What follows belongs to an exercise in optimizing a design on an open flow for small area, a short achievable clock period and few clock cycles; a production flow would make more cautious choices. Where RTL was checked, it was by simulation tests only, not by an equivalence proof against the original. The series may have gaps, and a smaller design here may also do less where the tests do not look. No functional check of the RTL was part of runs 4, 5 and 9.

run_1/metal_density.png
The die is cut into 29 by 29 equal tiles; white is low, dark blue is high, scaled to the fullest tile. Values are wire area over tile area, all layers added.
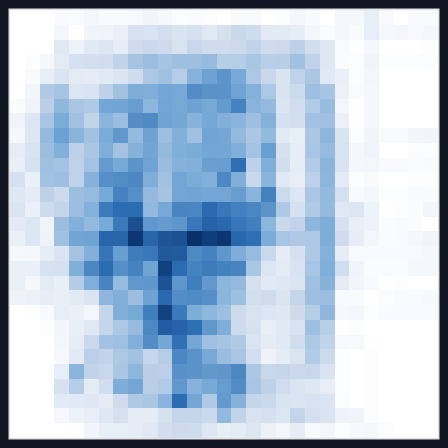
run_1/congestion.png
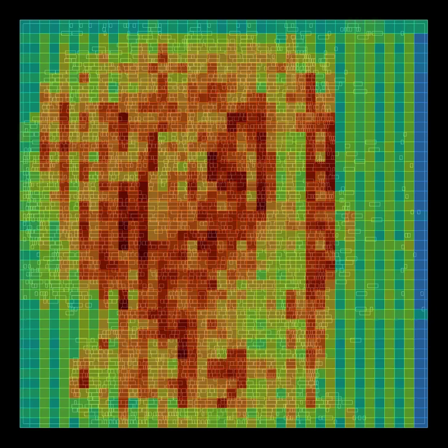
run_1/wires.png
Bar = 100 um. Two of the layers only.
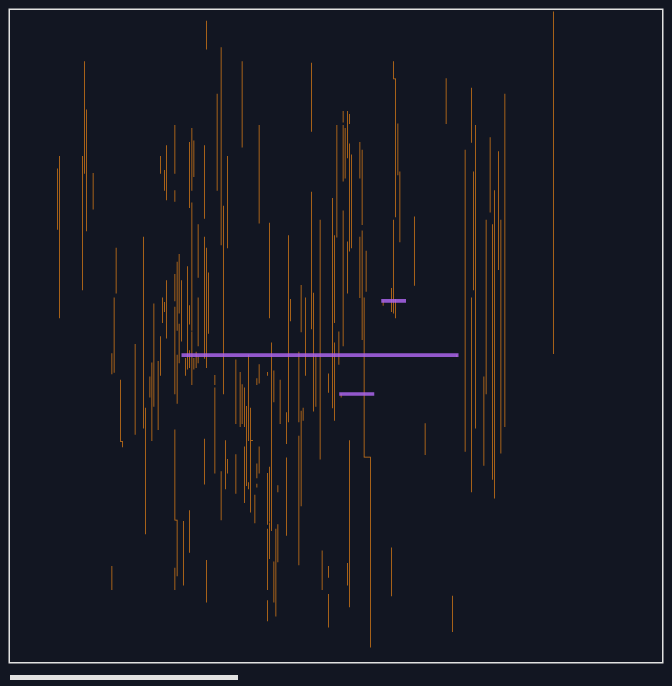
--- flow/design.v: outline only ---
// module mult: 2289 lines
// module mult_fa: 4 lines
// module mult_fa1: 4 lines
// module mult_ha: 4 lines
module mult #(parameter XLEN = 32, parameter NUM_STAGE = 4)
(
    input clock, reset,
    input start,
    input [1:0] sign,
    input [XLEN-1:0] mcand, mplier,
    output [(2*XLEN)-1:0] product,
    output logic done
);
  // ...
==> flow/flow/run.sh <==
#!/bin/bash
set -euo pipefail
bash standard.sh SETUP_SLACK_MARGIN=6.75 "BUFFER_PORTS_ARGS=-buffer_cell sky130_fd_sc_hd__buf_2" finish > flow_make.log 2>&1
==> flow/standard.sh <==
#!/bin/bash
# synth_recipe.tcl (not shown) runs the flow's synth.tcl, then flattens the netlist and writes it again
# the make line also repeats each setting of config.mk as NAME=value (left out here)
make -C /OpenROAD-flow-scripts/flow DESIGN_CONFIG=/design/flow/config.mk WORK_HOME=/design/flow/orfs CLKGATE_MAP_FILE= SYNTH_SCRIPT=/design/flow/synth_recipe.tcl "${@:-finish}"
==> flow/config.mk <==
export PLATFORM = sky130hd
export DESIGN_NAME = mult
export DESIGN_NICKNAME = mult
export VERILOG_FILES = /design/flow/design.v
export SDC_FILE = /design/flow/constraint.sdc
export NUM_CORES = 4
export LEC_CHECK = 0
export ABC_AREA = 1
export CAP_MARGIN = 20
export CORE_MARGIN = 2
export CORE_UTILIZATION = 40
export CTS_CLUSTER_DIAMETER = 100
export CTS_CLUSTER_SIZE = 20
export PLACE_DENSITY = 0.6
export SLEW_MARGIN = 20
export SYNTH_HIERARCHICAL = 1
==> flow/constraint.sdc <==
create_clock -name core_clock -period 10.0 [get_ports {clock}]
set_input_delay 2.0000 -clock core_clock [delete_from_list [all_inputs] [get_ports {clock}]]
set_output_delay 2.0000 -clock core_clock [all_outputs]
set_load 0.01 [all_outputs]
==> results.py, run 1 <==
metrics = {
    "routing": {
        "dr.max_layer_used": "met5",
    },
    "finish": {
        "fin_cells": 4155,
        "area_growth_pct": 12.1,
        "largest_reg_flops": 203,
        "fin_util": 0.451,
    },
    "placed_design": {
        "dpl_cell_area_sq_um": 32700,
        "routabilityCongestion": 0.931,
    },
    "floorplanning": {
        "core_sq_um": 78700,
        "die_area_sq_um": 81500,
    },
    "critical_path": {
        "critPathKind": "register to register",
        "required_ns": 10.49,
        "worst_ep_arrival_time_ns": 3.76,
    },
    "clocking": {
        "ctsHoldBuffers": 0,
        "clkSlewWorstSetupHoldPaths_ns": 0.08,
    },
    "logic_synthesis": {
        "synthAdderAreaFrac": 0.361,
        "synth_top_area_frac": 0.315,
        "yosys_warnings": 7,
        "muxShareOfSynthArea": 0,
        "syn_inst": 3154,
    },
    "sta": {
        "rsz0062_at_grt": "true",
        "worst_pin_slew_ns": 0.698,
        "period_needed_ns": 3.27,
    },
    "hold_path": {
        "holdPathStages": 2,
    },
    "outcome": {
        "outcome": "timing/DRC/antenna clean",
    },
    "global_route": {
        "grt_pass1_wl_um": 157000,
    },
}
Testbench counts for the RTL of run 1, summed over its fixed seeds: cycles 7,056.
Back to the opening pictures, metal_density.png:
fullest tile: 0.92
mean over tiles: 0.23
densest ninth of the die: middle
tiles over half the peak: 17%
nearly empty tiles: 17%
Routed Wire Length: 108000 um
Wirelength per Cell: 26.1 um

Back to the opening pictures, congestion.png:
overall routing resource usage: 0.255
GRT met2 Usage: 0.385

Back to the opening pictures, wires.png:
legend:
  metal 4:
    color: orange
    wire_length: 5660 um
  metal 5:
    color: purple
    wire_length: 143 um

==> run 1: per-stage QoR <==
stage	setup WS, ns	hold WS (ns)
floorplan	6.94	0.326
global placement	6.31	0.390
detailed placement	6.33	0.396
CTS	6.69	0.406
global route	6.65	0.420
finish	6.73	0.403
==> run 1: cell type report <==
class | count | share of cell area
timing repair buffer | 243 | 0.0576
inverter | 250 | 0.0266
sequential | 353 | 0.202
clock inverter | 9 | 0.00359
multi-input combinational | 2221 | 0.653
antenna | 1 | 0.0000705
clock buffer | 28 | 0.0194
tap | 1050 | 0.0370
==> run 1: critical path: stages, from the launching register on <==
cell     delay (ns)
dfxtp_1        0.32
fa_1           0.50
fa_1           0.52
ha_1           0.31
nand2_2        0.09
nor2_2         0.28
nand2_1        0.15
inv_4          0.13
nand2_2        0.08
nor2_2         0.12
nand2_2        0.08
nand3_4        0.11
fa_2           0.46
==> inputs of run 2 (changes only) <==
==> flow/flow/run.sh (replaced) <==
#!/bin/bash
set -euo pipefail
bash standard.sh SETUP_SLACK_MARGIN=6.75 "BUFFER_PORTS_ARGS=-buffer_cell sky130_fd_sc_hd__buf_1" finish > flow_make.log 2>&1
--- a/flow/config.mk
+++ b/flow/config.mk
@@ -14,3 +14,4 @@
 export PLACE_DENSITY = 0.6
 export SLEW_MARGIN = 20
 export SYNTH_HIERARCHICAL = 1
+export TNS_END_PERCENT = 5
run_2/layer_met3.png
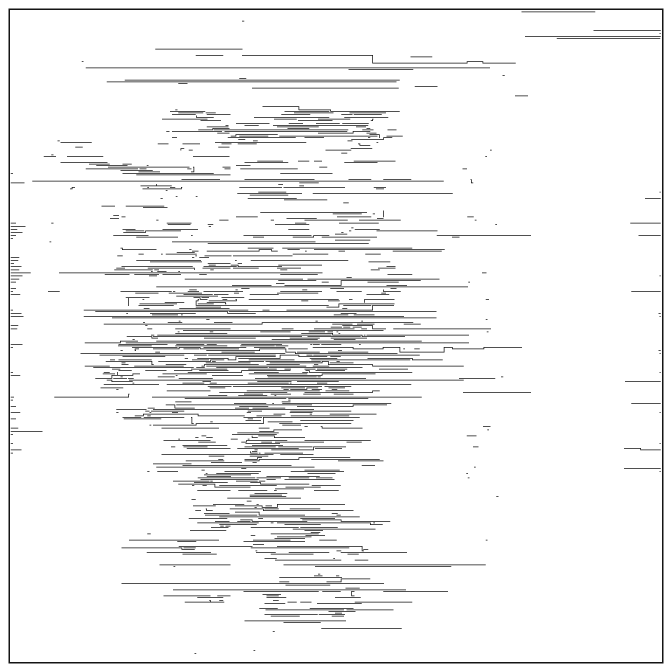
nets with wire on the layer: 341
share of all routed wire: 13%
GRT met3 Usage: 0.0926
Routed Wire Length: 107000 um
DR vias: 23500

run_2/logic_types.png
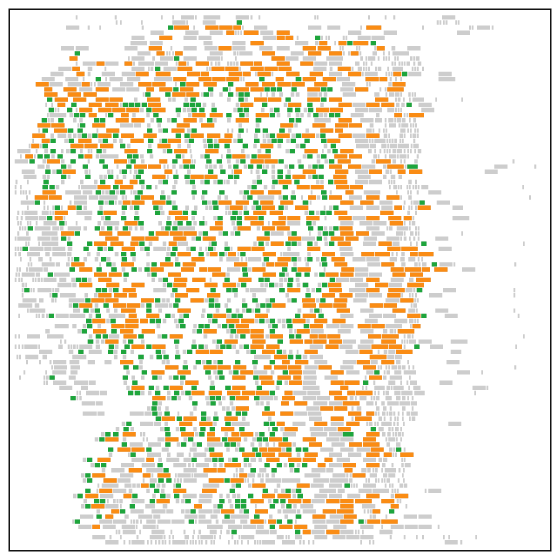
legend:
  XOR/XNOR gates:
    color: green
    cells: 623
  adder and majority cells:
    color: orange
    cells: 614
multi-input combinational area share: 0.661
commonest non-fill, non-tap cell in the layout: xor2_1

run_2/metal_density.png
The die is cut into 29 by 29 equal tiles; white is low, dark blue is high, scaled to the fullest tile. Values are wire area over tile area, all layers added.
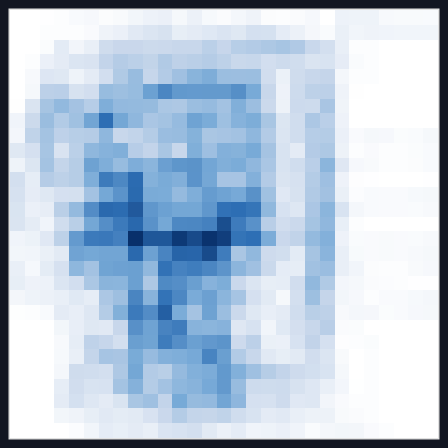
densest ninth of the die: middle
mean over tiles: 0.23
fullest tile: 0.97

run_2/congestion.png
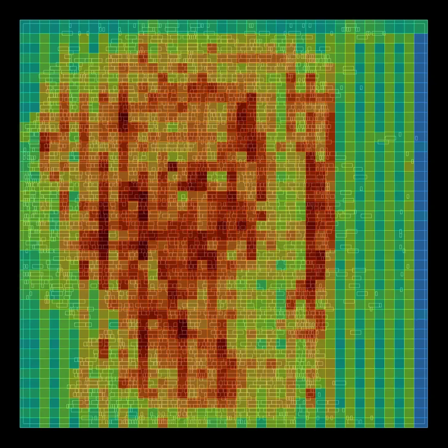
grt peak-use layer: met2
final core occ: 0.442
Wirelength per Cell: 25.9 um
overall routing resource usage: 0.257

==> run 2 against run 1 <==
Compared with the run above: register-to-register slack got worse by 0.09 ns; die area unchanged; still clean; critical path type unchanged; critical endpoint is now t4[110].
==> results.py, run 2 <==
metrics = {
    "finish": {
        "layout_common_cells": "xor2_1, o22ai_1, fa_1",
        "final-seq-area_sq_um": 7160,
        "postLayoutCellArea_sq_um": 34800,
        "multi_input_area_sq_um": 23000,
        "area_growth_pct": 9.78,
        "largest_reg_flops": 203,
        "antenna_cells": 0,
    },
    "critical_path": {
        "cp_max_fo": 33,
        "cpMostUsedCell": "fa_1",
        "worst_ep_arrival_time_ns": 3.84,
        "critPathLaunchType": "register",
        "cpPeakStageDelay_ns": 0.74,
        "rr_worst_depth": 7,
        "critPathKind": "register to register",
        "crit_path_top_delay_cell": "fa_1",
        "cp_num_buf_inv": 1,
        "path_cells": "buf_4 -> o22ai_1 -> xor2_1 -> fa_1 -> fa_1 -> fa_1 -> fa_1",
        "required_ns": 10.48,
        "r2r_slack_ns": 6.63,
        "cpLargestDelayFamily": "adder cells",
        "path_depth": 7,
    },
    "routing": {
        "dr.max_layer_used": "met5",
        "drtIter0Drc": 2610,
        "wl_met3_um": 13800,
        "firstDrtPassIters": 6,
        "final_antenna_net_count": 0,
        "routed-wl-met2_um": 46000,
    },
    "clocking": {
        "ctsHoldBuffers": 0,
        "cts.htree.levels": 1,
        "clkSlewWorstSetupHoldPaths_ns": 0.09,
        "clock-root-buffer": "clkbuf_16",
    },
    "sta": {
        "worst_slack_ns": 6.63,
        "fin_setup_tns_ns": 0,
        "period_needed_ns": 3.37,
        "worst_pin_slew_ns": 0.773,
        "rsz0062_at_grt": "true",
    },
    "placed_design": {
        "preCtsSetupSlack_ns": 6.38,
        "dpl_cell_area_sq_um": 32600,
        "routabilityCongestion": 0.946,
    },
    "logic_synthesis": {
        "muxShareOfSynthArea": 0,
        "synth_top_area_frac": 0.315,
        "syn_inst": 3154,
        "syn_area_sq_um": 31700,
        "synth_area_leaders": "fa_1, dfxtp_1, xor2_1",
        "async_reset_ff_frac": 0,
        "synth-compound-area-share": 0.113,
        "avgSynthCellArea_sq_um": 10.0,
        "synthAdderAreaFrac": 0.361,
        "yosys_warnings": 7,
    },
    "hold_path": {
        "holdPathStages": 2,
        "holdCritPathClass": "register to register",
    },
    "global_route": {
        "overflow": 0,
        "antenna_found_initial": 1,
        "grt_pass1_wl_um": 158000,
        "met2_usage": 0.388,
    },
    "floorplanning": {
        "core_sq_um": 78700,
        "die_area_sq_um": 81500,
        "ioPinCount": 134,
    },
    "outcome": {
        "outcome": "timing/DRC/antenna clean",
    },
}
==> run 2: area by class of cell <==
type                    instances  area share
clock buffers                  30      0.0203
inverters                     250      0.0271
repair buffers                223      0.0438
multi-input cells            2221       0.661
flip-flops and latches        353       0.206
well taps                    1050      0.0378
clock inverters                 9     0.00417
==> run 2: stage by stage <==
step / hold WS, ns / instances / utilization
6_report: 0.403 / 4136 / 0.442
5_1_grt: 0.424 / 4136 / 0.442
3_5_place_dp: 0.396 / 4073 / 0.414
2_1_floorplan: 0.326 / 3154 / -
3_3_place_gp: 0.393 / 4073 / 0.414
4_1_cts: 0.408 / 4120 / 0.431
==> run 2: repair_timing <==
item | CTS | global route
resized for setup | 86 | 148
buffers inserted | 8 | 16
setup endpoints to repair | 113 | 82
pin swaps | 7 | 52
==> inputs of run 3 (changes only) <==
--- a/flow/config.mk
+++ b/flow/config.mk
@@ -14,4 +14,3 @@
 export PLACE_DENSITY = 0.6
 export SLEW_MARGIN = 20
 export SYNTH_HIERARCHICAL = 1
-export TNS_END_PERCENT = 5
run_3/metal_density.png
The die is cut into 29 by 29 equal tiles; white is low, dark blue is high, scaled to the fullest tile. Values are wire area over tile area, all layers added.
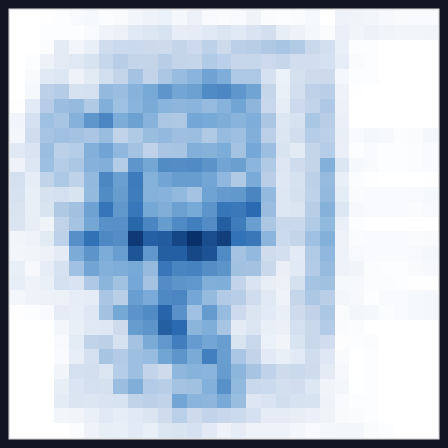
tiles over half the peak: 14%
emptiest ninth of the die: bottom right
nearly empty tiles: 18%
fullest tile: 1.0
Routed Wire Length: 109000 um
overall routing resource usage: 0.257
Wirelength per Cell: 26.3 um

run_3/logic_types.png
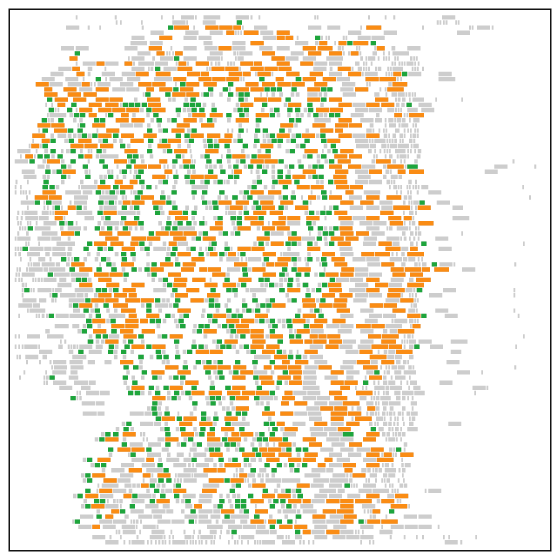
legend:
  adder and majority cells:
    color: orange
    cells: 614
  XOR/XNOR gates:
    color: green
    cells: 623
Final Non-Filler Cells: 4148
multi-input combinational area share: 0.657

run_3/wires.png
Bar = 100 um. Two of the layers only.
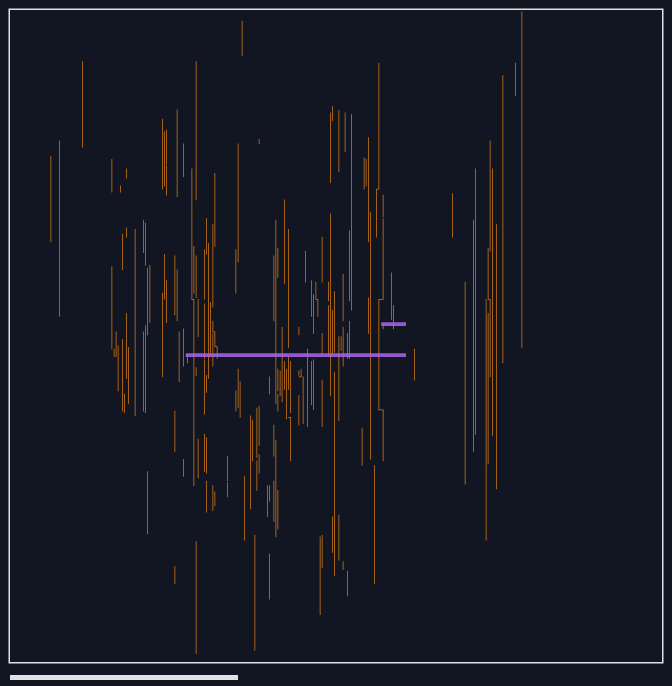
legend:
  metal 4:
    color: orange
    wire_length: 4960 um
  metal 5:
    color: purple
    wire_length: 104 um
DR vias: 23900

run_3/layer_met3.png
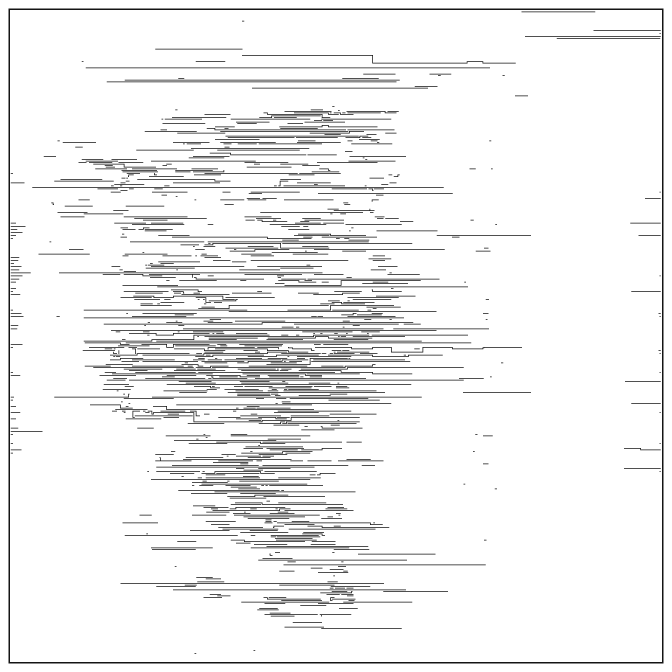
wire length on this layer: 14500 um
main direction: horizontal
share of all routed wire: 13%
longest straight run: 180 um
nets with wire on the layer: 369
GRT met3 Usage: 0.0941

==> run 3 against run 2 <==
Compared with the run above: clock skew about the same; routed wire length up 1.7%; first-iteration DRC count up 7.4%.
==> results.py, run 3 <==
metrics = {
    "critical_path": {
        "crit_path_top_delay_cell": "fa_1",
        "required_ns": 10.49,
        "cp_max_fo": 4,
        "rr_worst_depth": 12,
        "r2r_slack_ns": 6.73,
        "cpPeakStageDelay_ns": 0.55,
        "cpLargestDelayFamily": "adder cells",
        "critPathLaunchType": "register",
    },
    "routing": {
        "final_antenna_net_count": 0,
        "dr.max_layer_used": "met5",
        "routed-wl-met2_um": 47200,
    },
    "sta": {
        "rsz0062_at_grt": "true",
        "period_needed_ns": 3.27,
        "worst_pin_slew_ns": 0.702,
    },
    "logic_synthesis": {
        "synthAdderAreaFrac": 0.361,
        "synth_top_area_frac": 0.315,
        "avgSynthCellArea_sq_um": 10.0,
        "synth_area_leaders": "fa_1, dfxtp_1, xor2_1",
        "synth-compound-area-share": 0.113,
    },
    "finish": {
        "final_common_cell": "xor2_1",
        "layout_common_cells": "xor2_1, o22ai_1, fa_1",
        "area_growth_pct": 11.3,
        "fin_util": 0.448,
    },
    "hold_path": {
        "holdPathStages": 2,
        "holdCritPathClass": "register to register",
    },
    "placed_design": {
        "routabilityCongestion": 0.946,
        "place_inst": 4073,
    },
    "floorplanning": {
        "die_area_sq_um": 81500,
        "ioPinCount": 134,
    },
    "outcome": {
        "outcome": "timing/DRC/antenna clean",
    },
    "clocking": {
        "cts.htree.levels": 1,
        "clock-root-buffer": "clkbuf_16",
    },
}
[run 3: area by class of cell]
type / instances / area [sq um] / share of cell area
clock buffer: 30 / 707 / 0.0200
timing repair buffer: 235 / 1830 / 0.0518
multi-input combinational: 2221 / 23200 / 0.657
sequential: 353 / 7160 / 0.203
tap: 1050 / 1310 / 0.0373
clock inverter: 9 / 145 / 0.00412
inverter: 250 / 941 / 0.0267
[run 3: per-stage QoR]
step / hold slack, ns / cell area (sq um) / setup slack [ns]
finish: 0.403 / 35300 / 6.73
global route: 0.424 / 35300 / 6.64
CTS: 0.408 / 34100 / 6.68
detailed placement: 0.396 / 32600 / 6.38
global placement: 0.393 / 32600 / 6.36
floorplan: 0.326 / 31700 / 6.94
[run 3: timing repair]
item	in CTS	in global routing
hold endpoints to repair	0	0
setup buffers	8	27
cloned	0	1
endpoints found under the setup margin	113	73
pin swaps	8	71
gates resized for setup	113	209
==> inputs of run 4 (changes only) <==
--- a/flow/design.v
+++ b/flow/design.v
@@ -1764,264 +1764,120 @@
   wire kG31 = kg0[63] | (kp0[63] & kg0[62]);
   wire kP31 = kp0[63] & kp0[62];
   wire kG32 = kG1 | (kP1 & kG0);
-  wire kG33 = kG2 | (kP2 & kG1);
-  wire kP33 = kP2 & kP1;
-  wire kG34 = kG3 | (kP3 & kG2);
-  wire kP34 = kP3 & kP2;
-  wire kG35 = kG4 | (kP4 & kG3);
-  wire kP35 = kP4 & kP3;
-  wire kG36 = kG5 | (kP5 & kG4);
-  wire kP36 = kP5 & kP4;
-  wire kG37 = kG6 | (kP6 & kG5);
-  wire kP37 = kP6 & kP5;
-  wire kG38 = kG7 | (kP7 & kG6);
-  wire kP38 = kP7 & kP6;
-  wire kG39 = kG8 | (kP8 & kG7);
-  wire kP39 = kP8 & kP7;
-  wire kG40 = kG9 | (kP9 & kG8);
-  wire kP40 = kP9 & kP8;
-  wire kG41 = kG10 | (kP10 & kG9);
-  wire kP41 = kP10 & kP9;
-  wire kG42 = kG11 | (kP11 & kG10);
-  wire kP42 = kP11 & kP10;
-  wire kG43 = kG12 | (kP12 & kG11);
-  wire kP43 = kP12 & kP11;
-  wire kG44 = kG13 | (kP13 & kG12);
-  wire kP44 = kP13 & kP12;
-  wire kG45 = kG14 | (kP14 & kG13);
-  wire kP45 = kP14 & kP13;
-  wire kG46 = kG15 | (kP15 & kG14);
-  wire kP46 = kP15 & kP14;
-  wire kG47 = kG16 | (kP16 & kG15);
-  wire kP47 = kP16 & kP15;
-  wire kG48 = kG17 | (kP17 & kG16);
-  wire kP48 = kP17 & kP16;
-  wire kG49 = kG18 | (kP18 & kG17);
-  wire kP49 = kP18 & kP17;
-  wire kG50 = kG19 | (kP19 & kG18);
-  wire kP50 = kP19 & kP18;
-  wire kG51 = kG20 | (kP20 & kG19);
-  wire kP51 = kP20 & kP19;
-  wire kG52 = kG21 | (kP21 & kG20);
-  wire kP52 = kP21 & kP20;
-  wire kG53 = kG22 | (kP22 & kG21);
-  wire kP53 = kP22 & kP21;
-  wire kG54 = kG23 | (kP23 & kG22);
-  wire kP54 = kP23 & kP22;
-  wire kG55 = kG24 | (kP24 & kG23);
-  wire kP55 = kP24 & kP23;
-  wire kG56 = kG25 | (kP25 & kG24);
-  wire kP56 = kP25 & kP24;
-  wire kG57 = kG26 | (kP26 & kG25);
-  wire kP57 = kP26 & kP25;
-  wire kG58 = kG27 | (kP27 & kG26);
-  wire kP58 = kP27 & kP26;
-  wire kG59 = kG28 | (kP28 & kG27);
-  wire kP59 = kP28 & kP27;
-  wire kG60 = kG29 | (kP29 & kG28);
-  wire kP60 = kP29 & kP28;
-  wire kG61 = kG30 | (kP30 & kG29);
-  wire kP61 = kP30 & kP29;
-  wire kG62 = kG31 | (kP31 & kG30);
-  wire kP62 = kP31 & kP30;
-  wire kG63 = kG33 | (kP33 & kG0);
-  wire kG64 = kG34 | (kP34 & kG32);
-  wire kG65 = kG35 | (kP35 & kG33);
-  wire kP65 = kP35 & kP33;
-  wire kG66 = kG36 | (kP36 & kG34);
-  wire kP66 = kP36 & kP34;
-  wire kG67 = kG37 | (kP37 & kG35);
-  wire kP67 = kP37 & kP35;
-  wire kG68 = kG38 | (kP38 & kG36);
-  wire kP68 = kP38 & kP36;
-  wire kG69 = kG39 | (kP39 & kG37);
-  wire kP69 = kP39 & kP37;
-  wire kG70 = kG40 | (kP40 & kG38);
-  wire kP70 = kP40 & kP38;
-  wire kG71 = kG41 | (kP41 & kG39);
-  wire kP71 = kP41 & kP39;
-  wire kG72 = kG42 | (kP42 & kG40);
-  wire kP72 = kP42 & kP40;
-  wire kG73 = kG43 | (kP43 & kG41);
-  wire kP73 = kP43 & kP41;
-  wire kG74 = kG44 | (kP44 & kG42);
-  wire kP74 = kP44 & kP42;
-  wire kG75 = kG45 | (kP45 & kG43);
-  wire kP75 = kP45 & kP43;
-  wire kG76 = kG46 | (kP46 & kG44);
-  wire kP76 = kP46 & kP44;
-  wire kG77 = kG47 | (kP47 & kG45);
-  wire kP77 = kP47 & kP45;
-  wire kG78 = kG48 | (kP48 & kG46);
-  wire kP78 = kP48 & kP46;
-  wire kG79 = kG49 | (kP49 & kG47);
-  wire kP79 = kP49 & kP47;
-  wire kG80 = kG50 | (kP50 & kG48);
-  wire kP80 = kP50 & kP48;
-  wire kG81 = kG51 | (kP51 & kG49);
-  wire kP81 = kP51 & kP49;
-  wire kG82 = kG52 | (kP52 & kG50);
-  wire kP82 = kP52 & kP50;
-  wire kG83 = kG53 | (kP53 & kG51);
-  wire kP83 = kP53 & kP51;
-  wire kG84 = kG54 | (kP54 & kG52);
-  wire kP84 = kP54 & kP52;
-  wire kG85 = kG55 | (kP55 & kG53);
-  wire kP85 = kP55 & kP53;
-  wire kG86 = kG56 | (kP56 & kG54);
-  wire kP86 = kP56 & kP54;
-  wire kG87 = kG57 | (kP57 & kG55);
-  wire kP87 = kP57 & kP55;
-  wire kG88 = kG58 | (kP58 & kG56);
-  wire kP88 = kP58 & kP56;
-  wire kG89 = kG59 | (kP59 & kG57);
-  wire kP89 = kP59 & kP57;
-  wire kG90 = kG60 | (kP60 & kG58);
-  wire kP90 = kP60 & kP58;
-  wire kG91 = kG61 | (kP61 & kG59);
-  wire kP91 = kP61 & kP59;
-  wire kG92 = kG62 | (kP62 & kG60);
-  wire kP92 = kP62 & kP60;
-  wire kG93 = kG65 | (kP65 & kG0);
-  wire kG94 = kG66 | (kP66 & kG32);
-  wire kG95 = kG67 | (kP67 & kG63);
-  wire kG96 = kG68 | (kP68 & kG64);
-  wire kG97 = kG69 | (kP69 & kG65);
-  wire kP97 = kP69 & kP65;
-  wire kG98 = kG70 | (kP70 & kG66);
-  wire kP98 = kP70 & kP66;
-  wire kG99 = kG71 | (kP71 & kG67);
-  wire kP99 = kP71 & kP67;
-  wire kG100 = kG72 | (kP72 & kG68);
-  wire kP100 = kP72 & kP68;
-  wire kG101 = kG73 | (kP73 & kG69);
-  wire kP101 = kP73 & kP69;
-  wire kG102 = kG74 | (kP74 & kG70);
-  wire kP102 = kP74 & kP70;
-  wire kG103 = kG75 | (kP75 & kG71);
-  wire kP103 = kP75 & kP71;
-  wire kG104 = kG76 | (kP76 & kG72);
-  wire kP104 = kP76 & kP72;
-  wire kG105 = kG77 | (kP77 & kG73);
-  wire kP105 = kP77 & kP73;
-  wire kG106 = kG78 | (kP78 & kG74);
-  wire kP106 = kP78 & kP74;
-  wire kG107 = kG79 | (kP79 & kG75);
-  wire kP107 = kP79 & kP75;
-  wire kG108 = kG80 | (kP80 & kG76);
-  wire kP108 = kP80 & kP76;
-  wire kG109 = kG81 | (kP81 & kG77);
-  wire kP109 = kP81 & kP77;
-  wire kG110 = kG82 | (kP82 & kG78);
-  wire kP110 = kP82 & kP78;
-  wire kG111 = kG83 | (kP83 & kG79);
-  wire kP111 = kP83 & kP79;
-  wire kG112 = kG84 | (kP84 & kG80);
-  wire kP112 = kP84 & kP80;
-  wire kG113 = kG85 | (kP85 & kG81);
-  wire kP113 = kP85 & kP81;
-  wire kG114 = kG86 | (kP86 & kG82);
-  wire kP114 = kP86 & kP82;
-  wire kG115 = kG87 | (kP87 & kG83);
-  wire kP115 = kP87 & kP83;
-  wire kG116 = kG88 | (kP88 & kG84);
-  wire kP116 = kP88 & kP84;
-  wire kG117 = kG89 | (kP89 & kG85);
-  wire kP117 = kP89 & kP85;
-  wire kG118 = kG90 | (kP90 & kG86);
-  wire kP118 = kP90 & kP86;
-  wire kG119 = kG91 | (kP91 & kG87);
-  wire kP119 = kP91 & kP87;
-  wire kG120 = kG92 | (kP92 & kG88);
-  wire kP120 = kP92 & kP88;
-  wire kG121 = kG97 | (kP97 & kG0);
-  wire kG122 = kG98 | (kP98 & kG32);
-  wire kG123 = kG99 | (kP99 & kG63);
-  wire kG124 = kG100 | (kP100 & kG64);
-  wire kG125 = kG101 | (kP101 & kG93);
-  wire kG126 = kG102 | (kP102 & kG94);
-  wire kG127 = kG103 | (kP103 & kG95);
-  wire kG128 = kG104 | (kP104 & kG96);
-  wire kG129 = kG105 | (kP105 & kG97);
-  wire kP129 = kP105 & kP97;
-  wire kG130 = kG106 | (kP106 & kG98);
-  wire kP130 = kP106 & kP98;
-  wire kG131 = kG107 | (kP107 & kG99);
-  wire kP131 = kP107 & kP99;
-  wire kG132 = kG108 | (kP108 & kG100);
-  wire kP132 = kP108 & kP100;
-  wire kG133 = kG109 | (kP109 & kG101);
-  wire kP133 = kP109 & kP101;
-  wire kG134 = kG110 | (kP110 & kG102);
-  wire kP134 = kP110 & kP102;
-  wire kG135 = kG111 | (kP111 & kG103);
-  wire kP135 = kP111 & kP103;
-  wire kG136 = kG112 | (kP112 & kG104);
-  wire kP136 = kP112 & kP104;
-  wire kG137 = kG113 | (kP113 & kG105);
-  wire kP137 = kP113 & kP105;
-  wire kG138 = kG114 | (kP114 & kG106);
-  wire kP138 = kP114 & kP106;
-  wire kG139 = kG115 | (kP115 & kG107);
-  wire kP139 = kP115 & kP107;
-  wire kG140 = kG116 | (kP116 & kG108);
-  wire kP140 = kP116 & kP108;
-  wire kG141 = kG117 | (kP117 & kG109);
-  wire kP141 = kP117 & kP109;
-  wire kG142 = kG118 | (kP118 & kG110);
-  wire kP142 = kP118 & kP110;
-  wire kG143 = kG119 | (kP119 & kG111);
-  wire kP143 = kP119 & kP111;
-  wire kG144 = kG120 | (kP120 & kG112);
-  wire kP144 = kP120 & kP112;
-  wire kG145 = kG129 | (kP129 & kG0);
-  wire kG146 = kG130 | (kP130 & kG32);
-  wire kG147 = kG131 | (kP131 & kG63);
-  wire kG148 = kG132 | (kP132 & kG64);
-  wire kG149 = kG133 | (kP133 & kG93);
-  wire kG150 = kG134 | (kP134 & kG94);
-  wire kG151 = kG135 | (kP135 & kG95);
-  wire kG152 = kG136 | (kP136 & kG96);
-  wire kG153 = kG137 | (kP137 & kG121);
-  wire kG154 = kG138 | (kP138 & kG122);
-  wire kG155 = kG139 | (kP139 & kG123);
-  wire kG156 = kG140 | (kP140 & kG124);
-  wire kG157 = kG141 | (kP141 & kG125);
-  wire kG158 = kG142 | (kP142 & kG126);
-  wire kG159 = kG143 | (kP143 & kG127);
-  wire kG160 = kG144 | (kP144 & kG128);
-  wire kG161 = kg0[2] | (kp0[2] & kG0);
-  wire kG162 = kg0[4] | (kp0[4] & kG32);
-  wire kG163 = kg0[6] | (kp0[6] & kG63);
-  wire kG164 = kg0[8] | (kp0[8] & kG64);
-  wire kG165 = kg0[10] | (kp0[10] & kG93);
-  wire kG166 = kg0[12] | (kp0[12] & kG94);
-  wire kG167 = kg0[14] | (kp0[14] & kG95);
-  wire kG168 = kg0[16] | (kp0[16] & kG96);
-  wire kG169 = kg0[18] | (kp0[18] & kG121);
-  wire kG170 = kg0[20] | (kp0[20] & kG122);
-  wire kG171 = kg0[22] | (kp0[22] & kG123);
-  wire kG172 = kg0[24] | (kp0[24] & kG124);
-  wire kG173 = kg0[26] | (kp0[26] & kG125);
-  wire kG174 = kg0[28] | (kp0[28] & kG126);
-  wire kG175 = kg0[30] | (kp0[30] & kG127);
-  wire kG176 = kg0[32] | (kp0[32] & kG128);
-  wire kG177 = kg0[34] | (kp0[34] & kG145);
-  wire kG178 = kg0[36] | (kp0[36] & kG146);
-  wire kG179 = kg0[38] | (kp0[38] & kG147);
-  wire kG180 = kg0[40] | (kp0[40] & kG148);
-  wire kG181 = kg0[42] | (kp0[42] & kG149);
-  wire kG182 = kg0[44] | (kp0[44] & kG150);
-  wire kG183 = kg0[46] | (kp0[46] & kG151);
-  wire kG184 = kg0[48] | (kp0[48] & kG152);
-  wire kG185 = kg0[50] | (kp0[50] & kG153);
-  wire kG186 = kg0[52] | (kp0[52] & kG154);
-  wire kG187 = kg0[54] | (kp0[54] & kG155);
-  wire kG188 = kg0[56] | (kp0[56] & kG156);
-  wire kG189 = kg0[58] | (kp0[58] & kG157);
-  wire kG190 = kg0[60] | (kp0[60] & kG158);
-  wire kG191 = kg0[62] | (kp0[62] & kG159);
-  assign sum = {kp0[63] ^ kG191, kp0[62] ^ kG159, kp0[61] ^ kG190, kp0[60] ^ kG158, kp0[59] ^ kG189, kp0[58] ^ kG157, kp0[57] ^ kG188, kp0[56] ^ kG156, kp0[55] ^ kG187, kp0[54] ^ kG155, kp0[53] ^ kG186, kp0[52] ^ kG154, kp0[51] ^ kG185, kp0[50] ^ kG153, kp0[49] ^ kG184, kp0[48] ^ kG152, kp0[47] ^ kG183, kp0[46] ^ kG151, kp0[45] ^ kG182, kp0[44] ^ kG150, kp0[43] ^ kG181, kp0[42] ^ kG149, kp0[41] ^ kG180, kp0[40] ^ kG148, kp0[39] ^ kG179, kp0[38] ^ kG147, kp0[37] ^ kG178, kp0[36] ^ kG146, kp0[35] ^ kG177, kp0[34] ^ kG145, kp0[33] ^ kG176, kp0[32] ^ kG128, kp0[31] ^ kG175, kp0[30] ^ kG127, kp0[29] ^ kG174, kp0[28] ^ kG126, kp0[27] ^ kG173, kp0[26] ^ kG125, kp0[25] ^ kG172, kp0[24] ^ kG124, kp0[23] ^ kG171, kp0[22] ^ kG123, kp0[21] ^ kG170, kp0[20] ^ kG122, kp0[19] ^ kG169, kp0[18] ^ kG121, kp0[17] ^ kG168, kp0[16] ^ kG96, kp0[15] ^ kG167, kp0[14] ^ kG95, kp0[13] ^ kG166, kp0[12] ^ kG94, kp0[11] ^ kG165, kp0[10] ^ kG93, kp0[9] ^ kG164, kp0[8] ^ kG64, kp0[7] ^ kG163, kp0[6] ^ kG63, kp0[5] ^ kG162, kp0[4] ^ kG32, kp0[3] ^ kG161, kp0[2] ^ kG0, kp0[1] ^ kg0[0], kp0[0]};
+  wire kG33 = kG3 | (kP3 & kG2);
+  wire kP33 = kP3 & kP2;
+  wire kG34 = kG5 | (kP5 & kG4);
+  wire kP34 = kP5 & kP4;
+  wire kG35 = kG7 | (kP7 & kG6);
+  wire kP35 = kP7 & kP6;
+  wire kG36 = kG9 | (kP9 & kG8);
+  wire kP36 = kP9 & kP8;
+  wire kG37 = kG11 | (kP11 & kG10);
+  wire kP37 = kP11 & kP10;
+  wire kG38 = kG13 | (kP13 & kG12);
+  wire kP38 = kP13 & kP12;
+  wire kG39 = kG15 | (kP15 & kG14);
+  wire kP39 = kP15 & kP14;
+  wire kG40 = kG17 | (kP17 & kG16);
+  wire kP40 = kP17 & kP16;
+  wire kG41 = kG19 | (kP19 & kG18);
+  wire kP41 = kP19 & kP18;
+  wire kG42 = kG21 | (kP21 & kG20);
+  wire kP42 = kP21 & kP20;
+  wire kG43 = kG23 | (kP23 & kG22);
+  wire kP43 = kP23 & kP22;
+  wire kG44 = kG25 | (kP25 & kG24);
+  wire kP44 = kP25 & kP24;
+  wire kG45 = kG27 | (kP27 & kG26);
+  wire kP45 = kP27 & kP26;
+  wire kG46 = kG29 | (kP29 & kG28);
+  wire kP46 = kP29 & kP28;
+  wire kG47 = kG31 | (kP31 & kG30);
+  wire kP47 = kP31 & kP30;
+  wire kG48 = kG33 | (kP33 & kG32);
+  wire kG49 = kG35 | (kP35 & kG34);
+  wire kP49 = kP35 & kP34;
+  wire kG50 = kG37 | (kP37 & kG36);
+  wire kP50 = kP37 & kP36;
+  wire kG51 = kG39 | (kP39 & kG38);
+  wire kP51 = kP39 & kP38;
+  wire kG52 = kG41 | (kP41 & kG40);
+  wire kP52 = kP41 & kP40;
+  wire kG53 = kG43 | (kP43 & kG42);
+  wire kP53 = kP43 & kP42;
+  wire kG54 = kG45 | (kP45 & kG44);
+  wire kP54 = kP45 & kP44;
+  wire kG55 = kG47 | (kP47 & kG46);
+  wire kP55 = kP47 & kP46;
+  wire kG56 = kG49 | (kP49 & kG48);
+  wire kG57 = kG51 | (kP51 & kG50);
+  wire kP57 = kP51 & kP50;
+  wire kG58 = kG53 | (kP53 & kG52);
+  wire kP58 = kP53 & kP52;
+  wire kG59 = kG55 | (kP55 & kG54);
+  wire kP59 = kP55 & kP54;
+  wire kG60 = kG57 | (kP57 & kG56);
+  wire kG61 = kG59 | (kP59 & kG58);
+  wire kP61 = kP59 & kP58;
+  wire kG62 = kG61 | (kP61 & kG60);
+  wire kG63 = kG58 | (kP58 & kG60);
+  wire kG64 = kG50 | (kP50 & kG56);
+  wire kG65 = kG52 | (kP52 & kG60);
+  wire kG66 = kG54 | (kP54 & kG63);
+  wire kG67 = kG34 | (kP34 & kG48);
+  wire kG68 = kG36 | (kP36 & kG56);
+  wire kG69 = kG38 | (kP38 & kG64);
+  wire kG70 = kG40 | (kP40 & kG60);
+  wire kG71 = kG42 | (kP42 & kG65);
+  wire kG72 = kG44 | (kP44 & kG63);
+  wire kG73 = kG46 | (kP46 & kG66);
+  wire kG74 = kG2 | (kP2 & kG32);
+  wire kG75 = kG4 | (kP4 & kG48);
+  wire kG76 = kG6 | (kP6 & kG67);
+  wire kG77 = kG8 | (kP8 & kG56);
+  wire kG78 = kG10 | (kP10 & kG68);
+  wire kG79 = kG12 | (kP12 & kG64);
+  wire kG80 = kG14 | (kP14 & kG69);
+  wire kG81 = kG16 | (kP16 & kG60);
+  wire kG82 = kG18 | (kP18 & kG70);
+  wire kG83 = kG20 | (kP20 & kG65);
+  wire kG84 = kG22 | (kP22 & kG71);
+  wire kG85 = kG24 | (kP24 & kG63);
+  wire kG86 = kG26 | (kP26 & kG72);
+  wire kG87 = kG28 | (kP28 & kG66);
+  wire kG88 = kG30 | (kP30 & kG73);
+  wire kG89 = kg0[2] | (kp0[2] & kG0);
+  wire kG90 = kg0[4] | (kp0[4] & kG32);
+  wire kG91 = kg0[6] | (kp0[6] & kG74);
+  wire kG92 = kg0[8] | (kp0[8] & kG48);
+  wire kG93 = kg0[10] | (kp0[10] & kG75);
+  wire kG94 = kg0[12] | (kp0[12] & kG67);
+  wire kG95 = kg0[14] | (kp0[14] & kG76);
+  wire kG96 = kg0[16] | (kp0[16] & kG56);
+  wire kG97 = kg0[18] | (kp0[18] & kG77);
+  wire kG98 = kg0[20] | (kp0[20] & kG68);
+  wire kG99 = kg0[22] | (kp0[22] & kG78);
+  wire kG100 = kg0[24] | (kp0[24] & kG64);
+  wire kG101 = kg0[26] | (kp0[26] & kG79);
+  wire kG102 = kg0[28] | (kp0[28] & kG69);
+  wire kG103 = kg0[30] | (kp0[30] & kG80);
+  wire kG104 = kg0[32] | (kp0[32] & kG60);
+  wire kG105 = kg0[34] | (kp0[34] & kG81);
+  wire kG106 = kg0[36] | (kp0[36] & kG70);
+  wire kG107 = kg0[38] | (kp0[38] & kG82);
+  wire kG108 = kg0[40] | (kp0[40] & kG65);
+  wire kG109 = kg0[42] | (kp0[42] & kG83);
+  wire kG110 = kg0[44] | (kp0[44] & kG71);
+  wire kG111 = kg0[46] | (kp0[46] & kG84);
+  wire kG112 = kg0[48] | (kp0[48] & kG63);
+  wire kG113 = kg0[50] | (kp0[50] & kG85);
+  wire kG114 = kg0[52] | (kp0[52] & kG72);
+  wire kG115 = kg0[54] | (kp0[54] & kG86);
+  wire kG116 = kg0[56] | (kp0[56] & kG66);
+  wire kG117 = kg0[58] | (kp0[58] & kG87);
+  wire kG118 = kg0[60] | (kp0[60] & kG73);
+  wire kG119 = kg0[62] | (kp0[62] & kG88);
+  assign sum = {kp0[63] ^ kG119, kp0[62] ^ kG88, kp0[61] ^ kG118, kp0[60] ^ kG73, kp0[59] ^ kG117, kp0[58] ^ kG87, kp0[57] ^ kG116, kp0[56] ^ kG66, kp0[55] ^ kG115, kp0[54] ^ kG86, kp0[53] ^ kG114, kp0[52] ^ kG72, kp0[51] ^ kG113, kp0[50] ^ kG85, kp0[49] ^ kG112, kp0[48] ^ kG63, kp0[47] ^ kG111, kp0[46] ^ kG84, kp0[45] ^ kG110, kp0[44] ^ kG71, kp0[43] ^ kG109, kp0[42] ^ kG83, kp0[41] ^ kG108, kp0[40] ^ kG65, kp0[39] ^ kG107, kp0[38] ^ kG82, kp0[37] ^ kG106, kp0[36] ^ kG70, kp0[35] ^ kG105, kp0[34] ^ kG81, kp0[33] ^ kG104, kp0[32] ^ kG60, kp0[31] ^ kG103, kp0[30] ^ kG80, kp0[29] ^ kG102, kp0[28] ^ kG69, kp0[27] ^ kG101, kp0[26] ^ kG79, kp0[25] ^ kG100, kp0[24] ^ kG64, kp0[23] ^ kG99, kp0[22] ^ kG78, kp0[21] ^ kG98, kp0[20] ^ kG68, kp0[19] ^ kG97, kp0[18] ^ kG77, kp0[17] ^ kG96, kp0[16] ^ kG56, kp0[15] ^ kG95, kp0[14] ^ kG76, kp0[13] ^ kG94, kp0[12] ^ kG67, kp0[11] ^ kG93, kp0[10] ^ kG75, kp0[9] ^ kG92, kp0[8] ^ kG48, kp0[7] ^ kG91, kp0[6] ^ kG74, kp0[5] ^ kG90, kp0[4] ^ kG32, kp0[3] ^ kG89, kp0[2] ^ kG0, kp0[1] ^ kg0[0], kp0[0]};
     always_ff @(posedge clock) begin
         nar <= ~a;
         none[0] <= ~one0_d;
run_4/wires.png
Bar = 100 um. Two of the layers only.
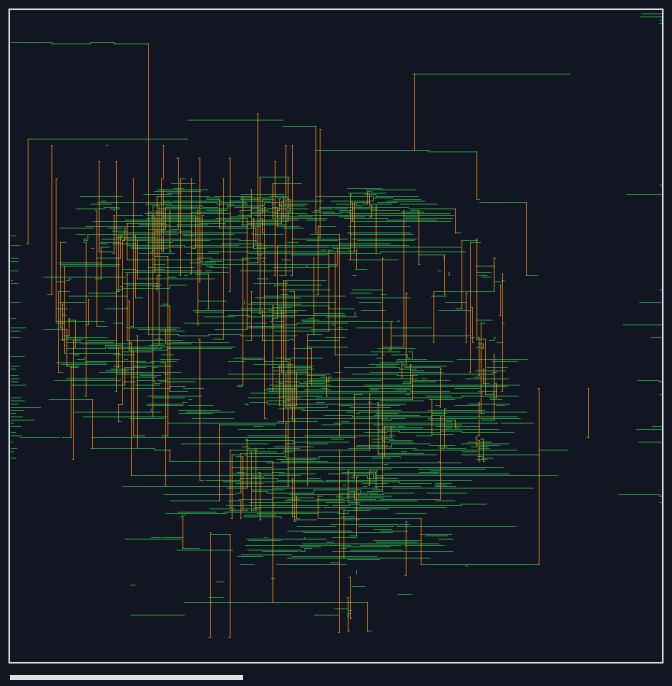
legend:
  metal 4:
    color: orange
    wire_length: 5550 um
  metal 3:
    color: green
    wire_length: 13000 um
DR vias: 22900
Wirelength per Cell: 26.5 um
Routed Wire Length: 101000 um
overall routing resource usage: 0.248

run_4/metal_density.png
The die is cut into 28 by 28 equal tiles; white is low, dark blue is high, scaled to the fullest tile. Values are wire area over tile area, all layers added.
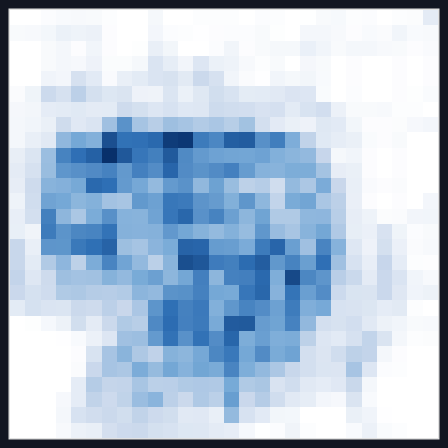
fullest tile: 0.89
tiles over half the peak: 20%
emptiest ninth of the die: top right
mean over tiles: 0.23
densest ninth of the die: middle

run_4/logic_types.png
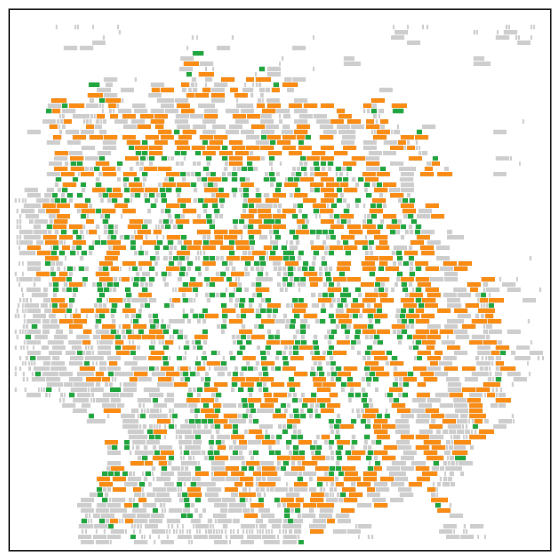
legend:
  XOR/XNOR gates:
    color: green
    cells: 623
  adder and majority cells:
    color: orange
    cells: 614
    where: widely spread

run_4/layer_met3.png
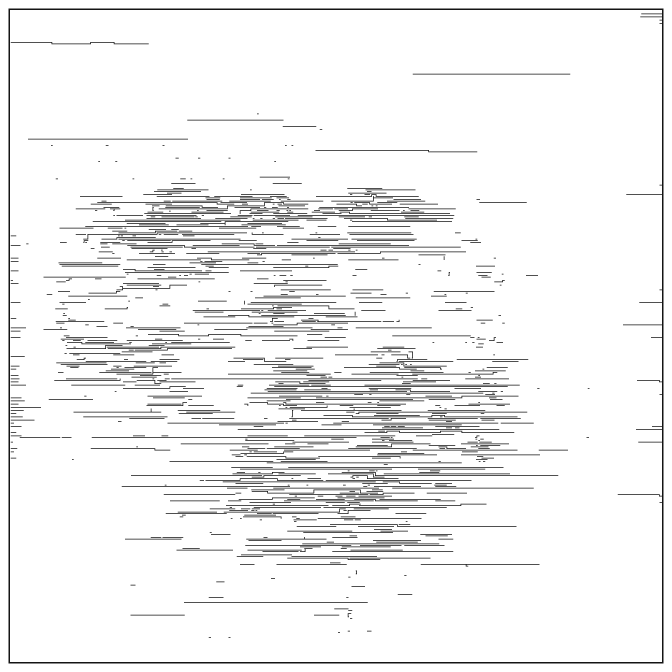
wire length on this layer: 13000 um
nets with wire on the layer: 345
longest straight run: 113 um

==> run 4 against run 3 <==
Compared with the run above: sequential cell count unchanged; hold slack improved by 0.0014 ns; still clean on timing, DRC and antenna; highest routed layer is now met4.
==> results.py, run 4 <==
metrics = {
    "logic_synthesis": {
        "synth_area_leaders": "fa_1, dfxtp_1, xor2_1",
        "syn_inst": 2868,
        "async_reset_ff_frac": 0,
        "avgSynthCellArea_sq_um": 10.6,
        "syn_area_sq_um": 30300,
        "yosys_warnings": 7,
        "synth_top_area_frac": 0.329,
    },
    "sta": {
        "fin_hold_ws_ns": 0.405,
        "rsz0062_at_grt": "true",
        "worst_slack_ns": 6.52,
        "period_needed_ns": 3.48,
        "worst_pin_slew_ns": 0.708,
    },
    "critical_path": {
        "critPathLaunchType": "register",
        "path_depth": 17,
        "cp_num_buf_inv": 1,
        "required_ns": 10.47,
        "crit_path_top_delay_cell": "fa_1",
        "critPathKind": "register to register",
        "path_cells": "fa_1 -> fa_1 -> ha_4 -> nand2_1 -> nand2_1 -> a21oi_2 -> nand2_2 -> a21oi_4 -> nand2_8 -> nand2_4 -> nand2_8 -> nand2_4 -> nand2_4 -> inv_4 -> o21ai_2 -> fa_2 -> xor2_1",
        "cp_max_fo": 5,
        "worst_ep_arrival_time_ns": 3.95,
        "cpPeakStageDelay_ns": 0.57,
        "cpMostUsedCell": "nand2_4",
    },
    "routing": {
        "dr.max_layer_used": "met4",
        "final_antenna_net_count": 0,
        "wl_met3_um": 13000,
        "drtIter0Drc": 2419,
    },
    "global_route": {
        "met2_usage": 0.393,
        "antenna_found_initial": 4,
        "overflow": 0,
        "grt_pass1_wl_um": 149000,
        "grt_use_met3": 0.0717,
    },
    "clocking": {
        "ctsHoldBuffers": 0,
        "clock-root-buffer": "clkbuf_16",
        "cts.htree.levels": 1,
        "clkSlewWorstSetupHoldPaths_ns": 0.09,
        "cts-resized-gates": 137,
    },
    "placed_design": {
        "routabilityCongestion": 0.906,
        "place_inst": 3706,
        "preCtsSetupSlack_ns": 6.22,
    },
    "finish": {
        "fin_cells": 3802,
        "final_common_cell": "xor2_1",
        "fin_util": 0.452,
        "layout_common_cells": "xor2_1, o22ai_1, fa_1",
        "largest_reg_flops": 203,
        "area_growth_pct": 11.5,
        "postLayoutCellArea_sq_um": 33800,
    },
    "floorplanning": {
        "die_area_sq_um": 78100,
        "core_sq_um": 74800,
        "ioPinCount": 134,
    },
    "hold_path": {
        "holdCritPathClass": "register to register",
        "holdPathStages": 2,
    },
    "outcome": {
        "outcome": "timing/DRC/antenna clean",
    },
}
-- run 4: cell count changes after synthesis, moves of 5 or more --
cell / before / now
nor2_2: 22 / 2
nor2_1: 104 / 94
inv_1: 240 / 154
a21o_1: 1 / 7
clkbuf_1: 164 / 279
inv_2: 10 / 1
a21oi_1: 53 / 45
a31o_2: 0 / 5
nand2_2: 22 / 9
nand2_1: 224 / 82
buf_2: 163 / 51
-- run 4: cell families after synthesis --
kind of cell,count (synthesis),synth area share
buffers and inverters,485,0.0621
adder cells (fa/ha/maj),614,0.376
flip-flops,353,0.233
AO/OA/AOI/OAI,585,0.120
XOR/XNOR,623,0.180
AND/OR/NAND/NOR,208,0.0283
-- run 4: final cells by class --
type	instances	area, sq um
inverter	155	587
tap	969	1210
timing repair buffer	254	2060
fill	6861	41000
multi-input combinational	2030	22000
sequential	353	7190
clock inverter	10	136
antenna	3	7.51
clock buffer	28	637
==> inputs of run 5 (changes only) <==
--- a/flow/design.v
+++ b/flow/design.v
@@ -1794,90 +1794,136 @@
   wire kP46 = kP29 & kP28;
   wire kG47 = kG31 | (kP31 & kG30);
   wire kP47 = kP31 & kP30;
-  wire kG48 = kG33 | (kP33 & kG32);
-  wire kG49 = kG35 | (kP35 & kG34);
-  wire kP49 = kP35 & kP34;
-  wire kG50 = kG37 | (kP37 & kG36);
-  wire kP50 = kP37 & kP36;
-  wire kG51 = kG39 | (kP39 & kG38);
-  wire kP51 = kP39 & kP38;
-  wire kG52 = kG41 | (kP41 & kG40);
-  wire kP52 = kP41 & kP40;
-  wire kG53 = kG43 | (kP43 & kG42);
-  wire kP53 = kP43 & kP42;
-  wire kG54 = kG45 | (kP45 & kG44);
-  wire kP54 = kP45 & kP44;
-  wire kG55 = kG47 | (kP47 & kG46);
-  wire kP55 = kP47 & kP46;
-  wire kG56 = kG49 | (kP49 & kG48);
-  wire kG57 = kG51 | (kP51 & kG50);
-  wire kP57 = kP51 & kP50;
-  wire kG58 = kG53 | (kP53 & kG52);
-  wire kP58 = kP53 & kP52;
-  wire kG59 = kG55 | (kP55 & kG54);
-  wire kP59 = kP55 & kP54;
-  wire kG60 = kG57 | (kP57 & kG56);
-  wire kG61 = kG59 | (kP59 & kG58);
-  wire kP61 = kP59 & kP58;
-  wire kG62 = kG61 | (kP61 & kG60);
-  wire kG63 = kG58 | (kP58 & kG60);
-  wire kG64 = kG50 | (kP50 & kG56);
-  wire kG65 = kG52 | (kP52 & kG60);
-  wire kG66 = kG54 | (kP54 & kG63);
-  wire kG67 = kG34 | (kP34 & kG48);
-  wire kG68 = kG36 | (kP36 & kG56);
-  wire kG69 = kG38 | (kP38 & kG64);
-  wire kG70 = kG40 | (kP40 & kG60);
-  wire kG71 = kG42 | (kP42 & kG65);
-  wire kG72 = kG44 | (kP44 & kG63);
-  wire kG73 = kG46 | (kP46 & kG66);
-  wire kG74 = kG2 | (kP2 & kG32);
-  wire kG75 = kG4 | (kP4 & kG48);
-  wire kG76 = kG6 | (kP6 & kG67);
-  wire kG77 = kG8 | (kP8 & kG56);
-  wire kG78 = kG10 | (kP10 & kG68);
-  wire kG79 = kG12 | (kP12 & kG64);
-  wire kG80 = kG14 | (kP14 & kG69);
-  wire kG81 = kG16 | (kP16 & kG60);
-  wire kG82 = kG18 | (kP18 & kG70);
-  wire kG83 = kG20 | (kP20 & kG65);
-  wire kG84 = kG22 | (kP22 & kG71);
-  wire kG85 = kG24 | (kP24 & kG63);
-  wire kG86 = kG26 | (kP26 & kG72);
-  wire kG87 = kG28 | (kP28 & kG66);
-  wire kG88 = kG30 | (kP30 & kG73);
-  wire kG89 = kg0[2] | (kp0[2] & kG0);
-  wire kG90 = kg0[4] | (kp0[4] & kG32);
-  wire kG91 = kg0[6] | (kp0[6] & kG74);
-  wire kG92 = kg0[8] | (kp0[8] & kG48);
-  wire kG93 = kg0[10] | (kp0[10] & kG75);
-  wire kG94 = kg0[12] | (kp0[12] & kG67);
-  wire kG95 = kg0[14] | (kp0[14] & kG76);
-  wire kG96 = kg0[16] | (kp0[16] & kG56);
-  wire kG97 = kg0[18] | (kp0[18] & kG77);
-  wire kG98 = kg0[20] | (kp0[20] & kG68);
-  wire kG99 = kg0[22] | (kp0[22] & kG78);
-  wire kG100 = kg0[24] | (kp0[24] & kG64);
-  wire kG101 = kg0[26] | (kp0[26] & kG79);
-  wire kG102 = kg0[28] | (kp0[28] & kG69);
-  wire kG103 = kg0[30] | (kp0[30] & kG80);
-  wire kG104 = kg0[32] | (kp0[32] & kG60);
-  wire kG105 = kg0[34] | (kp0[34] & kG81);
-  wire kG106 = kg0[36] | (kp0[36] & kG70);
-  wire kG107 = kg0[38] | (kp0[38] & kG82);
-  wire kG108 = kg0[40] | (kp0[40] & kG65);
-  wire kG109 = kg0[42] | (kp0[42] & kG83);
-  wire kG110 = kg0[44] | (kp0[44] & kG71);
-  wire kG111 = kg0[46] | (kp0[46] & kG84);
-  wire kG112 = kg0[48] | (kp0[48] & kG63);
-  wire kG113 = kg0[50] | (kp0[50] & kG85);
-  wire kG114 = kg0[52] | (kp0[52] & kG72);
-  wire kG115 = kg0[54] | (kp0[54] & kG86);
-  wire kG116 = kg0[56] | (kp0[56] & kG66);
-  wire kG117 = kg0[58] | (kp0[58] & kG87);
-  wire kG118 = kg0[60] | (kp0[60] & kG73);
-  wire kG119 = kg0[62] | (kp0[62] & kG88);
-  assign sum = {kp0[63] ^ kG119, kp0[62] ^ kG88, kp0[61] ^ kG118, kp0[60] ^ kG73, kp0[59] ^ kG117, kp0[58] ^ kG87, kp0[57] ^ kG116, kp0[56] ^ kG66, kp0[55] ^ kG115, kp0[54] ^ kG86, kp0[53] ^ kG114, kp0[52] ^ kG72, kp0[51] ^ kG113, kp0[50] ^ kG85, kp0[49] ^ kG112, kp0[48] ^ kG63, kp0[47] ^ kG111, kp0[46] ^ kG84, kp0[45] ^ kG110, kp0[44] ^ kG71, kp0[43] ^ kG109, kp0[42] ^ kG83, kp0[41] ^ kG108, kp0[40] ^ kG65, kp0[39] ^ kG107, kp0[38] ^ kG82, kp0[37] ^ kG106, kp0[36] ^ kG70, kp0[35] ^ kG105, kp0[34] ^ kG81, kp0[33] ^ kG104, kp0[32] ^ kG60, kp0[31] ^ kG103, kp0[30] ^ kG80, kp0[29] ^ kG102, kp0[28] ^ kG69, kp0[27] ^ kG101, kp0[26] ^ kG79, kp0[25] ^ kG100, kp0[24] ^ kG64, kp0[23] ^ kG99, kp0[22] ^ kG78, kp0[21] ^ kG98, kp0[20] ^ kG68, kp0[19] ^ kG97, kp0[18] ^ kG77, kp0[17] ^ kG96, kp0[16] ^ kG56, kp0[15] ^ kG95, kp0[14] ^ kG76, kp0[13] ^ kG94, kp0[12] ^ kG67, kp0[11] ^ kG93, kp0[10] ^ kG75, kp0[9] ^ kG92, kp0[8] ^ kG48, kp0[7] ^ kG91, kp0[6] ^ kG74, kp0[5] ^ kG90, kp0[4] ^ kG32, kp0[3] ^ kG89, kp0[2] ^ kG0, kp0[1] ^ kg0[0], kp0[0]};
+  wire kG48 = kG2 | (kP2 & kG32);
+  wire kG49 = kG33 | (kP33 & kG32);
+  wire kG50 = kG6 | (kP6 & kG34);
+  wire kP50 = kP6 & kP34;
+  wire kG51 = kG35 | (kP35 & kG34);
+  wire kP51 = kP35 & kP34;
+  wire kG52 = kG10 | (kP10 & kG36);
+  wire kP52 = kP10 & kP36;
+  wire kG53 = kG37 | (kP37 & kG36);
+  wire kP53 = kP37 & kP36;
+  wire kG54 = kG14 | (kP14 & kG38);
+  wire kP54 = kP14 & kP38;
+  wire kG55 = kG39 | (kP39 & kG38);
+  wire kP55 = kP39 & kP38;
+  wire kG56 = kG18 | (kP18 & kG40);
+  wire kP56 = kP18 & kP40;
+  wire kG57 = kG41 | (kP41 & kG40);
+  wire kP57 = kP41 & kP40;
+  wire kG58 = kG22 | (kP22 & kG42);
+  wire kP58 = kP22 & kP42;
+  wire kG59 = kG43 | (kP43 & kG42);
+  wire kP59 = kP43 & kP42;
+  wire kG60 = kG26 | (kP26 & kG44);
+  wire kP60 = kP26 & kP44;
+  wire kG61 = kG45 | (kP45 & kG44);
+  wire kP61 = kP45 & kP44;
+  wire kG62 = kG30 | (kP30 & kG46);
+  wire kP62 = kP30 & kP46;
+  wire kG63 = kG47 | (kP47 & kG46);
+  wire kP63 = kP47 & kP46;
+  wire kG64 = kG4 | (kP4 & kG49);
+  wire kG65 = kG34 | (kP34 & kG49);
+  wire kG66 = kG50 | (kP50 & kG49);
+  wire kG67 = kG51 | (kP51 & kG49);
+  wire kG68 = kG12 | (kP12 & kG53);
+  wire kP68 = kP12 & kP53;
+  wire kG69 = kG38 | (kP38 & kG53);
+  wire kP69 = kP38 & kP53;
+  wire kG70 = kG54 | (kP54 & kG53);
+  wire kP70 = kP54 & kP53;
+  wire kG71 = kG55 | (kP55 & kG53);
+  wire kP71 = kP55 & kP53;
+  wire kG72 = kG20 | (kP20 & kG57);
+  wire kP72 = kP20 & kP57;
+  wire kG73 = kG42 | (kP42 & kG57);
+  wire kP73 = kP42 & kP57;
+  wire kG74 = kG58 | (kP58 & kG57);
+  wire kP74 = kP58 & kP57;
+  wire kG75 = kG59 | (kP59 & kG57);
+  wire kP75 = kP59 & kP57;
+  wire kG76 = kG28 | (kP28 & kG61);
+  wire kP76 = kP28 & kP61;
+  wire kG77 = kG46 | (kP46 & kG61);
+  wire kP77 = kP46 & kP61;
+  wire kG78 = kG62 | (kP62 & kG61);
+  wire kP78 = kP62 & kP61;
+  wire kG79 = kG63 | (kP63 & kG61);
+  wire kP79 = kP63 & kP61;
+  wire kG80 = kG8 | (kP8 & kG67);
+  wire kG81 = kG36 | (kP36 & kG67);
+  wire kG82 = kG52 | (kP52 & kG67);
+  wire kG83 = kG53 | (kP53 & kG67);
+  wire kG84 = kG68 | (kP68 & kG67);
+  wire kG85 = kG69 | (kP69 & kG67);
+  wire kG86 = kG70 | (kP70 & kG67);
+  wire kG87 = kG71 | (kP71 & kG67);
+  wire kG88 = kG24 | (kP24 & kG75);
+  wire kP88 = kP24 & kP75;
+  wire kG89 = kG44 | (kP44 & kG75);
+  wire kP89 = kP44 & kP75;
+  wire kG90 = kG60 | (kP60 & kG75);
+  wire kP90 = kP60 & kP75;
+  wire kG91 = kG61 | (kP61 & kG75);
+  wire kP91 = kP61 & kP75;
+  wire kG92 = kG76 | (kP76 & kG75);
+  wire kP92 = kP76 & kP75;
+  wire kG93 = kG77 | (kP77 & kG75);
+  wire kP93 = kP77 & kP75;
+  wire kG94 = kG78 | (kP78 & kG75);
+  wire kP94 = kP78 & kP75;
+  wire kG95 = kG79 | (kP79 & kG75);
+  wire kP95 = kP79 & kP75;
+  wire kG96 = kG16 | (kP16 & kG87);
+  wire kG97 = kG40 | (kP40 & kG87);
+  wire kG98 = kG56 | (kP56 & kG87);
+  wire kG99 = kG57 | (kP57 & kG87);
+  wire kG100 = kG72 | (kP72 & kG87);
+  wire kG101 = kG73 | (kP73 & kG87);
+  wire kG102 = kG74 | (kP74 & kG87);
+  wire kG103 = kG75 | (kP75 & kG87);
+  wire kG104 = kG88 | (kP88 & kG87);
+  wire kG105 = kG89 | (kP89 & kG87);
+  wire kG106 = kG90 | (kP90 & kG87);
+  wire kG107 = kG91 | (kP91 & kG87);
+  wire kG108 = kG92 | (kP92 & kG87);
+  wire kG109 = kG93 | (kP93 & kG87);
+  wire kG110 = kG94 | (kP94 & kG87);
+  wire kG111 = kG95 | (kP95 & kG87);
+  wire kG112 = kg0[2] | (kp0[2] & kG0);
+  wire kG113 = kg0[4] | (kp0[4] & kG32);
+  wire kG114 = kg0[6] | (kp0[6] & kG48);
+  wire kG115 = kg0[8] | (kp0[8] & kG49);
+  wire kG116 = kg0[10] | (kp0[10] & kG64);
+  wire kG117 = kg0[12] | (kp0[12] & kG65);
+  wire kG118 = kg0[14] | (kp0[14] & kG66);
+  wire kG119 = kg0[16] | (kp0[16] & kG67);
+  wire kG120 = kg0[18] | (kp0[18] & kG80);
+  wire kG121 = kg0[20] | (kp0[20] & kG81);
+  wire kG122 = kg0[22] | (kp0[22] & kG82);
+  wire kG123 = kg0[24] | (kp0[24] & kG83);
+  wire kG124 = kg0[26] | (kp0[26] & kG84);
+  wire kG125 = kg0[28] | (kp0[28] & kG85);
+  wire kG126 = kg0[30] | (kp0[30] & kG86);
+  wire kG127 = kg0[32] | (kp0[32] & kG87);
+  wire kG128 = kg0[34] | (kp0[34] & kG96);
+  wire kG129 = kg0[36] | (kp0[36] & kG97);
+  wire kG130 = kg0[38] | (kp0[38] & kG98);
+  wire kG131 = kg0[40] | (kp0[40] & kG99);
+  wire kG132 = kg0[42] | (kp0[42] & kG100);
+  wire kG133 = kg0[44] | (kp0[44] & kG101);
+  wire kG134 = kg0[46] | (kp0[46] & kG102);
+  wire kG135 = kg0[48] | (kp0[48] & kG103);
+  wire kG136 = kg0[50] | (kp0[50] & kG104);
+  wire kG137 = kg0[52] | (kp0[52] & kG105);
+  wire kG138 = kg0[54] | (kp0[54] & kG106);
+  wire kG139 = kg0[56] | (kp0[56] & kG107);
+  wire kG140 = kg0[58] | (kp0[58] & kG108);
+  wire kG141 = kg0[60] | (kp0[60] & kG109);
+  wire kG142 = kg0[62] | (kp0[62] & kG110);
+  assign sum = {kp0[63] ^ kG142, kp0[62] ^ kG110, kp0[61] ^ kG141, kp0[60] ^ kG109, kp0[59] ^ kG140, kp0[58] ^ kG108, kp0[57] ^ kG139, kp0[56] ^ kG107, kp0[55] ^ kG138, kp0[54] ^ kG106, kp0[53] ^ kG137, kp0[52] ^ kG105, kp0[51] ^ kG136, kp0[50] ^ kG104, kp0[49] ^ kG135, kp0[48] ^ kG103, kp0[47] ^ kG134, kp0[46] ^ kG102, kp0[45] ^ kG133, kp0[44] ^ kG101, kp0[43] ^ kG132, kp0[42] ^ kG100, kp0[41] ^ kG131, kp0[40] ^ kG99, kp0[39] ^ kG130, kp0[38] ^ kG98, kp0[37] ^ kG129, kp0[36] ^ kG97, kp0[35] ^ kG128, kp0[34] ^ kG96, kp0[33] ^ kG127, kp0[32] ^ kG87, kp0[31] ^ kG126, kp0[30] ^ kG86, kp0[29] ^ kG125, kp0[28] ^ kG85, kp0[27] ^ kG124, kp0[26] ^ kG84, kp0[25] ^ kG123, kp0[24] ^ kG83, kp0[23] ^ kG122, kp0[22] ^ kG82, kp0[21] ^ kG121, kp0[20] ^ kG81, kp0[19] ^ kG120, kp0[18] ^ kG80, kp0[17] ^ kG119, kp0[16] ^ kG67, kp0[15] ^ kG118, kp0[14] ^ kG66, kp0[13] ^ kG117, kp0[12] ^ kG65, kp0[11] ^ kG116, kp0[10] ^ kG64, kp0[9] ^ kG115, kp0[8] ^ kG49, kp0[7] ^ kG114, kp0[6] ^ kG48, kp0[5] ^ kG113, kp0[4] ^ kG32, kp0[3] ^ kG112, kp0[2] ^ kG0, kp0[1] ^ kg0[0], kp0[0]};
     always_ff @(posedge clock) begin
         nar <= ~a;
         none[0] <= ~one0_d;
run_5/logic_types.png
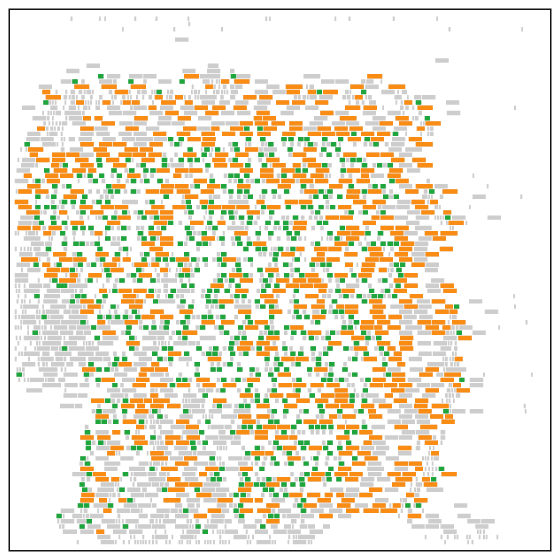
legend:
  XOR/XNOR gates:
    color: green
    cells: 623
  adder and majority cells:
    color: orange
    cells: 614

run_5/wires.png
Bar = 100 um. Two of the layers only.
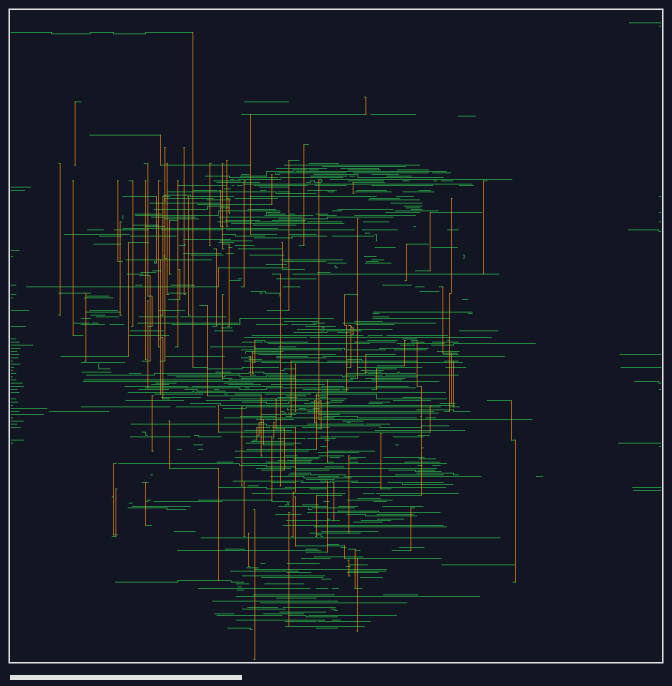
overall routing resource usage: 0.238
DR vias: 22500

run_5/congestion.png
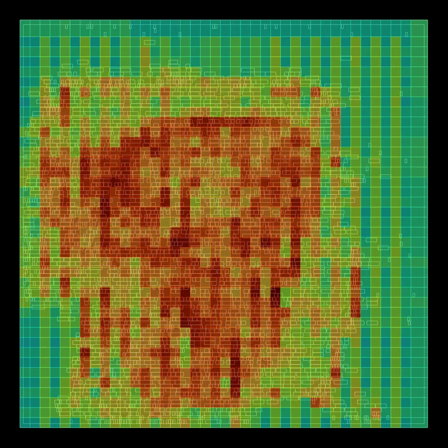
final core occ: 0.445
met1 Use GR: 0.314

run_5/layer_met3.png
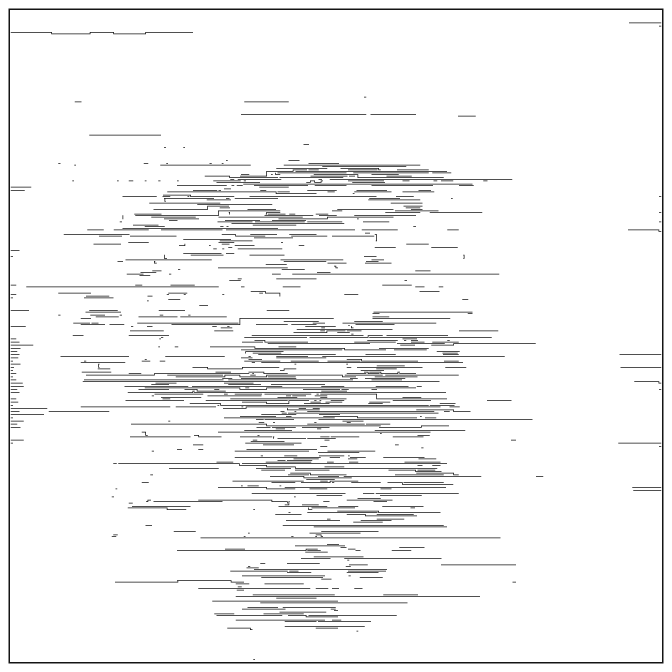
main direction: horizontal
wire length on this layer: 11200 um
longest straight run: 153 um
nets with wire on the layer: 310
share of all routed wire: 12%

==> run 5 against run 4 <==
Compared with the run above: area after synthesis grew 0.87%; synthesized cell count grew 3.0%; non-clock buffer count shrank 22; register-to-register slack gained 0.12 ns; first-iteration DRC count shrank 8.4%; maximum frequency grew 3.5%; sequential cell count is the same; critical endpoint is now p[56]; highest routed layer unchanged.
==> results.py, run 5 <==
metrics = {
    "outcome": {
        "outcome": "timing/DRC/antenna clean",
    },
    "global_route": {
        "antenna_found_initial": 2,
        "grt_use_met3": 0.0644,
        "top_usage_layer": "met2",
    },
    "sta": {
        "fin_hold_ws_ns": 0.411,
        "worst_slack_ns": 6.64,
        "period_needed_ns": 3.36,
    },
    "floorplanning": {
        "core_sq_um": 75800,
    },
    "logic_synthesis": {
        "synth_top_area_frac": 0.326,
        "synthAdderAreaFrac": 0.373,
        "synth-compound-area-share": 0.117,
        "async_reset_ff_frac": 0,
        "synth_simple_gate_area_share": 0.0369,
        "synth_top_family_by_area": "adder cells",
        "synth_area_leaders": "fa_1, dfxtp_1, xor2_1",
    },
    "clocking": {
        "clkSlewWorstSetupHoldPaths_ns": 0.08,
        "clock-root-buffer": "clkbuf_16",
        "cts-resized-gates": 89,
    },
    "finish": {
        "final_common_cell": "xor2_1",
        "layout_common_cells": "xor2_1, o22ai_1, fa_1",
        "postLayoutCellArea_sq_um": 33700,
    },
    "critical_path": {
        "cp_num_buf_inv": 2,
        "cpMostUsedCell": "nor2_2",
        "cpPeakStageDelay_ns": 0.56,
        "critPathLaunchType": "register",
        "cp_max_fo": 3,
        "cpLargestDelayFamily": "adder cells",
    },
    "placed_design": {
        "preCtsSetupSlack_ns": 6.37,
    },
    "routing": {
        "wl_per_cell_um": 25.0,
        "drtIter0Drc": 2216,
        "final_antenna_net_count": 0,
    },
    "hold_path": {
        "holdCritPathClass": "register to register",
    },
}
## run 5: cell count changes after synthesis, moves of 3 or more
| cell | previous run | this run |
|---|---|---|
| a31o_2 | 5 | 1 |
| nand2_2 | 9 | 5 |
| nand2_1 | 82 | 147 |
| a21oi_1 | 45 | 57 |
| nand4_1 | 4 | 1 |
| nor2_1 | 94 | 106 |
| nor2_2 | 2 | 7 |
| nor3_1 | 1 | 4 |
| a21o_1 | 7 | 3 |
| inv_1 | 154 | 169 |
| nand3_1 | 11 | 7 |
## run 5: area by class of cell
| type | count | area, sq um |
|---|---|---|
| inverter | 169 | 634 |
| sequential | 353 | 7170 |
| clock buffer | 24 | 558 |
| clock inverter | 6 | 138 |
| multi-input combinational | 2101 | 22200 |
| timing repair buffer | 232 | 1760 |
| tap | 978 | 1220 |
| fill | 7132 | 42100 |
| antenna | 2 | 5.00 |
## Run 6: large edit since run 5, in outline
flow/design.v: 2203 -> 2301 lines; modules unchanged: 3
  mult: edited, 2191 -> 2289 lines
run_6/logic_types.png
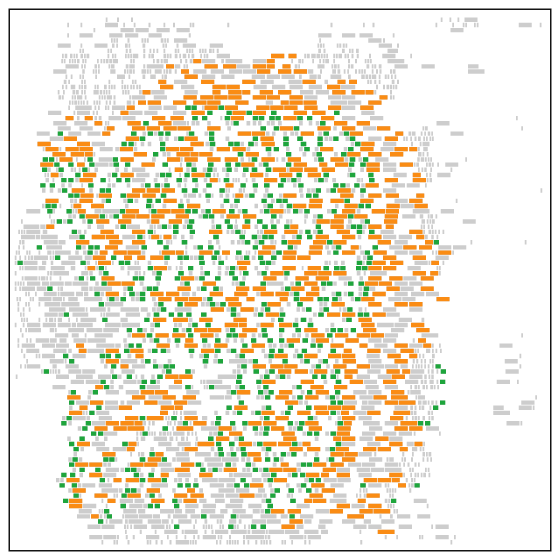
legend:
  XOR/XNOR gates:
    color: green
    cells: 613
  adder and majority cells:
    color: orange
    cells: 588
Final Non-Filler Cells: 4175
multi-input combinational area share: 0.654

run_6/layer_met3.png
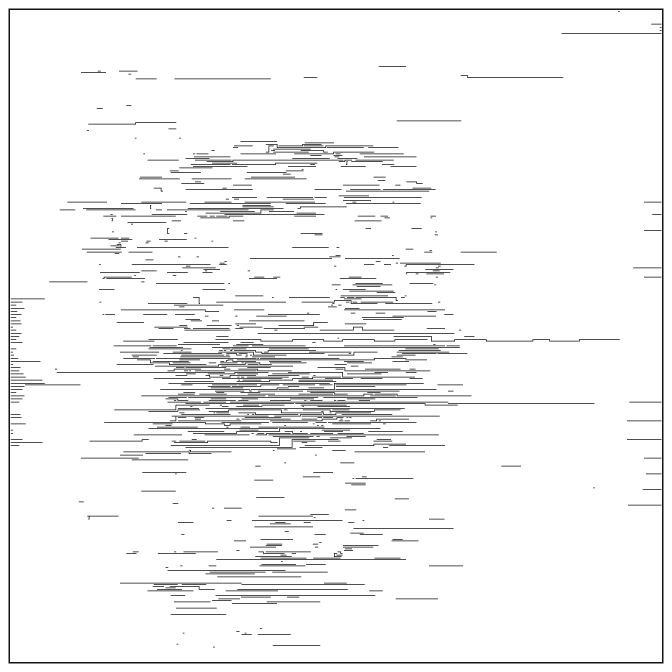
longest straight run: 108 um
wire length on this layer: 10200 um
main direction: horizontal
nets with wire on the layer: 319

run_6/wires.png
Bar = 100 um. Two of the layers only.
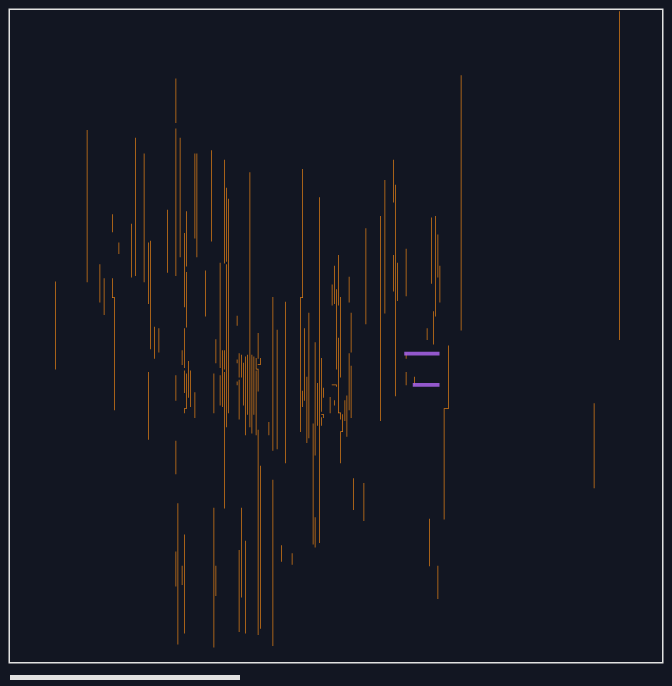
legend:
  metal 5:
    color: purple
    wire_length: 23.9 um
  metal 4:
    color: orange
    wire_length: 4250 um
overall routing resource usage: 0.230
DR vias: 23800
Wirelength per Cell: 23.2 um
Routed Wire Length: 96800 um

run_6/metal_density.png
The die is cut into 28 by 28 equal tiles; white is low, dark blue is high, scaled to the fullest tile. Values are wire area over tile area, all layers added.
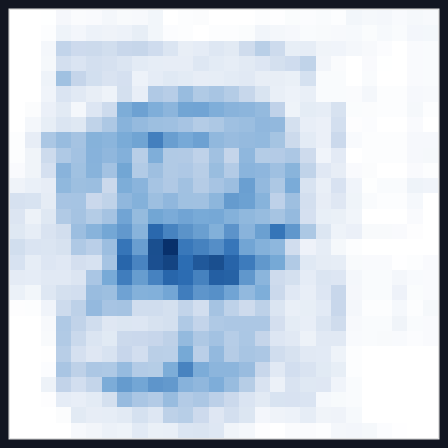
densest ninth of the die: middle
tiles over half the peak: 8.7%
mean over tiles: 0.20
nearly empty tiles: 18%
fullest tile: 1.0

==> run 6 against run 5 <==
Compared with the run above: still clean on timing, DRC and antenna; clock skew is 0.035 ns higher; hold slack worse by 0.0014 ns; critical path depth is 7 lower; routed wire length hardly changed; via count is 5.6% higher; sequential share of layout area is 0.25 points lower; maximum frequency is 2.4% higher; die area is 2.4% higher; global-route usage is 0.81 points lower.
==> results.py, run 6 <==
metrics = {
    "logic_synthesis": {
        "avgSynthCellArea_sq_um": 9.75,
        "yosys_warnings": 7,
        "synth_area_leaders": "fa_1, dfxtp_1, xor2_1",
        "syn_inst": 3216,
        "syn_area_sq_um": 31400,
    },
    "critical_path": {
        "cpMostUsedCell": "fa_1",
        "cp_max_fo": 33,
        "required_ns": 10.42,
        "crit_path_top_delay_cell": "fa_1",
        "cpPeakStageDelay_ns": 0.61,
        "path_depth": 7,
        "r2r_slack_ns": 6.72,
        "rr_worst_depth": 7,
        "path_cells": "buf_6 -> o22ai_1 -> xor2_1 -> fa_1 -> fa_1 -> fa_1 -> fa_1",
        "critPathLaunchType": "register",
    },
    "routing": {
        "dr.max_layer_used": "met5",
        "firstDrtPassIters": 6,
        "routed-wl-met2_um": 43000,
        "wl_met3_um": 10200,
        "final_antenna_net_count": 0,
    },
    "global_route": {
        "top_usage_layer": "met2",
        "met2_usage": 0.369,
        "grtUsageMet1": 0.303,
        "grt_use_met3": 0.0572,
        "overflow": 0,
        "antenna_found_initial": 2,
        "grt_pass1_wl_um": 145000,
    },
    "finish": {
        "nClkBuffers": 25,
        "nFlopsAndLatches": 353,
        "final-seq-area_sq_um": 7190,
        "buf_share": 0.0520,
        "clock_cell_area_share": 0.0216,
        "largest_reg_flops": 203,
        "nNonClkInverters": 216,
        "final_common_cell": "xor2_1",
        "seq_share": 0.210,
        "nMultiInputCombCells": 2313,
        "multi_input_area_sq_um": 22400,
        "fillers": 7422,
        "antenna_cells": 0,
        "top_area_cell_class": "multi-input combinational cells",
        "layout_common_cells": "xor2_1, o22ai_1, fa_1",
    },
    "floorplanning": {
        "ioPinCount": 134,
        "dieWidth_um": 284,
        "core_sq_um": 77500,
        "die_area_sq_um": 80600,
        "nWellTaps": 1040,
    },
    "outcome": {
        "outcome": "timing/DRC/antenna clean",
    },
    "placed_design": {
        "routabilityCongestion": 0.864,
        "place_inst": 4116,
    },
    "clocking": {
        "clkSlewWorstSetupHoldPaths_ns": 0.08,
        "cts.htree.levels": 1,
        "ctsHoldBuffers": 0,
    },
    "sta": {
        "worst_pin_slew_ns": 0.706,
        "fin_hold_ws_ns": 0.410,
        "fin_setup_tns_ns": 0,
        "rsz0062_at_grt": "true",
    },
    "hold_path": {
        "holdPathStages": 2,
    },
}
Testbench counts for the RTL of run 6, summed over its fixed seeds: cycles 7,056.
[run 6: cell count changes after synthesis, moves of 11 or more]
| cell | change |
|---|---|
| a21oi_1 | +18 |
| inv_1 | +41 |
| fa_1 | -23 |
| nand2_1 | +139 |
| xor2_1 | -11 |
| nor2_1 | +30 |
| nand3_1 | +34 |
[run 6: what timing repair did]
action / 4_1_cts / 5_1_grt
pin swaps: 2 / 4
gates cloned: 1 / 0
endpoints found under the setup margin: 111 / 76
resized for setup: 58 / 91
setup buffers: 3 / 19
[run 6: through the flow]
step,area (sq um),util
3_3_place_gp,32300,0.417
2_1_floorplan,31400,-
4_1_cts,33300,0.430
5_1_grt,34200,0.441
3_5_place_dp,32300,0.417
6_report,34200,0.441
[run 6: kinds of logic after synthesis]
group,count (synthesis),share of synthesized area
xor gates and xnor gates,613,0.171
AOI/OAI and AO/OA,612,0.120
adders and majority gates,588,0.348
buffers and inverters,551,0.0690
and+or+nand+nor,499,0.0655
DFF,353,0.225
==> inputs of run 7 (changes only) <==
==> flow/flow/run.sh (replaced) <==
#!/bin/bash
set -euo pipefail
bash standard.sh SETUP_SLACK_MARGIN=6.85 "BUFFER_PORTS_ARGS=-buffer_cell sky130_fd_sc_hd__buf_1" finish > flow_make.log 2>&1
run_7/wires.png
Bar = 100 um. Two of the layers only.
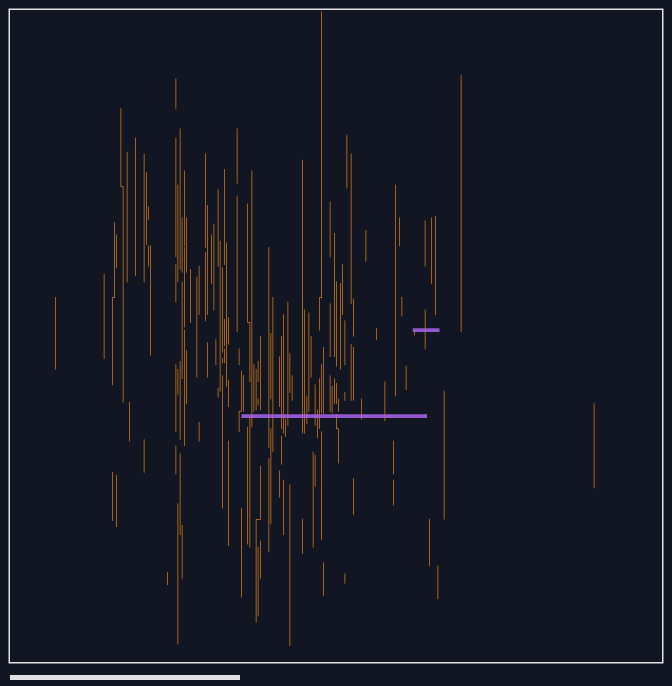
Routed Wire Length: 100000 um
Wirelength per Cell: 23.7 um

run_7/congestion.png
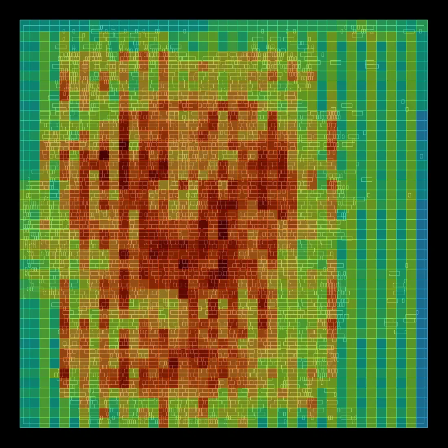
overall routing resource usage: 0.239
final core occ: 0.456
GRT met2 Usage: 0.374
met1 Use GR: 0.310

run_7/metal_density.png
The die is cut into 28 by 28 equal tiles; white is low, dark blue is high, scaled to the fullest tile. Values are wire area over tile area, all layers added.
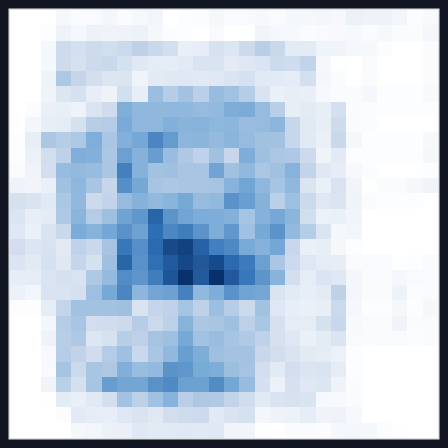
DR vias: 24100

run_7/logic_types.png
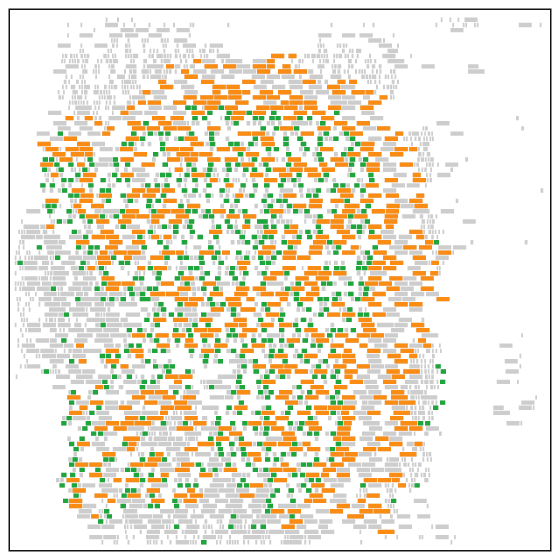
multi-input combinational area share: 0.641
Final Non-Filler Cells: 4217

==> run 7 against run 6 <==
Compared with the run above: area after synthesis is the same; sequential cell count is the same; routed wire length up 3.4%; still clean on timing, DRC and antenna; global-route usage grew 0.87 points; clock skew down 0.0020 ns.
==> results.py, run 7 <==
metrics = {
    "outcome": {
        "outcome": "timing/DRC/antenna clean",
    },
    "floorplanning": {
        "ioPinCount": 134,
    },
    "logic_synthesis": {
        "synth_top_area_frac": 0.303,
        "syn_area_sq_um": 31400,
    },
    "critical_path": {
        "cpPeakStageDelay_ns": 0.58,
        "critPathLaunchType": "register",
        "required_ns": 10.52,
        "path_depth": 14,
        "crit_path_top_delay_cell": "fa_1",
        "critPathKind": "register to register",
        "cp_num_buf_inv": 2,
        "cpLargestDelayFamily": "adder cells",
    },
    "sta": {
        "worst_pin_slew_ns": 0.583,
        "period_needed_ns": 3.18,
    },
    "finish": {
        "final_common_cell": "xor2_1",
        "largest_reg_flops": 203,
        "postLayoutCellArea_sq_um": 35300,
        "antenna_cells": 0,
        "layout_common_cells": "xor2_1, o22ai_1, fa_1",
    },
    "hold_path": {
        "holdCritPathClass": "register to register",
        "holdPathStages": 2,
    },
    "global_route": {
        "antenna_found_initial": 1,
    },
    "clocking": {
        "clkSlewWorstSetupHoldPaths_ns": 0.08,
    },
}
[run 7: repair_timing]
item / 4_1_cts / 5_1_grt
pin swaps: 2 / 28
setup endpoints to repair: 125 / 92
setup buffers: 21 / 32
gates resized for setup: 117 / 181
cloned: 1 / 11
[run 7: logic make-up after synthesis]
family	share of synthesized area
xor+xnor	0.171
compound gates	0.120
fa+ha+maj	0.348
buf+inv	0.0690
simple gates	0.0655
flops	0.225
[run 7: final cells by class]
type	count	area, sq um
Clock buffer	25	626
Clock inverter	11	114
Fill cell	7287	42100
Inverter	216	811
Multi-Input combinational cell	2314	22700
Sequential cell	353	7210
Tap cell	1040	1300
Timing Repair Buffer	258	2610
[run 7: through the flow]
stage                     setup WS, ns  hold slack [ns]  cells
after global placement            6.21            0.388   4116
after global routing              6.70            0.442   4217
after CTS                         6.84            0.413   4174
final                             6.82            0.410   4217
after floorplan                   6.89            0.329   3216
after detailed placement          6.22            0.395   4116
[run 7: routing by layer]
layer | up-vias | track usage | wire (um)
met1 | 11900 | 0.310 | 40100
met5 | - | 0.00714 | 89
met3 | 348 | 0.0618 | 10300
li1 | 10400 | - | -
met4 | 4 | 0.106 | 4810
met2 | 1461 | 0.374 | 44700
==> inputs of run 8 (changes only) <==
--- a/flow/config.mk
+++ b/flow/config.mk
@@ -9,8 +9,9 @@
 export CAP_MARGIN = 20
 export CORE_MARGIN = 2
 export CORE_UTILIZATION = 40
-export CTS_CLUSTER_DIAMETER = 100
-export CTS_CLUSTER_SIZE = 20
+export CTS_BUF_LIST = sky130_fd_sc_hd__clkbuf_8
+export CTS_CLUSTER_DIAMETER = 80
+export CTS_CLUSTER_SIZE = 14
 export PLACE_DENSITY = 0.6
 export SLEW_MARGIN = 20
 export SYNTH_HIERARCHICAL = 1
run_8/logic_types.png
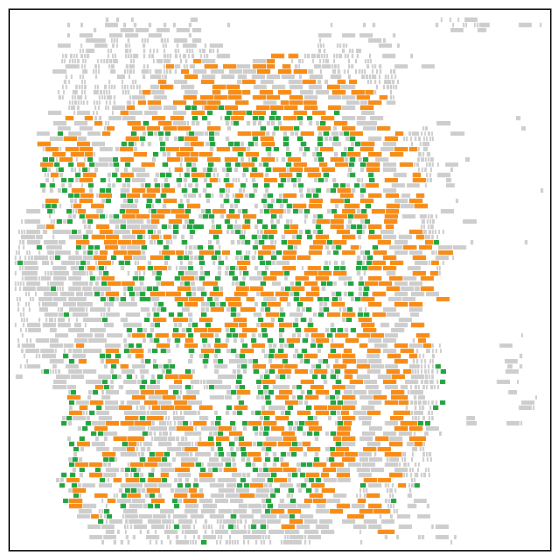
legend:
  adder and majority cells:
    color: orange
    cells: 588
  XOR/XNOR gates:
    color: green
    cells: 613
Final Non-Filler Cells: 4242
multi-input combinational area share: 0.635

run_8/metal_density.png
The die is cut into 28 by 28 equal tiles; white is low, dark blue is high, scaled to the fullest tile. Values are wire area over tile area, all layers added.
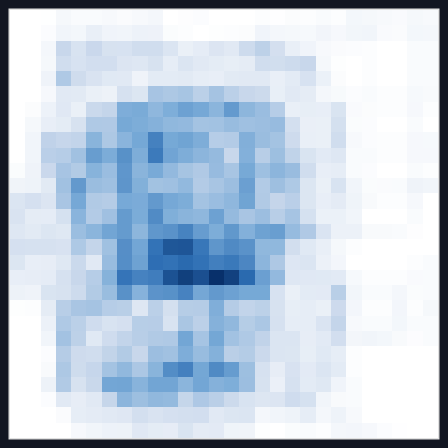
Wirelength per Cell: 23.9 um
Routed Wire Length: 102000 um

run_8/layer_met3.png
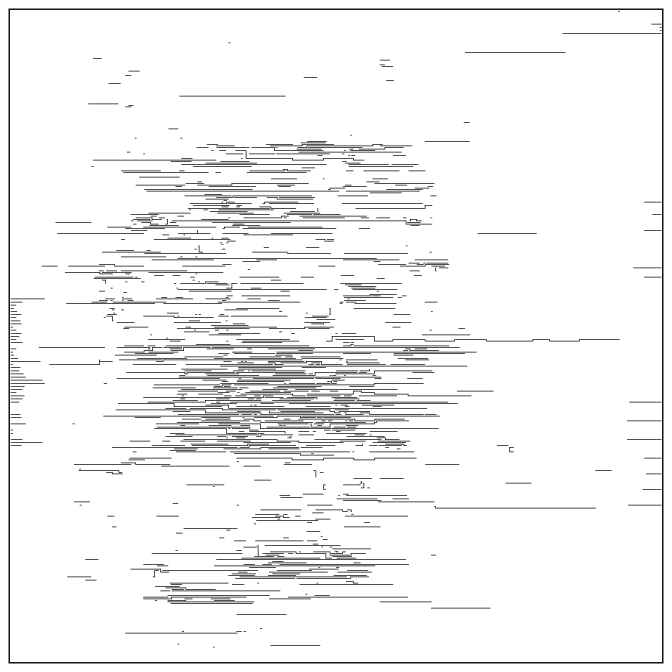
share of all routed wire: 12%
main direction: horizontal
nets with wire on the layer: 369

run_8/wires.png
Bar = 100 um. Two of the layers only.
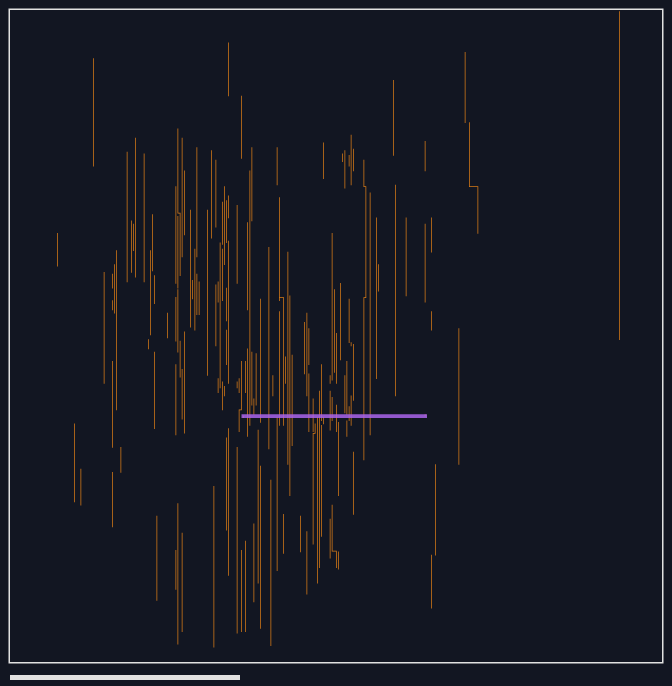
legend:
  metal 5:
    color: purple
    wire_length: 79.1 um
  metal 4:
    color: orange
    wire_length: 5260 um

==> run 8 against run 7 <==
Compared with the run above: hold slack got worse by 0.0061 ns; still clean; critical endpoint is now t4[111]; clock skew rose by 0.0091 ns; worst setup slack got worse by 0.0020 ns.
==> results.py, run 8 <==
metrics = {
    "outcome": {
        "outcome": "timing/DRC/antenna clean",
    },
    "finish": {
        "postLayoutCellArea_sq_um": 35600,
        "layout_common_cells": "xor2_1, o22ai_1, fa_1",
        "nNonClkInverters": 216,
        "antenna_cells": 1,
        "nMultiInputCombCells": 2314,
    },
    "routing": {
        "drtIter0Drc": 2708,
        "dr.max_layer_used": "met5",
        "final_antenna_net_count": 0,
        "routed-wl-met2_um": 44900,
        "wl_met1_um": 39500,
        "wl_met3_um": 11800,
        "num_vias": 24400,
    },
    "critical_path": {
        "cp_num_buf_inv": 0,
        "worst_ep_arrival_time_ns": 3.65,
        "path_cells": "o22ai_1 -> xor2_1 -> fa_1 -> fa_1 -> fa_1 -> fa_1",
        "critPathLaunchType": "register",
        "cpLargestDelayFamily": "adder cells",
        "critPathKind": "register to register",
        "rr_worst_depth": 6,
        "cp_max_fo": 18,
        "crit_path_top_delay_cell": "dfxtp_4",
    },
    "sta": {
        "fin_setup_tns_ns": 0,
        "worst_pin_slew_ns": 0.585,
    },
    "global_route": {
        "grt_use_met3": 0.0674,
        "grt_pass1_wl_um": 150000,
        "grt_use_total": 0.242,
        "met2_usage": 0.378,
        "grtUsageMet1": 0.309,
        "overflow": 0,
    },
    "floorplanning": {
        "dieWidth_um": 284,
        "ioPinCount": 134,
    },
    "placed_design": {
        "dpl_cell_area_sq_um": 32300,
        "preCtsSetupSlack_ns": 6.22,
    },
    "logic_synthesis": {
        "syn_inst": 3216,
        "synth_top_area_frac": 0.303,
        "avgSynthCellArea_sq_um": 9.75,
        "async_reset_ff_frac": 0,
    },
    "hold_path": {
        "holdPathStages": 2,
    },
}
[run 8: cell families (layout without fill, tap and decap cells)]
logic type | after synthesis | in the layout | synth area share
AOI/OAI and AO/OA | 612 | 612 | 0.120
other | 0 | 1 | 0
buffers and inverters | 551 | 534 | 0.0690
and+or+nand+nor | 499 | 501 | 0.0655
adders and majority gates | 588 | 588 | 0.348
xor gates and xnor gates | 613 | 613 | 0.171
DFF | 353 | 353 | 0.225
[run 8: worst register-to-register path: cells and delay by family (launching register included)]
kind / cells / cell delay [ns]
flops: 1 / 0.59
fa+ha+maj: 4 / 2.03
compound gates: 1 / 0.18
xor+xnor: 1 / 0.19
[run 8: timing repair]
action	CTS	global route
resized for setup	181	181
endpoints found under the setup margin	165	95
gates cloned	3	16
hold endpoints to repair	0	0
setup buffers	23	27
pin swaps	3	27
--- run 9: outline of the changes from run 8 ---
flow/design.v: 2301 -> 2032 lines; modules unchanged: 3
  mult: edited, 2289 -> 2020 lines
--- a/flow/config.mk
+++ b/flow/config.mk
@@ -10,7 +10,6 @@
 export CORE_MARGIN = 2
 export CORE_UTILIZATION = 40
-export CTS_BUF_LIST = sky130_fd_sc_hd__clkbuf_8
-export CTS_CLUSTER_DIAMETER = 80
-export CTS_CLUSTER_SIZE = 14
+export CTS_CLUSTER_DIAMETER = 100
+export CTS_CLUSTER_SIZE = 20
 export PLACE_DENSITY = 0.6
 export SLEW_MARGIN = 20
run_9/metal_density.png
The die is cut into 29 by 29 equal tiles; white is low, dark blue is high, scaled to the fullest tile. Values are wire area over tile area, all layers added.
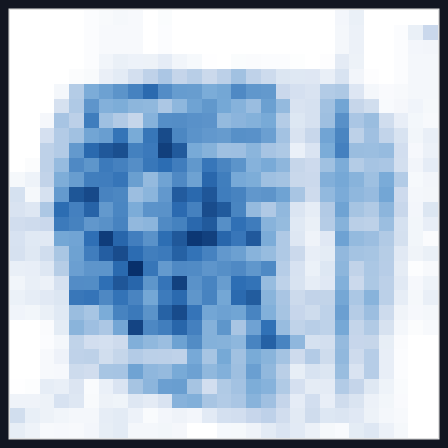
tiles over half the peak: 25%
emptiest ninth of the die: top right
mean over tiles: 0.24
nearly empty tiles: 16%
densest ninth of the die: middle
fullest tile: 0.80
DR vias: 27100
overall routing resource usage: 0.267
Wirelength per Cell: 25.0 um

run_9/congestion.png
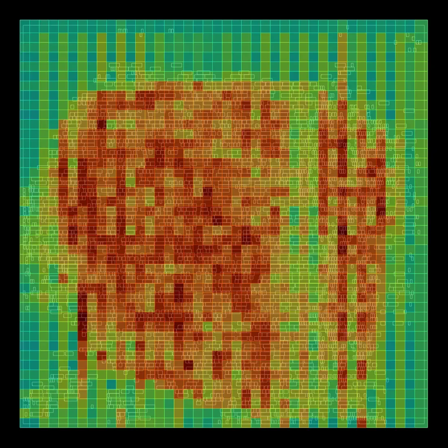
GRT met2 Usage: 0.418
GRT met3 Usage: 0.0868

run_9/logic_types.png
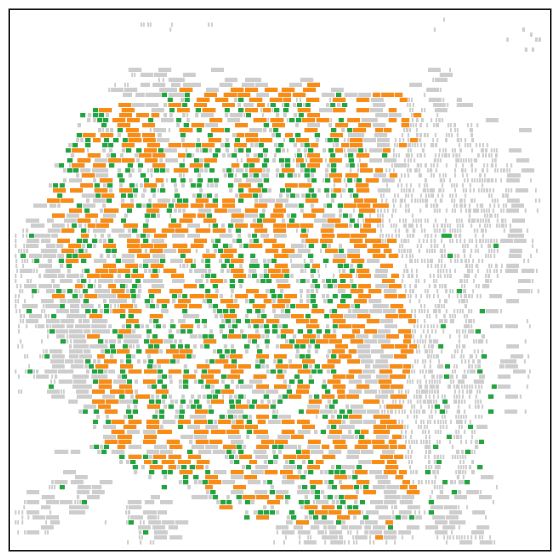
legend:
  adder and majority cells:
    color: orange
    cells: 583
  XOR/XNOR gates:
    color: green
    cells: 626

run_9/layer_met3.png
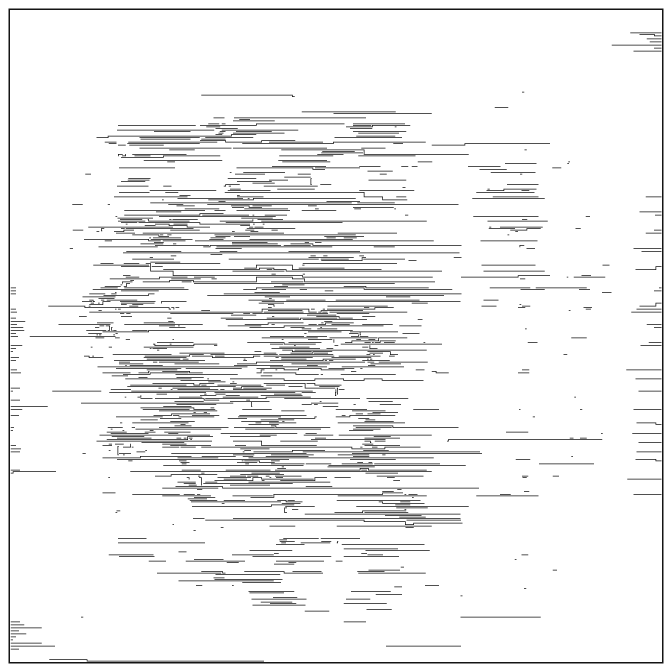
main direction: horizontal
nets with wire on the layer: 448
longest straight run: 150 um
share of all routed wire: 14%
Routed Wire Length: 118000 um

==> run 9 against run 8 <==
Compared with the run above: still clean; non-clock buffer count down 41; sequential cell count is the same; sequential share of layout area fell by 0.79 points; maximum frequency up 1.5%.
==> results.py, run 9 <==
metrics = {
    "critical_path": {
        "r2r_slack_ns": 6.87,
        "critPathKind": "register to register",
        "cp_max_fo": 33,
        "rr_worst_depth": 7,
        "worst_ep_arrival_time_ns": 3.58,
        "required_ns": 10.45,
    },
    "outcome": {
        "outcome": "timing/DRC/antenna clean",
    },
    "floorplanning": {
        "dieWidth_um": 292,
    },
    "logic_synthesis": {
        "syn_area_sq_um": 33200,
        "syn_inst": 3712,
        "synth_top_area_frac": 0.285,
        "async_reset_ff_frac": 0,
    },
    "sta": {
        "rsz0062_at_grt": "true",
        "fin_hold_ws_ns": 0.406,
        "fin_setup_tns_ns": 0,
    },
    "routing": {
        "wl_met3_um": 16000,
        "drtIter0Drc": 2928,
        "wl_met1_um": 45400,
    },
    "clocking": {
        "clock-root-buffer": "clkbuf_16",
        "clkSlewWorstSetupHoldPaths_ns": 0.08,
    },
    "finish": {
        "fillers": 7931,
        "largest_reg_flops": 203,
        "area_growth_pct": 10.4,
        "antenna_cells": 0,
        "fin_util": 0.446,
        "fin_cells": 4710,
    },
    "global_route": {
        "grt_pass1_wl_um": 173000,
    },
    "placed_design": {
        "place_inst": 4657,
    },
}
## run 9: timing repair
item / 4_1_cts / 5_1_grt
gates cloned: 0 / 2
gates resized for setup: 102 / 217
pin swaps: 0 / 6
setup endpoints to repair: 108 / 81
buffers inserted: 1 / 13
## run 9: area by class of cell
cell class	instances	area [sq um]	share of cell area
multi-input cells	2651	23900	0.652
flip-flops and latches	353	7150	0.195
repair buffers	221	1970	0.0539
inverters	378	1420	0.0387
well taps	1070	1340	0.0365
clock buffers	26	639	0.0174
clock inverters	11	225	0.00614
## run 9: critical path: stages, from the launching register on
cell      delay [ns]
dfxtp_1         0.33
clkbuf_8        0.35
o22ai_1         0.13
xor2_1          0.18
fa_1            0.47
fa_1            0.50
fa_1            0.57
fa_1            0.43
## run 9: cells by family after synthesis
family	after synthesis	share of synthesized area
AOI/OAI and AO/OA	604	0.111
adders and majority gates	583	0.326
DFF	353	0.213
xor gates and xnor gates	626	0.165
buffers and inverters	708	0.0820
and+or+nand+nor	838	0.103
## run 9: metal layers
metal	track usage	vias up
met3	0.0868	338
met2	0.418	1883
li1	-	11700
met1	0.346	13100
met5	0	-
met4	0.0952	2

-- what the ideal ports hide --
How much do the figures lean on ideal ports? The routed layouts below were timed once more, with nothing changed but the port constraints. Step 1 (the two cells are an assumption about what drives the block):
set clk [get_ports {clock}]
set_driving_cell -lib_cell sky130_fd_sc_hd__clkbuf_16 $clk
set_driving_cell -lib_cell sky130_fd_sc_hd__buf_2 [delete_from_list [all_inputs] $clk]
Step 2 also shifts input and output timing later by t, the mid clock arrival at the registers, as if the neighbouring blocks saw the same clock. a / b / c = ideal ports / drivers / drivers and shift; a / b = the first two.
run | shift t [ns] | setup WS [ns] | worst data-port slew with drivers (ns)
run 1 | 0.665 | 6.728 / 6.728 / 6.728 | 0.07
run 2 | 0.663 | 6.634 / 6.634 / 6.634 | 0.07
run 3 | 0.666 | 6.729 / 6.729 / 6.729 | 0.07
run 4 | 0.639 | 6.518 / 6.518 / 6.518 | 0.08
run 5 | 0.643 | 6.637 / 6.637 / 6.637 | 0.08
run 6 | 0.644 | 6.716 / 6.716 / 6.716 | 0.05
run 7 | 0.639 | 6.824 / 6.824 / 6.824 | 0.05
run 8 | 0.696 | 6.822 / 6.822 / 6.822 | 0.05
run 9 | 0.647 | 6.868 / 6.868 / 6.868 | 0.04
After both steps setup and hold are still met in every run listed.
